Source: an optimization exercise on an open RTL-to-GDS flow (aim: small area). Production flows keep margins and buffers that such runs may drop.
Only simulation tests tie the RTL to the original design; equivalence was not proved.
The series may have gaps, and a smaller design here may also do less where the tests do not look.
Power figures rest on the tool's default switching activity, not on a simulated workload.

**Run 1: supply network**

Scale: 4 px per um. Pins as bars on the die edge. Tap cells in grey.
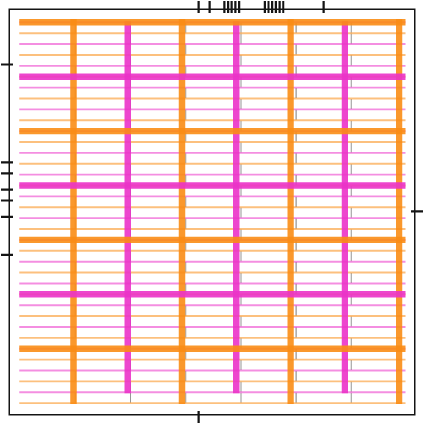
**Run 1: cell classes on the final placement**

Scale: 4 px per um. Fill, decap, tap and diode cells in grey.
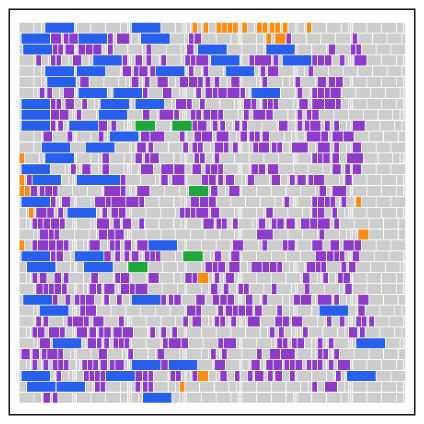
**Run 1: clock network drawn from the DEF**

Scale: 4 px per um.
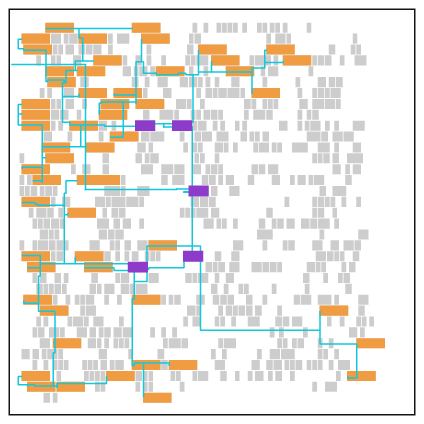
$ cat design/flow/design.v
module top(clk, rst, jumpButton, duckButton, start, collided, Hsynq, Vsynq, run, dead, resetButton, Red, Green, Blue);
  input clk;
  wire clk;
  input rst;
  wire rst;
  input jumpButton;
  wire jumpButton;
  input duckButton;
  wire duckButton;
  input start;
  wire start;
  output collided;
  reg collided;
  output Hsynq;
  wire Hsynq;
  output Vsynq;
  wire Vsynq;
  output run;
  reg run;
  output dead;
  reg dead;
  input resetButton;
  wire resetButton;
  output [3:0] Red;
  wire [3:0] Red;
  output [3:0] Green;
  wire [3:0] Green;
  output [3:0] Blue;
  wire [3:0] Blue;
  reg [14:0] ac;
  reg anim;
  reg [6:0] c;
  wire d_hld;
  wire [6:0] db0;
  reg en;
  wire gs1;
  wire hend;
  reg [7:0] hq;
  wire [2:0] hr;
  reg hr4;
  reg jreg;
  reg menu;
  wire n0;
  wire n1;
  wire n10;
  wire n100;
  wire n101;
  wire n102;
  wire n103;
  wire n104;
  wire n105;
  wire n106;
  wire n107;
  wire n108;
  wire n109;
  wire n11;
  wire n110;
  wire n111;
  wire n112;
  wire n113;
  wire n114;
  wire n115;
  wire n116;
  wire n117;
  wire n118;
  wire n119;
  wire n12;
  wire n120;
  wire n121;
  wire n122;
  wire n123;
  wire n124;
  wire n125;
  wire n126;
  wire n127;
  wire n128;
  wire n129;
  wire n13;
  wire n130;
  wire n131;
  wire n132;
  wire n133;
  wire n134;
  wire n135;
  wire n136;
  wire n137;
  wire n138;
  wire n139;
  wire n14;
  wire n140;
  wire n141;
  wire n142;
  wire n143;
  wire n144;
  wire n145;
  wire n146;
  wire n147;
  wire n148;
  wire n149;
  wire n15;
  wire n150;
  wire n151;
  wire n152;
  wire n153;
  wire n154;
  wire n155;
  wire n156;
  wire n157;
  wire n158;
  wire n159;
  wire n16;
  wire n160;
  wire n161;
  wire n162;
  wire n163;
  wire n164;
  wire n165;
  wire n166;
  wire n167;
  wire n168;
  wire n169;
  wire n17;
  wire n170;
  wire n171;
  wire n172;
  wire n173;
  wire n174;
  wire n175;
  wire n176;
  wire n177;
  wire n178;
  wire n179;
  wire n18;
  wire n180;
  wire n181;
  wire n182;
  wire n183;
  wire n184;
  wire n185;
  wire n186;
  wire n187;
  wire n188;
  wire n189;
  wire n19;
  wire n190;
  wire n191;
  wire n192;
  wire n193;
  wire n194;
  wire n195;
  wire n196;
  wire n197;
  wire n198;
  wire n199;
  wire n2;
  wire n20;
  wire n200;
  wire n201;
  wire n202;
  wire n203;
  wire n204;
  wire n205;
  wire n206;
  wire n207;
  wire n208;
  wire n209;
  wire n21;
  wire n210;
  wire n211;
  wire n212;
  wire n213;
  wire n214;
  wire n215;
  wire n216;
  wire n217;
  wire n218;
  wire n219;
  wire n22;
  wire n220;
  wire n221;
  wire n222;
  wire n223;
  wire n224;
  wire n225;
  wire n226;
  wire n227;
  wire n228;
  wire n229;
  wire n23;
  wire n230;
  wire n231;
  wire n232;
  wire n233;
  wire n234;
  wire n235;
  wire n236;
  wire n237;
  wire n238;
  wire n239;
  wire n24;
  wire n240;
  wire n241;
  wire n242;
  wire n243;
  wire n244;
  wire n245;
  wire n246;
  wire n247;
  wire n248;
  wire n249;
  wire n25;
  wire n250;
  wire n251;
  wire n252;
  wire n253;
  wire n254;
  wire n255;
  wire n256;
  wire n257;
  wire n258;
  wire n259;
  wire n26;
  wire n260;
  wire n261;
  wire n262;
  wire n263;
  wire n264;
  wire n265;
  wire n266;
  wire n267;
  wire n268;
  wire n269;
  wire n27;
  wire n270;
  wire n271;
  wire n272;
  wire n273;
  wire n274;
  wire n275;
  wire n276;
  wire n277;
  wire n278;
  wire n279;
  wire n28;
  wire n280;
  wire n281;
  wire n282;
  wire n283;
  wire n284;
  wire n285;
  wire n286;
  wire n287;
  wire n288;
  wire n289;
  wire n29;
  wire n290;
  wire n291;
  wire n292;
  wire n293;
  wire n294;
  wire n295;
  wire n296;
  wire n297;
  wire n298;
  wire n299;
  wire n3;
  wire n30;
  wire n300;
  wire n301;
  wire n302;
  wire n303;
  wire n304;
  wire n305;
  wire n306;
  wire n307;
  wire n308;
  wire n309;
  wire n31;
  wire n310;
  wire n311;
  wire n312;
  wire n313;
  wire n314;
  wire n315;
  wire n316;
  wire n317;
  wire n318;
  wire n319;
  wire n32;
  wire n320;
  wire n321;
  wire n322;
  wire n323;
  wire n324;
  wire n325;
  wire n326;
  wire n327;
  wire n328;
  wire n329;
  wire n33;
  wire n330;
  wire n331;
  wire n332;
  wire n333;
  wire n334;
  wire n335;
  wire n336;
  wire n337;
  wire n338;
  wire n339;
  wire n34;
  wire n340;
  wire n341;
  wire n342;
  wire n343;
  wire n344;
  wire n345;
  wire n346;
  wire n347;
  wire n348;
  wire n349;
  wire n35;
  wire n350;
  wire n351;
  wire n352;
  wire n353;
  wire n354;
  wire n355;
  wire n356;
  wire n357;
  wire n358;
  wire n359;
  wire n36;
  wire n360;
  wire n361;
  wire n362;
  wire n363;
  wire n364;
  wire n365;
  wire n366;
  wire n367;
  wire n368;
  wire n369;
  wire n37;
  wire n370;
  wire n371;
  wire n372;
  wire n373;
  wire n374;
  wire n375;
  wire n376;
  wire n377;
  wire n378;
  wire n379;
  wire n38;
  wire n380;
  wire n381;
  wire n382;
  wire n383;
  wire n384;
  wire n385;
  wire n386;
  wire n387;
  wire n388;
  wire n389;
  wire n39;
  wire n390;
  wire n391;
  wire n392;
  wire n393;
  wire n394;
  wire n395;
  wire n396;
  wire n397;
  wire n398;
  wire n399;
  wire n4;
  wire n40;
  wire n400;
  wire n401;
  wire n402;
  wire n403;
  wire n404;
  wire n405;
  wire n406;
  wire n407;
  wire n408;
  wire n409;
  wire n41;
  wire n410;
  wire n411;
  wire n412;
  wire n413;
  wire n414;
  wire n415;
  wire n416;
  wire n417;
  wire n418;
  wire n419;
  wire n42;
  wire n420;
  wire n421;
  wire n422;
  wire n423;
  wire n424;
  wire n425;
  wire n426;
  wire n427;
  wire n428;
  wire n429;
  wire n43;
  wire n430;
  wire n431;
  wire n432;
  wire n433;
  wire n434;
  wire n435;
  wire n436;
  wire n437;
  wire n438;
  wire n439;
  wire n44;
  wire n440;
  wire n441;
  wire n442;
  wire n443;
  wire n444;
  wire n445;
  wire n446;
  wire n447;
  wire n448;
  wire n449;
  wire n45;
  wire n450;
  wire n451;
  wire n452;
  wire n453;
  wire n454;
  wire n455;
  wire n456;
  wire n457;
  wire n458;
  wire n459;
  wire n46;
  wire n460;
  wire n461;
  wire n462;
  wire n463;
  wire n464;
  wire n465;
  wire n466;
  wire n467;
  wire n468;
  wire n469;
  wire n47;
  wire n470;
  wire n471;
  wire n472;
  wire n473;
  wire n474;
  wire n475;
  wire n476;
  wire n477;
  wire n478;
  wire n479;
  wire n48;
  wire n480;
  wire n481;
  wire n482;
  wire n483;
  wire n484;
  wire n485;
  wire n486;
  wire n487;
  wire n488;
  wire n489;
  wire n49;
  wire n490;
  wire n491;
  wire n492;
  wire n493;
  wire n494;
  wire n495;
  wire n496;
  wire n497;
  wire n498;
  wire n499;
  wire n5;
  wire n50;
  wire n500;
  wire n501;
  wire n502;
  wire n503;
  wire n504;
  wire n505;
  wire n506;
  wire n507;
  wire n508;
  wire n509;
  wire n51;
  wire n510;
  wire n511;
  wire n512;
  wire n513;
  wire n514;
  wire n515;
  wire n516;
  wire n517;
  wire n518;
  wire n519;
  wire n52;
  wire n520;
  wire n521;
  wire n522;
  wire n523;
  wire n524;
  wire n525;
  wire n526;
  wire n527;
  wire n528;
  wire [2:0] n529;
  wire n53;
  wire n530;
  wire n531;
  wire n532;
  wire n533;
  wire n534;
  wire n535;
  wire n536;
  wire n537;
  wire n538;
  wire n539;
  wire n54;
  wire n540;
  wire n541;
  wire n542;
  wire n543;
  wire n544;
  wire n545;
  wire n546;
  wire n547;
  wire n548;
  wire n549;
  wire n55;
  wire n550;
  wire n551;
  wire n552;
  wire n553;
  wire n554;
  wire n555;
  wire n556;
  wire n557;
  wire n558;
  wire n559;
  wire n56;
  wire n560;
  wire n561;
  wire n562;
  wire n563;
  wire n564;
  wire n565;
  wire n566;
  wire n567;
  wire n568;
  wire n569;
  wire n57;
  wire n570;
  wire n571;
  wire n572;
  wire n573;
  wire n574;
  wire n575;
  wire n576;
  wire n577;
  wire n578;
  wire n579;
  wire n58;
  wire n580;
  wire n581;
  wire n582;
  wire n583;
  wire n584;
  wire n585;
  wire n586;
  wire n587;
  wire n588;
  wire n589;
  wire n59;
  wire n590;
  wire n591;
  wire n592;
  wire n593;
  wire n594;
  wire n595;
  wire n596;
  wire n597;
  wire n598;
  wire n599;
  wire n6;
  wire n60;
  wire n600;
  wire n601;
  wire n602;
  wire n603;
  wire n604;
  wire n605;
  wire n606;
  wire n607;
  wire n608;
  wire n609;
  wire n61;
  wire n610;
  wire n611;
  wire n612;
  wire n613;
  wire n614;
  wire n615;
  wire n616;
  wire n617;
  wire n618;
  wire n619;
  wire n62;
  wire n620;
  wire n621;
  wire n622;
  wire n623;
  wire n624;
  wire n625;
  wire n626;
  wire n627;
  wire n628;
  wire n629;
  wire n63;
  wire n630;
  wire n631;
  wire n632;
  wire n633;
  wire n634;
  wire n635;
  wire [2:0] n636;
  wire n637;
  wire n638;
  wire n639;
  wire n64;
  wire n640;
  wire n641;
  wire n642;
  wire n643;
  wire n644;
  wire n645;
  wire n646;
  wire n647;
  wire n648;
  wire n649;
  wire n65;
  wire n650;
  wire n651;
  wire n652;
  wire n653;
  wire n654;
  wire n655;
  wire n656;
  wire n657;
  wire n658;
  wire n659;
  wire n66;
  wire n67;
  wire n68;
  wire n69;
  wire n7;
  wire n70;
  wire n71;
  wire n72;
  wire n73;
  wire n74;
  wire n75;
  wire n76;
  wire n77;
  wire n78;
  wire n79;
  wire n8;
  wire n80;
  wire n81;
  wire n82;
  wire n83;
  wire n84;
  wire n85;
  wire n86;
  wire n87;
  wire n88;
  wire n89;
  wire n9;
  wire n90;
  wire n91;
  wire n92;
  wire n93;
  wire n94;
  wire n95;
  wire n96;
  wire n97;
  wire n98;
  wire n99;
  reg o;
  reg p;
  reg r;
  reg seg;
  wire [6:0] vq;
  reg [2:0] vr;
  wire w;
  assign n197 = ~duckButton;
  assign n196 = n197 & ~(n460);
  assign n195 = ~n196;
  assign n194 = hq[3] ? hq[2] : n413;
  assign n193 = ~n383;
  assign n192 = n460 & jreg;
  assign n558 = ~jumpButton;
  assign n191 = n460 | n197;
  assign n190 = n558 & ~(n191);
  assign n189 = ~(n190 | n192);
  assign n188 = n437 ^ vq[3];
  assign n187 = n188 ^ n189;
  assign n186 = n412 & ~(n475);
  assign n185 = ~(n186 | n312);
  assign n184 = n187 ? n185 : n193;
  assign n183 = n184 | n194;
  assign n182 = n187 & ~(n437);
  assign n181 = n182 & ~(n424);
  assign n180 = vq[1] & ~(db0[0]);
  assign n179 = n180 & ~(n425);
  assign n178 = n179 & ~(n187);
  assign n177 = ~(n178 | n181);
  assign n176 = n188 & ~(n189);
  assign n175 = n382 & ~(n176);
  assign n174 = n175 ^ vq[4];
  assign n173 = n187 | n384;
  assign n172 = n173 | n263;
  assign n171 = n387 & n470;
  assign n170 = vq[1] | ~(db0[0]);
  assign n169 = n574 & ~(n170);
  assign n168 = n399 & ~(n169);
  assign n167 = n168 | n171;
  assign n166 = n172 & ~(n167);
  assign n165 = n166 | n174;
  assign n164 = n177 & ~(n165);
  assign n163 = n183 & ~(n164);
  assign n162 = ~(n163 | n337);
  assign n161 = n421 & n593;
  assign n160 = n161 & ~(n359);
  assign n159 = n160 | n420;
  assign n158 = n159 | ~(n182);
  assign n157 = n158 & ~(n174);
  assign n156 = n326 & ~(n157);
  assign n155 = n179 | ~(n447);
  assign n154 = n155 | n329;
  assign n153 = n187 & ~(n154);
  assign n152 = n422 & ~(n470);
  assign n151 = n415 & ~(n474);
  assign n150 = n151 | n360;
  assign n149 = n150 | n152;
  assign n148 = n149 | n414;
  assign n147 = n173 & ~(n148);
  assign n146 = n147 | n153;
  assign n145 = n146 | n156;
  assign n144 = n145 | n162;
  assign n143 = n400 | ~(n412);
  assign n142 = ~n447;
  assign n141 = n508 | vr[0];
  assign n140 = ~n446;
  assign n139 = n140 | n141;
  assign n138 = n142 & ~(n139);
  assign n137 = anim & ~(n138);
  assign n136 = gs1 & ~(n137);
  assign n135 = n136 | n143;
  assign n134 = anim & ~(n460);
  assign n133 = n466 & ~(n134);
  assign n132 = n135 & ~(n133);
  assign n131 = n424 & n466;
  assign n130 = n132 & ~(n131);
  assign n129 = n132 | ~(n424);
  assign n128 = n409 | ~(n129);
  assign n127 = n128 & ~(n593);
  assign n126 = n127 | n130;
  assign n125 = ~n420;
  assign n124 = ~(n125 | n578);
  assign n123 = n124 & ~(n582);
  assign n122 = gs1 & ~(n430);
  assign n121 = n122 | n138;
  assign n120 = n143 | anim;
  assign n119 = n121 & ~(n120);
  assign n118 = n119 | n123;
  assign n117 = ~(n174 & n230);
  assign n116 = n117 | n118;
  assign n115 = n126 & ~(n116);
  assign n114 = n144 & ~(n115);
  assign n113 = n195 & ~(n114);
  assign n112 = n193 & ~(n187);
  assign n111 = n174 & ~(n112);
  assign n110 = ~(n344 | n351);
  assign n109 = ~n253;
  assign n108 = n434 ? n354 : n109;
  assign n107 = n189 ? n110 : n108;
  assign n106 = ~(n107 | n111);
  assign n105 = ~(n400 & n438);
  assign n104 = n174 & ~(n105);
  assign n103 = ~(n281 & n142);
  assign n102 = n103 | n104;
  assign n101 = n125 & ~(n102);
  assign n100 = n101 | n324;
  assign n99 = ~(n100 & n338);
  assign n98 = db0[0] | hq[2];
  assign n97 = n98 & ~(n470);
  assign n96 = n421 & ~(n97);
  assign n95 = n470 | ~(vq[1]);
  assign n94 = n471 | n448;
  assign n93 = n95 & ~(n94);
  assign n92 = n93 | n96;
  assign n91 = n180 & n413;
  assign n90 = vq[3] & ~(n91);
  assign n89 = n92 ? n442 : n90;
  assign n88 = n188 | n374;
  assign n87 = ~(n88 & n89);
  assign n86 = vq[4] & ~(n89);
  assign n85 = n86 | n329;
  assign n84 = n87 & ~(n85);
  assign n83 = vq[2] & hq[3];
  assign n82 = n437 | hq[2];
  assign n81 = n82 & ~(n83);
  assign n80 = hq[0] & vq[1];
  assign n79 = n80 | ~(n83);
  assign n78 = ~(n79 & n359);
  assign n77 = n78 | n81;
  assign n76 = db0[0] | ~(hq[1]);
  assign n75 = n76 & ~(n194);
  assign n74 = ~(n413 & n459);
  assign n73 = n415 & ~(n74);
  assign n72 = hq[6] & ~(n73);
  assign n71 = n72 | n75;
  assign n70 = ~(n80 & n467);
  assign n69 = n180 | vq[2];
  assign n68 = n70 & ~(n69);
  assign n67 = n230 & ~(n68);
  assign n66 = n67 | n71;
  assign n65 = n358 & ~(n66);
  assign n64 = n77 & ~(n65);
  assign n63 = n187 & ~(n64);
  assign n62 = n368 | n415;
  assign n61 = n442 ? vq[4] : n230;
  assign n60 = n61 | n149;
  assign n59 = n62 & ~(n60);
  assign n58 = n59 | n195;
  assign n57 = n58 | n63;
  assign n56 = n57 | n84;
  assign n55 = n56 | ~(n99);
  assign n54 = ~(n55 & n106);
  assign n567 = n54 | n113;
  assign n53 = n139 & n102;
  assign n52 = ~(n593 & anim);
  assign n51 = n324 & ~(n52);
  assign n50 = n125 & ~(n51);
  assign n49 = n50 | n191;
  assign n48 = n49 | n117;
  assign n47 = n48 | n53;
  assign n46 = ~(n400 & vq[4]);
  assign n45 = n195 & ~(n46);
  assign n44 = n45 & n281;
  assign n43 = n44 & ~(n177);
  assign n42 = n47 & ~(n43);
  assign d_hld = n106 & ~(n42);
  assign n564 = n488 | rst;
  assign n41 = vr[2] | ~(vr[1]);
  assign n563 = vr[0] & ~(n41);
  assign n40 = hq[5] & ~(n152);
  assign n39 = n422 & ~(hq[5]);
  assign n38 = n39 | n197;
  assign n37 = n38 | n40;
  assign n36 = hq[7] | ~(jumpButton);
  assign n35 = n36 | n72;
  assign n34 = n37 & ~(n35);
  assign n33 = n34 | n340;
  assign n32 = n318 & ~(n317);
  assign n31 = n32 & ~(n152);
  assign n30 = ~(n383 & vq[3]);
  assign n29 = n30 | n234;
  assign n28 = ~(n29 | n31);
  assign n27 = n33 & ~(n28);
  assign n26 = n27 | o;
  assign n25 = ~(n381 & vq[4]);
  assign n24 = n297 & ~(n351);
  assign n23 = n25 & ~(n24);
  assign n22 = n573 & ~(n23);
  assign n21 = n358 & ~(n22);
  assign n20 = n21 | ~(n149);
  assign n19 = n340 & ~(n22);
  assign n18 = r | ~(n33);
  assign n17 = n18 | n19;
  assign n16 = n20 & ~(n17);
  assign n15 = n26 & ~(n16);
  assign n14 = n15 | n460;
  assign n13 = ~(n469 & n422);
  assign n12 = n13 | n33;
  assign n11 = n470 & ~(hr4);
  assign n10 = n422 & ~(n11);
  assign n9 = ~(n10 | n317);
  assign n8 = n9 & ~(hq[7]);
  assign n7 = n436 | ~(n338);
  assign n6 = n7 ? n441 : n253;
  assign n5 = ~(n6 | n8);
  assign n4 = n12 & ~(n5);
  assign n3 = hq[7] & ~(n9);
  assign n2 = p & ~(n8);
  assign n1 = n460 & ~(n2);
  assign n0 = n1 | n3;
  assign n659 = n0 | n4;
  assign w = n14 & ~(n659);
  assign n658 = n427 & ~(c[5]);
  assign n657 = ~(n658 ^ c[6]);
  assign n561 = ~(n657 & n498);
  assign n656 = seg | jumpButton;
  assign n655 = n506 | ~(n497);
  assign n654 = n503 & ~(n655);
  assign n653 = ~(n654 | n500);
  assign n652 = c[4] & ~(n504);
  assign n651 = n493 | ~(n502);
  assign n650 = n652 & ~(n651);
  assign n649 = seg & ~(n650);
  assign n648 = n507 & ~(n649);
  assign n556 = ~(n648 & n653);
  assign n647 = n656 & ~(n556);
  assign n560 = n579 & ~(n647);
  assign n559 = n499 & ~(resetButton);
  assign n646 = n199 | hq[6];
  assign n645 = n199 & hq[6];
  assign n644 = n645 | hend;
  assign n594 = n646 & ~(n644);
  assign n643 = n469 | hr4;
  assign n642 = n643 | ~(seg);
  assign n641 = n642 & ~(n574);
  assign n640 = hq[4] | ~(c[3]);
  assign n639 = c[3] | ~(hq[4]);
  assign n638 = ~(n639 & n640);
  assign n637 = c[2] | ~(hq[3]);
  assign n635 = hq[3] | ~(c[2]);
  assign n634 = c[1] & ~(hq[2]);
  assign n633 = c[1] | ~(hq[2]);
  assign n632 = c[0] & ~(hq[1]);
  assign n631 = hq[1] ^ c[0];
  assign n630 = n574 & ~(n642);
  assign n629 = n630 & ~(n631);
  assign n628 = n629 | n632;
  assign n627 = n628 & n633;
  assign n626 = n627 | n634;
  assign n625 = n635 & ~(n626);
  assign n624 = n637 & ~(n625);
  assign n623 = n624 ^ n638;
  assign n622 = n623 | n641;
  assign n621 = n631 & ~(n630);
  assign n620 = ~(n621 & n622);
  assign n619 = ~(n622 | n631);
  assign n618 = n619 | n140;
  assign n617 = n618 | ~(n620);
  assign n616 = n617 & ~(n349);
  assign n615 = n382 | ~(n344);
  assign n614 = n351 & ~(n442);
  assign n613 = n615 & ~(n614);
  assign n612 = n631 ? n641 : n630;
  assign n611 = n635 & n637;
  assign n610 = ~n634;
  assign n609 = n628 ? n610 : n633;
  assign n608 = n609 ^ n611;
  assign n607 = ~n608;
  assign n606 = n628 | n633;
  assign n605 = ~n628;
  assign n604 = n634 ? n605 : n627;
  assign n603 = n606 & ~(n604);
  assign n602 = n612 ? n607 : n603;
  assign n601 = ~(n602 | n268);
  assign n600 = n601 | n613;
  assign n599 = n600 | n616;
  assign n598 = n621 | n629;
  assign n597 = n420 & ~(vq[6]);
  assign n596 = n597 & ~(n612);
  assign n588 = n596 | ~(n598);
  assign n587 = n603 ? n612 : n588;
  assign n586 = n608 & ~(n340);
  assign n585 = n586 & ~(n587);
  assign n569 = n599 & ~(n585);
  assign n566 = n603 & ~(n612);
  assign n565 = n566 & ~(n608);
  assign n562 = n623 & ~(n565);
  assign n549 = vq[6] | vq[3];
  assign n548 = n598 & ~(n549);
  assign n545 = hq[6] & ~(c[5]);
  assign n544 = c[6] ^ hq[7];
  assign n543 = ~(n544 | n545);
  assign n542 = c[5] & ~(hq[6]);
  assign n541 = c[4] | ~(hq[5]);
  assign n540 = n639 & ~(n635);
  assign n539 = n640 & ~(n540);
  assign n538 = n539 | ~(n541);
  assign n537 = n538 & ~(n542);
  assign n536 = n543 & ~(n537);
  assign n535 = c[4] & ~(hq[5]);
  assign n534 = n541 & ~(n535);
  assign n533 = n539 & ~(n534);
  assign n532 = n544 & ~(n542);
  assign n531 = n532 | ~(n535);
  assign n530 = n531 & ~(n543);
  assign n528 = n530 | n533;
  assign n527 = n528 | n536;
  assign n526 = n527 | n548;
  assign n525 = n526 | n562;
  assign n524 = n525 | n569;
  assign n523 = n13 | n318;
  assign n522 = n523 & n28;
  assign n521 = n522 & ~(n3);
  assign n557 = n524 & ~(n521);
  assign n520 = n507 & ~(n653);
  assign n555 = n579 & ~(n520);
  assign n554 = ~collided;
  assign n551 = en & vr[2];
  assign n550 = ~(ac[14] ^ ac[13]);
  assign n519 = n253 & ~(n7);
  assign n518 = n508 | ~(n420);
  assign Vsynq = n519 & ~(n518);
  assign n517 = n468 | hr4;
  assign n516 = ~(n517 & n471);
  assign n515 = hq[3] | hq[2];
  assign n514 = n516 & ~(n515);
  assign n513 = hq[4] & ~(n514);
  assign Hsynq = n32 & ~(n513);
  assign n512 = vq[5] & ~(n432);
  assign n511 = n297 & ~(n512);
  assign n547 = n439 & ~(n511);
  assign n510 = hq[7] & ~(n644);
  assign n509 = n473 & ~(n335);
  assign n546 = n509 | n510;
  always @(posedge clk)
    if (gs1) jreg <= n558;
  always @(posedge clk)
    if (rst) vr[1] <= 1'h0;
    else if (en) vr[1] <= n592;
  always @(posedge clk)
    if (rst) vr[0] <= 1'h0;
    else if (en) vr[0] <= n580;
  always @(posedge clk)
    if (n564) ac[10] <= 1'h0;
    else ac[10] <= ac[9];
  reg n1331;
  always @(posedge clk)
    if (rst) n1331 <= 1'h0;
    else if (n551) n1331 <= n575;
  assign vq[3] = n1331;
  always @(posedge clk)
    if (menu) r <= 1'h1;
    else if (!d_hld) r <= n567;
  always @(posedge clk)
    if (rst) hq[4] <= 1'h0;
    else if (hr4) hq[4] <= n584;
  always @(posedge clk)
    if (n564) ac[3] <= 1'h0;
    else ac[3] <= ac[2];
  reg n1335;
  always @(posedge clk)
    if (n568) n1335 <= 1'h0;
    else n1335 <= n529[0];
  assign hr[0] = n1335;
  always @(posedge clk)
    if (rst) run <= 1'h0;
    else if (start) run <= n554;
  always @(posedge clk)
    if (rst) c[2] <= 1'h1;
    else if (n560) c[2] <= n581;
  always @(posedge clk)
    if (rst) hq[5] <= 1'h0;
    else if (hr4) hq[5] <= n595;
  always @(posedge clk)
    if (n564) ac[14] <= 1'h0;
    else ac[14] <= ac[13];
  always @(posedge clk)
    if (rst) seg <= 1'h1;
    else if (n579) seg <= n556;
  reg n1341;
  always @(posedge clk)
    if (rst) n1341 <= 1'h0;
    else if (n551) n1341 <= n547;
  assign vq[6] = n1341;
  always @(posedge clk)
    if (rst) dead <= 1'h0;
    else if (start) dead <= collided;
  always @(posedge clk)
    if (rst) c[0] <= 1'h0;
    else if (n560) c[0] <= n583;
  reg n1344;
  always @(posedge clk)
    if (rst) n1344 <= 1'h0;
    else if (n551) n1344 <= n570;
  assign vq[2] = n1344;
  always @(posedge clk)
    p <= n367;
  reg n1346;
  always @(posedge clk)
    if (n568) n1346 <= 1'h0;
    else n1346 <= n529[1];
  assign hr[1] = n1346;
  always @(posedge clk)
    if (rst) c[5] <= 1'h0;
    else if (n560) c[5] <= n572;
  always @(posedge clk)
    if (n564) ac[9] <= 1'h0;
    else ac[9] <= ac[8];
  reg n1349;
  always @(posedge clk)
    if (rst) n1349 <= 1'h0;
    else if (n551) n1349 <= n576;
  assign vq[1] = n1349;
  always @(posedge clk)
    if (rst) hq[0] <= 1'h0;
    else if (hr4) hq[0] <= n574;
  reg n1351;
  always @(posedge clk)
    if (rst) n1351 <= 1'h0;
    else if (n551) n1351 <= n577;
  assign vq[4] = n1351;
  always @(posedge clk)
    if (n564) ac[5] <= 1'h0;
    else ac[5] <= ac[4];
  always @(posedge clk)
    if (n564) ac[4] <= 1'h0;
    else ac[4] <= ac[3];
  always @(posedge clk)
    if (n564) ac[0] <= 1'h0;
    else ac[0] <= n550;
  always @(posedge clk)
    if (rst) hq[7] <= 1'h0;
    else if (hr4) hq[7] <= n546;
  always @(posedge clk)
    if (rst) hq[3] <= 1'h0;
    else if (hr4) hq[3] <= n582;
  always @(posedge clk)
    if (n564) ac[7] <= 1'h0;
    else ac[7] <= ac[6];
  always @(posedge clk)
    if (rst) hq[1] <= 1'h0;
    else if (hr4) hq[1] <= n593;
  always @(posedge clk)
    if (rst) en <= 1'h0;
    else en <= hend;
  always @(posedge clk)
    if (rst) vr[2] <= 1'h0;
    else if (en) vr[2] <= n563;
  always @(posedge clk)
    if (rst) anim <= 1'h0;
    else if (n488) anim <= n552;
  always @(posedge clk)
    if (n564) ac[2] <= 1'h0;
    else ac[2] <= ac[1];
  always @(posedge clk)
    if (n564) ac[13] <= 1'h0;
    else ac[13] <= ac[12];
  always @(posedge clk)
    if (rst) collided <= 1'h0;
    else if (n555) collided <= n559;
  always @(posedge clk)
    if (n564) ac[11] <= 1'h0;
    else ac[11] <= ac[10];
  always @(posedge clk)
    if (rst) hq[2] <= 1'h0;
    else if (hr4) hq[2] <= n578;
  always @(posedge clk)
    if (rst) c[4] <= 1'h0;
    else if (n560) c[4] <= n591;
  always @(posedge clk)
    if (rst) o <= 1'h0;
    else if (gs1) o <= n557;
  always @(posedge clk)
    if (n564) ac[6] <= 1'h0;
    else ac[6] <= ac[5];
  always @(posedge clk)
    if (rst) menu <= 1'h1;
    else menu <= n553;
  always @(posedge clk)
    if (rst) c[6] <= 1'h1;
    else if (n560) c[6] <= n561;
  reg n1372;
  always @(posedge clk)
    if (rst) n1372 <= 1'h0;
    else if (n551) n1372 <= n573;
  assign vq[5] = n1372;
  always @(posedge clk)
    if (n564) ac[8] <= 1'h0;
    else ac[8] <= ac[7];
  always @(posedge clk)
    if (rst) c[3] <= 1'h1;
    else if (n560) c[3] <= n589;
  always @(posedge clk)
    if (n564) ac[12] <= 1'h0;
    else ac[12] <= ac[11];
  always @(posedge clk)
    if (n568) hr4 <= 1'h0;
    else hr4 <= n636[2];
  always @(posedge clk)
    if (rst) c[1] <= 1'h1;
    else if (n560) c[1] <= n590;
  always @(posedge clk)
    if (rst) hq[6] <= 1'h0;
    else if (hr4) hq[6] <= n594;
  reg n1379;
  always @(posedge clk)
    if (rst) n1379 <= 1'h0;
    else if (n551) n1379 <= n571;
  assign db0[0] = n1379;
  always @(posedge clk)
    if (n564) ac[1] <= 1'h0;
    else ac[1] <= ac[0];
  assign n508 = vr[1] | vr[2];
  assign n580 = ~(vr[0] | vr[2]);
  assign n592 = n508 ? n580 : vr[0];
  assign n507 = ~resetButton;
  assign n506 = seg | ~(jumpButton);
  assign n505 = ~c[4];
  assign n504 = c[6] | c[5];
  assign n503 = n505 & ~(n504);
  assign n502 = c[2] & c[3];
  assign n501 = n502 | seg;
  assign n500 = n503 & ~(n501);
  assign n499 = n500 | ~(n506);
  assign n498 = n507 & ~(n499);
  assign n497 = ~(c[0] | c[1]);
  assign n496 = n497 & ~(c[2]);
  assign n495 = n496 & ~(c[3]);
  assign n494 = n495 ^ n505;
  assign n591 = n498 & ~(n494);
  assign n493 = ~(c[0] & c[1]);
  assign n492 = n493 & ~(n497);
  assign n590 = ~(n492 & n498);
  assign n491 = ~(n496 ^ c[3]);
  assign n589 = ~(n491 & n498);
  assign n529[0] = ~hr[0];
  assign n490 = ac[2] & ~(ac[3]);
  assign n489 = ~(ac[5] & ac[4]);
  assign n487 = n490 & ~(n489);
  assign n486 = ac[14] | ~(ac[13]);
  assign n485 = ac[0] | ~(ac[1]);
  assign n484 = n485 | n486;
  assign n483 = n487 & ~(n484);
  assign n482 = ac[11] & ~(ac[10]);
  assign n481 = ~(n482 & ac[12]);
  assign n480 = ac[6] | ~(ac[7]);
  assign n479 = ac[8] | ~(ac[9]);
  assign n478 = n479 | n480;
  assign n477 = n478 | n481;
  assign n488 = n483 & ~(n477);
  assign n476 = hq[3] & hq[4];
  assign n574 = ~hq[0];
  assign n475 = hq[1] & hq[2];
  assign n474 = n475 & ~(n574);
  assign n473 = n474 & n476;
  assign n472 = hq[7] & hr4;
  assign hend = n472 & n473;
  assign n471 = hq[1] & hq[0];
  assign n470 = ~(hq[1] | hq[0]);
  assign n593 = ~(n470 | n471);
  assign n469 = hr[1] & hr[0];
  assign n636[2] = n469 ^ hr4;
  assign n468 = hr[1] | hr[0];
  assign n529[1] = n468 & ~(n469);
  assign n467 = ~hq[4];
  assign n466 = hq[3] & hq[2];
  assign n465 = n466 & n471;
  assign n464 = n467 & ~(n465);
  assign n584 = ~(n464 | n473);
  assign n583 = n498 & ~(c[0]);
  assign n463 = ~hq[3];
  assign n462 = n463 & ~(n474);
  assign n582 = ~(n462 | n465);
  assign n461 = ~(n497 ^ c[2]);
  assign n581 = ~(n461 & n498);
  assign n460 = menu | ~(run);
  assign gs1 = ~n460;
  assign n459 = ~hq[5];
  assign n458 = hq[7] | ~(hq[6]);
  assign n457 = n459 & ~(n458);
  assign n456 = hq[3] & ~(hq[4]);
  assign n455 = ~(n456 & n475);
  assign n454 = n457 & ~(n455);
  assign n453 = n460 & ~(resetButton);
  assign n452 = ~(hr4 & vr[1]);
  assign n451 = hq[0] & ~(n452);
  assign n450 = ~(n451 & n580);
  assign n449 = n450 | n453;
  assign n579 = n454 & ~(n449);
  assign n448 = ~hq[2];
  assign n447 = n448 & ~(n471);
  assign n578 = ~(n447 | n474);
  assign n446 = db0[0] & vq[1];
  assign n445 = vq[2] & vq[3];
  assign n444 = n445 & n446;
  assign n443 = n444 | vq[4];
  assign n442 = ~vq[3];
  assign n441 = vq[6] & vq[5];
  assign n440 = n441 & ~(n442);
  assign n439 = ~n440;
  assign n438 = ~db0[0];
  assign n437 = vq[1] & vq[2];
  assign n436 = n437 & ~(n438);
  assign n435 = vq[4] & vq[3];
  assign n434 = ~n435;
  assign n433 = n436 & ~(n434);
  assign n432 = n439 & ~(n433);
  assign n577 = n432 & n443;
  assign n431 = ~(db0[0] | vq[1]);
  assign n430 = n431 | n446;
  assign n576 = ~(n430 | n440);
  assign n429 = n442 & ~(n436);
  assign n428 = ~(n440 | n444);
  assign n575 = n428 & ~(n429);
  assign n573 = vq[5] ? n432 : n433;
  assign n427 = n495 & ~(c[4]);
  assign n426 = ~(n427 ^ c[5]);
  assign n572 = n498 & ~(n426);
  assign n571 = n438 & ~(n440);
  assign n425 = ~vq[2];
  assign n424 = n425 & ~(n446);
  assign n423 = ~(n424 | n436);
  assign n570 = n423 & ~(n440);
  assign n553 = ~start;
  assign n422 = n476 & ~(n448);
  assign n421 = ~(vq[1] | vq[2]);
  assign n420 = n421 & ~(db0[0]);
  assign n419 = n420 ^ vq[3];
  assign n418 = ~n419;
  assign n417 = n575 & ~(n418);
  assign n416 = hq[2] & hq[4];
  assign n415 = ~(hq[3] | hq[4]);
  assign n414 = ~n415;
  assign n413 = ~(hq[1] | hq[2]);
  assign n412 = n463 & ~(n413);
  assign n411 = n414 & ~(n412);
  assign n410 = n411 | n416;
  assign n409 = n466 & ~(hq[1]);
  assign n408 = n409 | n476;
  assign n407 = n419 & ~(n408);
  assign n406 = n407 | ~(n410);
  assign n405 = n417 | ~(n406);
  assign n404 = n405 & ~(n422);
  assign n403 = n424 & ~(vq[3]);
  assign n402 = ~(n471 & vq[1]);
  assign n401 = ~(n402 & n403);
  assign n400 = hq[2] & ~(n470);
  assign n399 = n400 & ~(hq[3]);
  assign n398 = ~(n399 & vq[4]);
  assign n397 = n401 & ~(n398);
  assign n396 = n420 & ~(hq[1]);
  assign n395 = vq[3] | ~(hq[2]);
  assign n394 = n395 | n396;
  assign n393 = ~(n415 & n593);
  assign n392 = n394 & ~(n393);
  assign n391 = n392 | n459;
  assign n390 = n391 | n397;
  assign n389 = n390 | n404;
  assign n388 = n415 | n476;
  assign n387 = hq[3] & ~(hq[2]);
  assign n386 = n419 & ~(n387);
  assign n385 = n386 | n388;
  assign n384 = vq[2] & ~(vq[1]);
  assign n383 = n384 & ~(n438);
  assign n382 = n437 | vq[3];
  assign n381 = ~(n382 | n383);
  assign n380 = hq[3] & ~(n381);
  assign n379 = ~vq[4];
  assign n378 = n474 | n379;
  assign n377 = n380 & ~(n378);
  assign n376 = n385 & ~(n377);
  assign n375 = n376 | n413;
  assign n374 = ~n413;
  assign n373 = n374 & ~(n465);
  assign n372 = n456 | vq[2];
  assign n371 = n372 | n373;
  assign n370 = vq[2] & ~(n415);
  assign n369 = n370 | n430;
  assign n368 = n371 & ~(n369);
  assign n366 = n368 | hq[5];
  assign n365 = n366 | n417;
  assign n364 = n375 & ~(n365);
  assign n363 = n364 | n458;
  assign n362 = n389 & ~(n363);
  assign n361 = hq[6] | hq[7];
  assign n360 = n361 | n459;
  assign n359 = hq[4] & ~(n360);
  assign n358 = n463 ? n457 : n359;
  assign n357 = ~(n475 & hq[4]);
  assign n356 = n358 & ~(n357);
  assign n355 = n356 | n362;
  assign n354 = vq[6] | ~(vq[5]);
  assign n353 = n379 & ~(n354);
  assign n352 = ~n353;
  assign n351 = vq[4] & ~(n354);
  assign n350 = ~n351;
  assign n349 = n445 ? n352 : n350;
  assign n348 = n355 & ~(n349);
  assign n347 = n348 | start;
  assign n346 = n351 & ~(n425);
  assign n345 = vq[5] | vq[4];
  assign n344 = vq[6] & ~(n345);
  assign n343 = n431 | ~(n445);
  assign n342 = ~(n343 & n344);
  assign n341 = n351 & ~(n429);
  assign n340 = n342 & ~(n341);
  assign n339 = n340 & ~(n346);
  assign n338 = ~(vq[4] | vq[3]);
  assign n337 = ~n359;
  assign n336 = hq[5] & ~(n458);
  assign n335 = ~n336;
  assign n334 = hq[4] & ~(n462);
  assign n333 = n334 | n335;
  assign n332 = n414 & ~(n333);
  assign n331 = n337 & ~(n332);
  assign n330 = n413 & ~(hq[0]);
  assign n329 = n360 | ~(n456);
  assign n328 = ~(n329 | n330);
  assign n327 = n359 & n462;
  assign n326 = n327 | n328;
  assign n325 = ~(n330 | n466);
  assign n324 = n326 & ~(n325);
  assign n323 = n435 & ~(n420);
  assign n322 = n323 | n324;
  assign n321 = n322 | n331;
  assign n320 = hq[3] & ~(n447);
  assign n319 = n320 | ~(n419);
  assign n318 = ~hq[7];
  assign n317 = hq[5] | hq[6];
  assign n316 = n317 | n318;
  assign n315 = n467 & ~(n316);
  assign n314 = ~n315;
  assign n313 = ~(n431 | hq[1]);
  assign n312 = n424 & ~(n313);
  assign n311 = n312 & ~(vq[4]);
  assign n310 = n311 | n314;
  assign n309 = n319 & ~(n310);
  assign n308 = n321 & ~(n309);
  assign n307 = n308 | n338;
  assign n306 = n400 | n456;
  assign n305 = hq[1] & hq[3];
  assign n304 = n306 & ~(n305);
  assign n303 = n470 & ~(n463);
  assign n302 = n303 | n416;
  assign n301 = n302 | n304;
  assign n300 = n409 | ~(n457);
  assign n299 = n301 & ~(n300);
  assign n298 = ~(n299 | n324);
  assign n297 = ~vq[6];
  assign n296 = n380 & ~(n297);
  assign n295 = n388 | ~(n457);
  assign n294 = ~(n295 | n464);
  assign n293 = n470 | ~(n387);
  assign n292 = n315 & ~(n293);
  assign n291 = ~(n292 | n294);
  assign n290 = ~(n291 & n457);
  assign n289 = n290 | n296;
  assign n288 = n298 & ~(n289);
  assign n287 = n336 & n422;
  assign n286 = n330 & ~(n414);
  assign n285 = n286 & ~(n316);
  assign n284 = n285 | n287;
  assign n283 = n475 | hq[3];
  assign n282 = n283 | n330;
  assign n281 = n359 & ~(n282);
  assign n280 = n414 | n447;
  assign n279 = n336 & ~(n280);
  assign n278 = n279 | n281;
  assign n277 = n278 | n284;
  assign n276 = n277 | n288;
  assign n275 = n307 & ~(n276);
  assign n274 = n275 | n339;
  assign n273 = hq[4] ? n360 : n316;
  assign n272 = ~(n273 & n295);
  assign n271 = n281 | ~(n381);
  assign n270 = n424 | n442;
  assign n269 = n403 | vq[5];
  assign n268 = n270 & ~(n269);
  assign n267 = n271 & ~(n268);
  assign n266 = n272 & ~(n267);
  assign n265 = ~(n444 & n379);
  assign n264 = n379 & ~(n381);
  assign n263 = n400 | n463;
  assign n262 = n263 | n264;
  assign n261 = n415 ? n447 : n412;
  assign n260 = n261 | n268;
  assign n259 = n262 & ~(n260);
  assign n258 = n259 | n333;
  assign n257 = n284 | ~(n298);
  assign n256 = n258 & ~(n257);
  assign n255 = n265 & ~(n256);
  assign n254 = n255 | n266;
  assign n253 = ~(vq[6] | vq[5]);
  assign n252 = ~(n253 & vq[4]);
  assign n251 = n382 & ~(n252);
  assign n250 = n352 & ~(n251);
  assign n249 = n254 & ~(n250);
  assign n248 = n400 & n429;
  assign n247 = ~(n447 & hq[4]);
  assign n246 = ~(n247 & n462);
  assign n245 = n246 | n248;
  assign n244 = ~n457;
  assign n243 = hq[4] ? n244 : n316;
  assign n242 = hq[3] & ~(n413);
  assign n241 = n242 | n243;
  assign n240 = n241 | ~(n245);
  assign n239 = n240 & ~(n454);
  assign n238 = n418 & ~(n239);
  assign n237 = ~(n423 | n445);
  assign n236 = n237 & ~(n291);
  assign n235 = n236 | n238;
  assign n234 = ~n344;
  assign n233 = n234 | n381;
  assign n232 = n235 & ~(n233);
  assign n231 = n381 & ~(n234);
  assign n230 = ~n437;
  assign n229 = n351 & ~(n230);
  assign n228 = ~(n229 | n231);
  assign n227 = n424 | n297;
  assign n226 = n280 & ~(n227);
  assign n225 = ~(n226 | n228);
  assign n224 = n314 & ~(n332);
  assign n223 = n225 & ~(n224);
  assign n222 = vq[3] & ~(n421);
  assign n221 = n320 & n359;
  assign n220 = n221 | n222;
  assign n219 = n444 | ~(n353);
  assign n218 = n219 | n273;
  assign n217 = n220 & ~(n218);
  assign n216 = n217 | n553;
  assign n215 = ~(n466 | n474);
  assign n214 = n215 | n388;
  assign n213 = n330 | n387;
  assign n212 = n429 & ~(n213);
  assign n211 = hq[4] & ~(n212);
  assign n210 = n214 & ~(n211);
  assign n209 = n282 & ~(n429);
  assign n208 = n342 | n244;
  assign n207 = n208 | n209;
  assign n206 = ~(n207 | n210);
  assign n205 = n206 & ~(n225);
  assign n204 = n205 | n216;
  assign n203 = n204 | n223;
  assign n202 = n203 | n232;
  assign n201 = n202 | n249;
  assign n200 = n274 & ~(n201);
  assign n367 = n347 & ~(n200);
  assign n568 = rst | hr4;
  assign n552 = ~anim;
  assign n199 = n473 & ~(n459);
  assign n198 = n473 ? n472 : n459;
  assign n595 = ~(n198 | n199);
  assign n636[1:0] = n529[1:0];
  assign vq[0] = db0[0];
  assign hr[2] = hr4;
  assign Blue = { w, w, w, w };
  assign Green = { w, w, w, w };
  assign Red = { w, w, w, w };
endmodule
$ cat design/flow/flow/run.sh
#!/bin/bash
# Standard ORFS layout (standard.sh), with these changes:
#  - synthesis maps the logic with ABC's area-oriented mapper (amap) instead of
#    ORFS's abc_area.script; the ORFS scripts are copied unchanged otherwise;
#  - synthesis does not extract half/full adder cells (ADDER_MAP_FILE empty);
#    registers are exactly those of the standard synthesis;
#  - port buffers are sky130_fd_sc_hd__buf_1 (every input and output still gets one);
#  - clock tree synthesis adds no dummy loads.
set -euo pipefail
here=$(pwd)
rm -rf "$here/scripts_mod"
cp -r "$FLOW_HOME/scripts" "$here/scripts_mod"
cp "$here/flow/abc_area.script" "$here/scripts_mod/abc_area.script"
export SCRIPTS_DIR="$here/scripts_mod"
export ADDER_MAP_FILE=
export BUFFER_PORTS_ARGS="-buffer_cell sky130_fd_sc_hd__buf_1"
export CTS_ARGS="-sink_clustering_enable -repair_clock_nets -dont_use_dummy_load"
bash standard.sh > standard_flow.log 2>&1
$ cat design/flow/flow/abc_area.script
strash
dch
amap
topo
$ cat design/flow/standard.sh
#!/bin/bash
# synth_recipe.tcl (not shown) runs the flow's synth.tcl, then flattens the netlist and writes it again
# the make line also repeats each setting of config.mk as NAME=value (left out here)
make -C /OpenROAD-flow-scripts/flow DESIGN_CONFIG=/design/flow/config.mk WORK_HOME=/design/flow/orfs CLKGATE_MAP_FILE= SYNTH_SCRIPT=/design/flow/synth_recipe.tcl "${@:-finish}"
$ cat design/flow/config.mk
export PLATFORM = sky130hd
export DESIGN_NAME = top
export DESIGN_NICKNAME = top
export VERILOG_FILES = /design/flow/design.v
export SDC_FILE = /design/flow/constraint.sdc
export NUM_CORES = 4
export LEC_CHECK = 0
export ABC_AREA = 1
export CAP_MARGIN = 20
export CORE_MARGIN = 2
export CORE_UTILIZATION = 40
export SLEW_MARGIN = 20
$ cat design/flow/constraint.sdc
create_clock -name core_clock -period 10.0 [get_ports {clk}]
set_input_delay 2.0000 -clock core_clock [delete_from_list [all_inputs] [get_ports {clk}]]
set_output_delay 2.0000 -clock core_clock [all_outputs]
set_load 0.01 [all_outputs]
==> impl_metrics.env, run 1 <==
export IMPL_max_cap_viol_count=0
export IMPL_crit_path_max_fanout=12
export IMPL_synthTopCellsByArea="dfxtp_1 28%, nor2_1 15%, clkinv_1 8.2%"
export IMPL_worstMarginPinSlew_ns=0.736
export IMPL_cts_resized=0
export IMPL_path_clk_slew_ns=0.11
export IMPL_finalHoldViolations=0
export IMPL_critPathMaxStageDelay_ns=0.70
export IMPL_cpMaxStageDelayCell="a211oi_1"
export IMPL_ys_seq_area_share_pct=29.0
export IMPL_crit_path_start_kind="flip-flop"
export IMPL_cts_hold_fix_buffers=0
export IMPL_critPathKind="flip-flop to output pin"
export IMPL_syn_area_per_cell_um2=6.47
export IMPL_mostFrequentLayoutCells="151 x nor2_1, 82 x clkinv_1, 53 x dfxtp_1, 38 x o21ai_0, 36 x nor3_1"
export IMPL_synthToLayoutAreaGrowth_pct=6.25
export IMPL_reg2reg_to="r$_SDFFE_PP1N_"
export IMPL_status="finished clean"
export IMPL_synth_top_area_share_pct=28.2
export IMPL_drv_slew=0
export IMPL_cts_tree="done"
export IMPL_cp_required_ns=8.00
export IMPL_layout_commonest_cell="nor2_1"
export IMPL_antenna_cells=0
export IMPL_crit_start="hq[1]$_SDFFE_PP0P_"
export IMPL_reg2reg_from="hq[3]$_SDFFE_PP0P_"
export IMPL_portBuffers=22
export IMPL_syn_inst=582
export IMPL_synth_nets=588
export IMPL_crit_family="simple AND/OR/NAND/NOR gates"
export IMPL_post_drt_wl_per_cell_um=21.0
export IMPL_overflow=0
export IMPL_drcViolationCount=0
export IMPL_root_buffer="clkbuf_8"
export IMPL_ioPinCount=23
export IMPL_viasPerCell=6.26
export IMPL_r2r_cells=16
export IMPL_arrival_ns=4.09
export IMPL_yosysWarnings=1
export IMPL_period_minus_slack_ns=6.09
export IMPL_final_antenna_net_count=0
-- 'supply network' (at the start) --
magenta -> VDD
orange -> VSS
rows = 35
signal pins = 23
met5 straps = 7
met4 straps = 7
tap cells = 111
Chip Height: 101 um
Die Width: 101 um
VDD IR max: 82.4 uV

-- 'cell classes on the final placement' (at the start) --
green -> cells driving clock nets  # cells 5, share of their area 1.8%
purple -> all other logic  # cells 516, share of their area 67%
blue -> flip-flops  # cells 54, share of their area 28%
orange -> other buffers and delay cells  # cells 26, share of their area 2.9%
final core utilization: 43.5%
final instance area: 4000 um2
# rows: 35

-- 'clock network drawn from the DEF' (at the start) --
orange -> flip-flops  # count 54
purple -> cells driving clock nets  # count 5
cyan -> clock wires  # length 739 um
routed clock nets = 6
Clk pwr share: 32.4%
Clk Latency, worst-skew pair: 0.31 ns
Post-Route Skew: 0.0165 ns
clock group power: 117 uW

run 1: per-stage QoR:
stage	power [mW]	instances	hold slack (ns)	utilization [%]
CTS	0.362	712	0.432	43.4
global route	0.372	712	0.451	43.5
finish	0.360	712	0.426	43.5
floorplan	0.239	582	0.398	-
global placement	0.247	707	0.411	42.7
detailed placement	0.248	707	0.416	42.7
run 1: cell families after synthesis:
logic type	count (synthesis)	share of synthesized area (%)
simple gates	264	30.3
compound gates	170	30.2
buf+inv	94	10.6
flops	54	29.0
run 1: report_power, final:
part | total, mW | switching [mW] | internal [mW]
sequential | 0.221 | 0.00189 | 0.219
clock | 0.117 | 0.0710 | 0.0456
combinational | 0.0227 | 0.0164 | 0.00629
run 1: cells in the mapped netlist (2+ instances only):
library cell  count
nor2_1          151
clkinv_1         82
dfxtp_1          53
o21ai_0          38
nor3_1           37
nand2_1          34
a21oi_1          26
o22ai_1          17
a31oi_1          16
a22oi_1          12
buf_4            12
o21a_1           12
a211oi_1          9
and3_1            9
nand3_1           8
nor4_1            7
o311a_1           5
o32ai_1           5
nor2b_1           4
o211ai_1          4
a2111oi_0         3
o221a_1           3
or2_0             3
a221oi_1          2
a311oi_1          2
and2_0            2
nand4_1           2
o2111a_1          2
o2111ai_1         2
o221ai_1          2
o31ai_1           2
o41ai_1           2
or3_1             2
or4_1             2
run 1: final cells by class:
type | instances | area, um2
clock buffers | 5 | 68.8
fillers | 1033 | 5200
inverters | 82 | 308
multi-input cells | 434 | 2280
flip-flops and latches | 54 | 1090
well taps | 111 | 139
repair buffers | 26 | 113
run 1: registers in the layout (all words and copies together) (netlist names), 3 cells and up:
register and count:
ac 15, hq 8, c 7, vr 3
run 1: worst min-delay path by stage:
| stage | to | cells after the start |
|---|---|---|
| after floorplan | ac[12]$_SDFF_PP0_ | 2 |
| after global placement | ac[13]$_SDFF_PP0_ | 2 |
| final | ac[13]$_SDFF_PP0_ | 2 |
| after CTS | ac[13]$_SDFF_PP0_ | 2 |
| after global routing | ac[13]$_SDFF_PP0_ | 2 |
| after detailed placement | ac[13]$_SDFF_PP0_ | 2 |
run 1: metal layers:
metal | vias to the layer above | global-route usage (%) | wire, um
met3 | 56 | 3.88 | 936
met2 | 216 | 49.5 | 6970
met5 | - | 0 | 0
met1 | 2075 | 38.4 | 6290
li1 | 2108 | - | -
met4 | 0 | 14.8 | 751
**Run 1: track usage over the die**

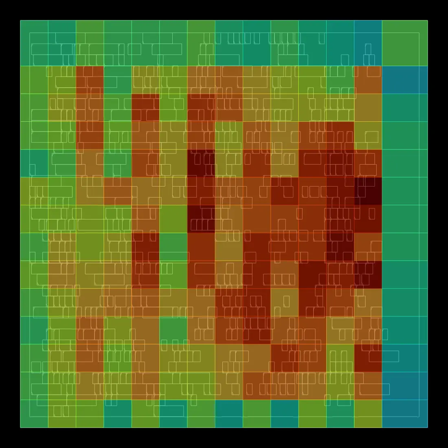

--- run 2: outline of the changes from run 1 ---
design/flow/design.v: 1561 -> 1626 lines; modules unchanged: 0
  top: edited, 1561 -> 1626 lines
--- a/design/flow/flow/run.sh
+++ b/design/flow/flow/run.sh
@@ -15,4 +15,4 @@
 export ADDER_MAP_FILE=
 export BUFFER_PORTS_ARGS="-buffer_cell sky130_fd_sc_hd__buf_1"
-export CTS_ARGS="-sink_clustering_enable -repair_clock_nets -dont_use_dummy_load"
+export CTS_ARGS="-sink_clustering_enable -repair_clock_nets -dont_use_dummy_load -sink_clustering_size 28 -sink_clustering_max_diameter 400 -buf_list sky130_fd_sc_hd__clkbuf_8"
 bash standard.sh > standard_flow.log 2>&1
--- a/design/flow/config.mk
+++ b/design/flow/config.mk
@@ -9,4 +9,4 @@
 export CAP_MARGIN = 20
 export CORE_MARGIN = 2
-export CORE_UTILIZATION = 40
+export CORE_UTILIZATION = 70
 export SLEW_MARGIN = 20
**Run 2: track usage over the die**

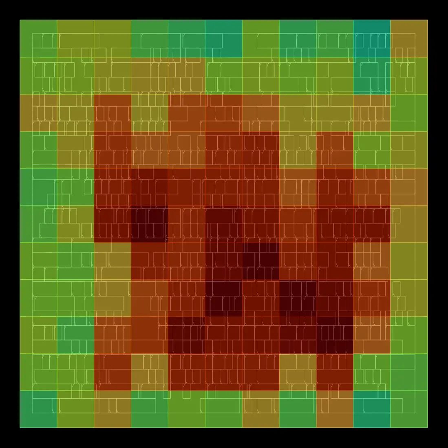
gr usage total: 41.5%
final core utilization: 74.9%
wire per inst: 18.8 um
met3 usage: 16.1%
global-route met2 utilization: 62.1%

**Run 2: supply network**

Scale: 4 px per um. Pins as bars on the die edge. Tap cells in grey.
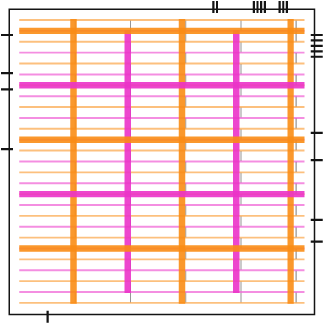
magenta -> VDD
orange -> VSS
met4 straps = 5
tap cells = 70
signal pins = 23
Core Region: 5040 um2
VDD IR max: 101 uV
Die Width: 75.9 um

**Run 2: clock network drawn from the DEF**

Scale: 6 px per um.
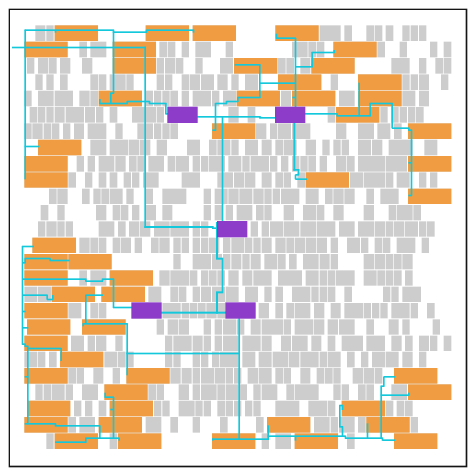
cyan -> clock wires  # length 584 um
orange -> flip-flops  # count 54
purple -> cells driving clock nets  # count 5
routed clock nets = 6
clock group power: 110 uW
Clk pwr share: 30.9%
Post-Route Skew: 0.0249 ns

==> run 2 against run 1 <==
  * Hold slack worse by 0.014 ns
  * Sequential share of layout area up 1.3 points
  * Largest cell class unchanged
  * Via count up 0.61%
  * Highest routed layer unchanged
  * Largest power group unchanged
  * Register-to-register slack worse by 1.1 ns
==> impl_metrics.env, run 2 <==
export IMPL_cts_resized=0
export IMPL_intPower_uw=271
export IMPL_yosys_top_cells_count="141 x nor2_1, 80 x clkinv_1, 54 x dfxtp_1"
export IMPL_yosysMostFrequentCell="nor2_1"
export IMPL_hold_slack_ns=0.412
export IMPL_drv_slew=0
export IMPL_ioPinCount=23
export IMPL_cts_tree="done"
export IMPL_cp_required_ns=8.00
export IMPL_syn_inst=557
export IMPL_synthTopCellsByArea="dfxtp_1 30%, nor2_1 15%, clkinv_1 8.3%"
export IMPL_p_leak_nw=1.15
export IMPL_root_buffer="clkbuf_8"
export IMPL_num_rows=26
export IMPL_clk_latency_ns=0.31
export IMPL_hold_class="flip-flop to flip-flop"
export IMPL_swShare_pct=23.9
export IMPL_synth_top_area_share_pct=29.8
export IMPL_synth_nets=563
export IMPL_max_cap_viol_count=0
export IMPL_slew_headroom_pct=36.8
export IMPL_grt_pass1_wl_um=19500
export IMPL_p_sw_uw=85.3
export IMPL_crit_path_max_fanout=14
export IMPL_power_frac_seq_pct=61.8
export IMPL_arrival_ns=4.40
export IMPL_crit_start="q776$_DFF_P_"
export IMPL_finalHoldViolations=0
export IMPL_final_antenna_net_count=0
export IMPL_p_per_area_nw_per_um2=94.4
export IMPL_crit_family="compound AO/OA/AOI/OAI gates"
export IMPL_reg2reg_from="q780$_DFF_P_"
export IMPL_ys_seq_area_share_pct=29.8
export IMPL_layout_commonest_cell="nor2_1"
export IMPL_combPwrFrac_pct=7.3
export IMPL_portBuffers=22
export IMPL_cts_hold_fix_buffers=0
export IMPL_path_clk_slew_ns=0.10
export IMPL_worstMarginPinSlew_ns=0.938
export IMPL_viasPerCell=6.98
export IMPL_mostFrequentLayoutCells="141 x nor2_1, 80 x clkinv_1, 54 x dfxtp_1, 46 x nand2_1, 36 x o21ai_0"
export IMPL_synthToLayoutAreaGrowth_pct=4.25
export IMPL_syn_area_per_cell_um2=6.51
export IMPL_yosysWarnings=1
export IMPL_cts_max_path_buffers=2
export IMPL_status="finished clean"
export IMPL_crit_path_start_kind="flip-flop"
export IMPL_htree_levels=2
export IMPL_antenna_cells=0
export IMPL_cts_sinks=54
export IMPL_critPathMaxStageDelay_ns=0.65
export IMPL_overflow=0
export IMPL_drcViolationCount=0
export IMPL_cpMaxStageDelayCell="dfxtp_1"
export IMPL_period_minus_slack_ns=6.40
export IMPL_critPathKind="flip-flop to output pin"
## run 2: per-stage QoR
| stage | power, mW | instance area, um2 | worst slack (ns) | instances |
|---|---|---|---|---|
| 2_1_floorplan | 0.242 | 3620 | 4.15 | 557 |
| 3_3_place_gp | 0.250 | 3700 | 3.92 | 637 |
| 3_5_place_dp | 0.250 | 3700 | 3.82 | 637 |
| 4_1_cts | 0.357 | 3770 | 3.48 | 642 |
| 5_1_grt | 0.369 | 3780 | 3.44 | 642 |
| 6_report | 0.357 | 3780 | 3.60 | 642 |
## run 2: metal layers
metal,track usage [%],vias to the layer above,share of wire (%)
met5,0,-,0
met4,23.5,0,7.9
met3,16.1,131,15
met2,62.1,406,40
met1,51.3,1926,37
li1,-,2019,-
## run 2: worst paths after layout
path | to | slack, ns | cells after the start
setup / recovery | Green[0] | 3.60 | 12
hold / removal | q743$_DFF_P_ | 0.41 | 2
setup reg to reg | q700$_DFF_P_ | 4.54 | 16
hold reg to reg | q743$_DFF_P_ | 0.41 | 2
## run 2: cell type report
class | instances | area, um2
Multi-Input combinational cell | 411 | 2160
Fill cell | 442 | 1260
Sequential cell | 54 | 1080
Inverter | 80 | 300
Tap cell | 70 | 87.6
Timing Repair Buffer | 22 | 82.6
Clock buffer | 5 | 68.8
## run 2: worst min-delay path: stages, from the launching register on
cell      delay (ns)
dfxtp_1         0.31
clkinv_1        0.05
nor2_1          0.04
## run 2: cell families (layout without fill, tap and decap cells)
kind of cell    count (synthesis)  in the layout  synth area share (%)
compound gates                163            163                  30.5
simple gates                  248            248                  28.9
buf+inv                        92            107                  10.8
flops                          54             54                  29.8
## run 2: power groups by stage
| stage | sequential (mW) | clock [mW] | combinational (mW) |
|---|---|---|---|
| floorplan | 0.225 | 0 | 0.0169 |
| global placement | 0.225 | 0 | 0.0243 |
| detailed placement | 0.225 | 0 | 0.0247 |
| CTS | 0.220 | 0.112 | 0.0248 |
| global route | 0.221 | 0.120 | 0.0285 |
| finish | 0.220 | 0.110 | 0.0260 |
**Run 2: cell classes on the final placement**

Scale: 6 px per um. Fill, decap, tap and diode cells in grey.
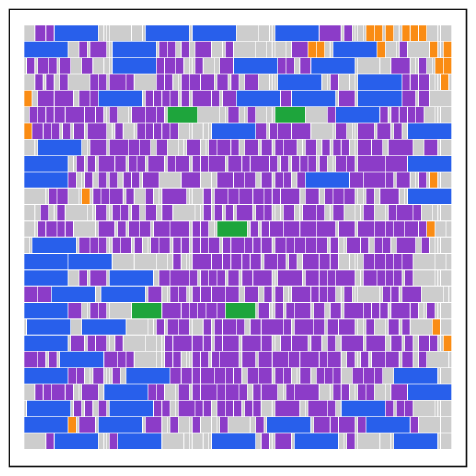

==> inputs of run 3 (changes only) <==
--- a/design/flow/flow/run.sh
+++ b/design/flow/flow/run.sh
@@ -14,5 +14,5 @@
 export SCRIPTS_DIR="$here/scripts_mod"
 export ADDER_MAP_FILE=
 export BUFFER_PORTS_ARGS="-buffer_cell sky130_fd_sc_hd__buf_1"
-export CTS_ARGS="-sink_clustering_enable -repair_clock_nets -dont_use_dummy_load -sink_clustering_size 28 -sink_clustering_max_diameter 400 -buf_list sky130_fd_sc_hd__clkbuf_8"
+export CTS_ARGS="-sink_clustering_enable -repair_clock_nets -dont_use_dummy_load"
 bash standard.sh > standard_flow.log 2>&1
--- a/design/flow/config.mk
+++ b/design/flow/config.mk
@@ -8,5 +8,5 @@
 export ABC_AREA = 1
 export CAP_MARGIN = 20
 export CORE_MARGIN = 2
-export CORE_UTILIZATION = 70
+export CORE_UTILIZATION = 40
 export SLEW_MARGIN = 20
**Run 3: cell classes on the final placement**

Scale: 4 px per um. Fill, decap, tap and diode cells in grey.
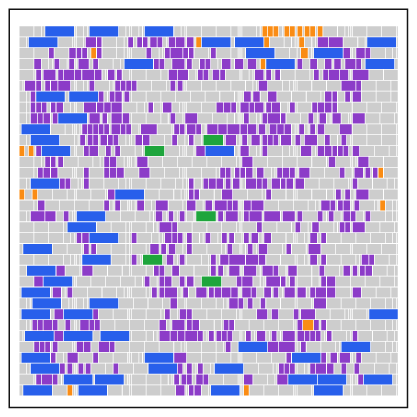
green -> cells driving clock nets  # cells 5, share of their area 1.9%
blue -> flip-flops  # cells 54, share of their area 29%
orange -> other buffers and delay cells  # cells 24, share of their area 2.6%
purple -> all other logic  # cells 491, share of their area 66%
Core Region: 8760 um2
final core utilization: 43.7%

**Run 3: supply network**

Scale: 4 px per um. Pins as bars on the die edge. Tap cells in grey.
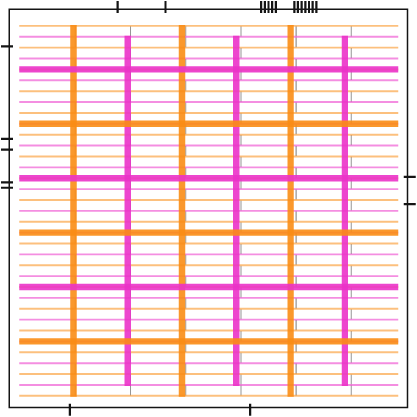
magenta -> VDD
orange -> VSS
met1 rails = 35
rows = 34
VDD IR max: 63.5 uV
Chip Height: 99.2 um
Die Width: 99.2 um

**Run 3: routed metal, one colour a layer**

Scale: 4 px per um. Only two layers are drawn.
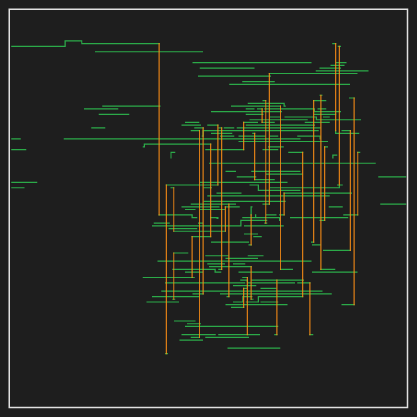
green -> met3  # wire length 1440 um
orange -> met4  # wire length 793 um
wire per inst: 21.5 um
via count: 4376
final wirelength: 14700 um
gr usage total: 30.2%

==> run 3 against run 2 <==
  * Die area up 71%
  * Largest power group unchanged
  * Wire length up 21%
  * Sequential power about the same
  * Cell area up 1.5%
  * Critical endpoint is now Blue[2]
==> impl_metrics.env, run 3 <==
export IMPL_drcViolationCount=0
export IMPL_ys_seq_area_share_pct=29.8
export IMPL_cts_sinks=54
export IMPL_r2r_cells=16
export IMPL_p_clk_uw=117
export IMPL_portBuffers=22
export IMPL_hold_class="flip-flop to flip-flop"
export IMPL_synthToLayoutAreaGrowth_pct=5.77
export IMPL_root_buffer="clkbuf_8"
export IMPL_clock_skew_ns=0.0233
export IMPL_top_usage_layer="met2"
export IMPL_cp_required_ns=8.00
export IMPL_overflow=0
export IMPL_worstMarginPinSlew_ns=0.918
export IMPL_status="finished clean"
export IMPL_yosysMostFrequentCell="nor2_1"
export IMPL_p_seq_uw=221
export IMPL_grt_util_met1_pct=40.0
export IMPL_clk_latency_ns=0.32
export IMPL_cts_max_path_buffers=2
export IMPL_final_antenna_net_count=0
export IMPL_arrival_ns=4.61
export IMPL_viasPerCell=6.42
export IMPL_total_power_uw=364
export IMPL_max_cap_viol_count=0
export IMPL_num_rows=34
## run 3: cell count changes in the layout (fill, tap and decap cells not counted), sizes merged
| cell | previous run | this run |
|---|---|---|
| buf | 22 | 23 |
| clkbuf | 5 | 6 |
## run 3: critical path: stages (launching register included)
cell	delay, ns
dfxtp_1	0.68
clkinv_1	0.45
nor2_1	0.49
clkinv_1	0.17
nor2_1	0.24
clkinv_1	0.18
o21ai_0	0.46
nor3_1	0.14
o21ai_0	0.21
o311a_1	0.25
a21oi_1	0.04
a211oi_1	0.57
clkbuf_2	0.27
buf_1	0.17
## run 3: worst max-delay path by stage
stage	from	to	slack, ns	cells past startpoint
2_1_floorplan	jumpButton	Blue[0]	4.15	7
3_3_place_gp	jumpButton	Blue[2]	3.91	8
3_5_place_dp	q776$_DFF_P_	Blue[2]	3.80	12
4_1_cts	q776$_DFF_P_	Blue[2]	3.49	12
5_1_grt	q776$_DFF_P_	Blue[2]	3.04	13
6_report	q776$_DFF_P_	Blue[2]	3.39	13
## run 3: cell families (layout without fill, tap and decap cells)
| group | count (synthesis) | count (layout) | synth area share, % |
|---|---|---|---|
| AO/OA/AOI/OAI | 163 | 163 | 30.5 |
| buffers and inverters | 92 | 109 | 10.8 |
| flip-flops | 54 | 54 | 29.8 |
| AND/OR/NAND/NOR | 248 | 248 | 28.9 |
## run 3: final cells by class
type                            count  area (um2)
Inverter                           80         300
Tap cell                          108         135
Clock buffer                        5        68.8
Sequential cell                    54        1080
Multi-Input combinational cell    411        2150
Fill cell                         977        4930
Timing Repair Buffer               24        95.1
## run 3: stage by stage
| stage | area [um2] | instances | hold slack [ns] | setup slack, ns |
|---|---|---|---|---|
| 6_report | 3830 | 682 | 0.425 | 3.39 |
| 5_1_grt | 3830 | 682 | 0.452 | 3.04 |
| 4_1_cts | 3830 | 681 | 0.431 | 3.49 |
| 3_5_place_dp | 3760 | 676 | 0.415 | 3.80 |
| 3_3_place_gp | 3760 | 676 | 0.412 | 3.91 |
| 2_1_floorplan | 3620 | 557 | 0.397 | 4.15 |
## run 3: metal layers
| metal | wire length [um] | part of all wire, % |
|---|---|---|
| met2 | 6340 | 43 |
| met4 | 792 | 5.4 |
| met3 | 1440 | 9.8 |
| met1 | 6080 | 41 |
| met5 | 0 | 0 |
**Run 3: track usage over the die**

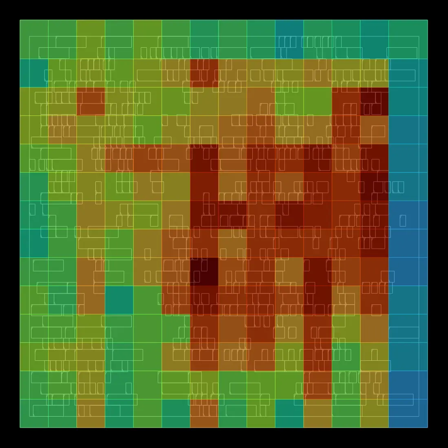

## Run 4: large edit since run 3, in outline
design/flow/design.v: 1626 -> 1618 lines; modules unchanged: 0
  top: edited, 1626 -> 1618 lines
**Run 4: track usage over the die**

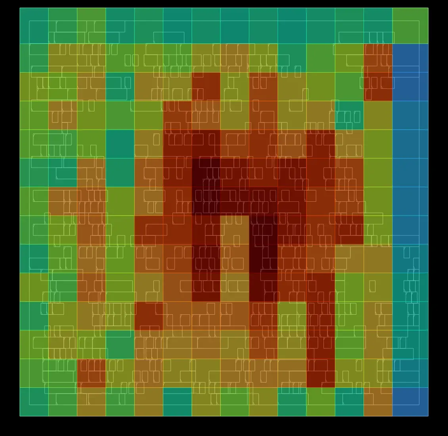
global-route met2 utilization: 45.2%
most used routing layer: met2

**Run 4: supply network**

Scale: 4 px per um. Pins as bars on the die edge. Tap cells in grey.
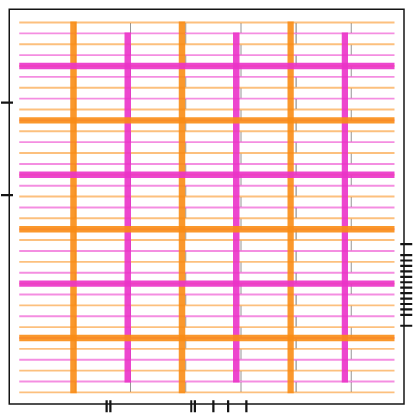
magenta -> VDD
orange -> VSS
tap cells = 108
rows = 34
signal pins = 23
met1 rails = 35
met4 straps = 6
Chip Height: 98.3 um
VDD IR max: 60.3 uV

==> run 4 against run 3 <==
  * Still clean on timing, DRC and antenna
  * Area after synthesis down 1.8%
  * Count of clock-buffer cells in the layout unchanged
  * Clock skew down 0.011 ns
==> impl_metrics.env, run 4 <==
export IMPL_status="finished clean"
export IMPL_cts_hold_fix_buffers=0
export IMPL_period_share_pct=66.1
export IMPL_mostFrequentLayoutCells="139 x nor2_1, 79 x clkinv_1, 54 x dfxtp_1, 46 x o21ai_0, 35 x nand2_1"
export IMPL_yosysMostFrequentCell="nor2_1"
export IMPL_overflow=0
export IMPL_drt_iter0_drc=643
export IMPL_hold_class="flip-flop to flip-flop"
export IMPL_synth_top_area_share_pct=30.4
export IMPL_portBuffers=22
export IMPL_pre_cts_ws_ns=3.98
export IMPL_synth_top_family_by_area="compound AO/OA/AOI/OAI gates"
export IMPL_synth_mux_area_fraction_pct=0
export IMPL_clock_skew_ns=0.0120
export IMPL_root_buffer="clkbuf_8"
export IMPL_ioPinCount=23
export IMPL_dp_cells=667
export IMPL_worst_slack_ns=3.39
export IMPL_arrival_ns=4.61
export IMPL_ys_seq_area_share_pct=30.4
export IMPL_r2r_cells=12
export IMPL_synthAdderAreaFrac_pct=0
export IMPL_viasPerCell=6.41
export IMPL_syn_area_per_cell_um2=6.52
export IMPL_stdcell_count=672
export IMPL_synthSimpleGateAreaFrac_pct=28.8
export IMPL_drcViolationCount=0
export IMPL_cts_sinks=54
export IMPL_synthXorXnorAreaFrac_pct=0
export IMPL_num_rows=34
export IMPL_cts_max_path_buffers=2
export IMPL_die_x_um=98.3
export IMPL_final_antenna_net_count=0
export IMPL_synth_compound_area_share_pct=30.0
export IMPL_clk_latency_ns=0.31
export IMPL_max_cap_viol_count=0
export IMPL_hold_start="r668$_DFF_P_"
export IMPL_synthToLayoutAreaGrowth_pct=6.36
export IMPL_cp_required_ns=8.00
export IMPL_worstMarginPinSlew_ns=0.762
export IMPL_numCtsBuffers=5
export IMPL_core_um2=8680
**Run 4: routed metal, one colour a layer**

Scale: 4 px per um. Only two layers are drawn.
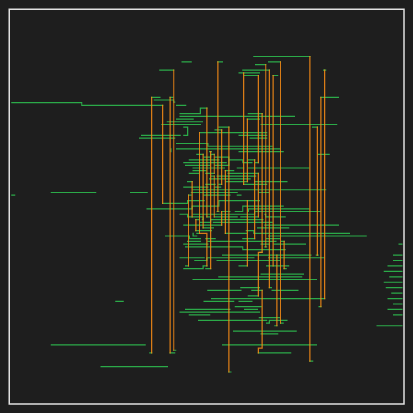
green -> met3  # wire length 1280 um
orange -> met4  # wire length 1140 um
wire per inst: 21.5 um
via count: 4308
final wirelength: 14500 um
gr usage total: 29.6%

run 4: layout make-up:
cell class	count	area, um2
clock buffers	5	68.8
inverters	79	297
well taps	108	135
repair buffers	25	105
flip-flops and latches	54	1080
multi-input cells	401	2100
fillers	1004	4890
run 4: worst max-delay path by stage:
stage	start	to	slack, ns	cells past startpoint
after global routing	r741$_DFF_P_	Red[1]	3.05	14
after detailed placement	r741$_DFF_P_	Red[2]	3.98	14
after floorplan	duckButton	Blue[0]	4.11	7
final	r741$_DFF_P_	Red[2]	3.39	14
after global placement	r741$_DFF_P_	Blue[0]	4.20	14
after CTS	r741$_DFF_P_	Red[2]	3.60	14
run 4: power by group:
group          switching, mW  total [mW]  leakage, nW  internal [mW]
clock                 0.0759       0.122       0.0359         0.0457
sequential           0.00191       0.220        0.437          0.218
combinational         0.0186      0.0254        0.712        0.00674
total                 0.0965       0.367         1.19          0.271
run 4: worst max-delay path, stage by stage (launching register included):
cell	delay (ns)
dfxtp_1	0.64
clkinv_1	0.38
nor2_1	0.40
clkinv_1	0.25
nor2_1	0.41
clkinv_1	0.24
o21ai_0	0.44
o21ai_0	0.20
or2_0	0.25
a31o_1	0.24
nor3_1	0.16
a21oi_1	0.07
nor4_1	0.23
buf_4	0.22
buf_1	0.16
run 4: cell families after synthesis:
group | count (synthesis)
buffers and inverters | 91
AO/OA/AOI/OAI | 161
AND/OR/NAND/NOR | 240
flip-flops | 54
run 4: per-stage QoR:
| stage | power, mW | area, um2 | hold WS [ns] | util, % |
|---|---|---|---|---|
| global placement | 0.250 | 3710 | 0.409 | 42.7 |
| detailed placement | 0.250 | 3710 | 0.419 | 42.7 |
| global route | 0.378 | 3780 | 0.452 | 43.6 |
| finish | 0.367 | 3780 | 0.431 | 43.6 |
| floorplan | 0.240 | 3560 | 0.397 | - |
| CTS | 0.368 | 3780 | 0.436 | 43.5 |
run 4: routing by layer:
| layer | global-route usage, % | wire length [um] | vias up |
|---|---|---|---|
| li1 | - | - | 1981 |
| met1 | 39.6 | 5970 | 1970 |
| met2 | 45.2 | 6080 | 280 |
| met3 | 4.65 | 1280 | 77 |
| met4 | 17.3 | 1140 | 0 |
| met5 | 0 | 0 | - |

[what the ideal ports hide]
No port has a modelled driver above. Below, the same layouts with a new extraction and two added sets of constraints. Step 1 (the two cells are an assumption about what drives the block):
set clk [get_ports {clk}]
set_driving_cell -lib_cell sky130_fd_sc_hd__clkbuf_16 $clk
set_driving_cell -lib_cell sky130_fd_sc_hd__buf_2 [delete_from_list [all_inputs] $clk]
Step 2, shift: input delay + t, output delay - t, t = (earliest + latest rising clock arrival at the registers) / 2. This alone moves slack from input paths to output paths. Three values: no drivers, after step 1, after step 2; two values: the first two.
run	shift t [ns]	setup WS [ns]	worst hold slack (ns)	worst setup path after step 2	slew at the worst register clock pin (ns)
run 1	0.335	3.913 / 3.883 / 4.115	0.426 / 0.426 / 0.426	input to output	0.11 / 0.11
run 2	0.326	3.596 / 3.566 / 3.892	0.412 / 0.412 / 0.412	register to output	0.10 / 0.10
run 3	0.340	3.392 / 3.358 / 3.698	0.425 / 0.425 / 0.425	register to output	0.11 / 0.11
run 4	0.340	3.392 / 3.361 / 3.701	0.431 / 0.431 / 0.431	register to output	0.11 / 0.11
After both steps every run listed still meets setup and hold.
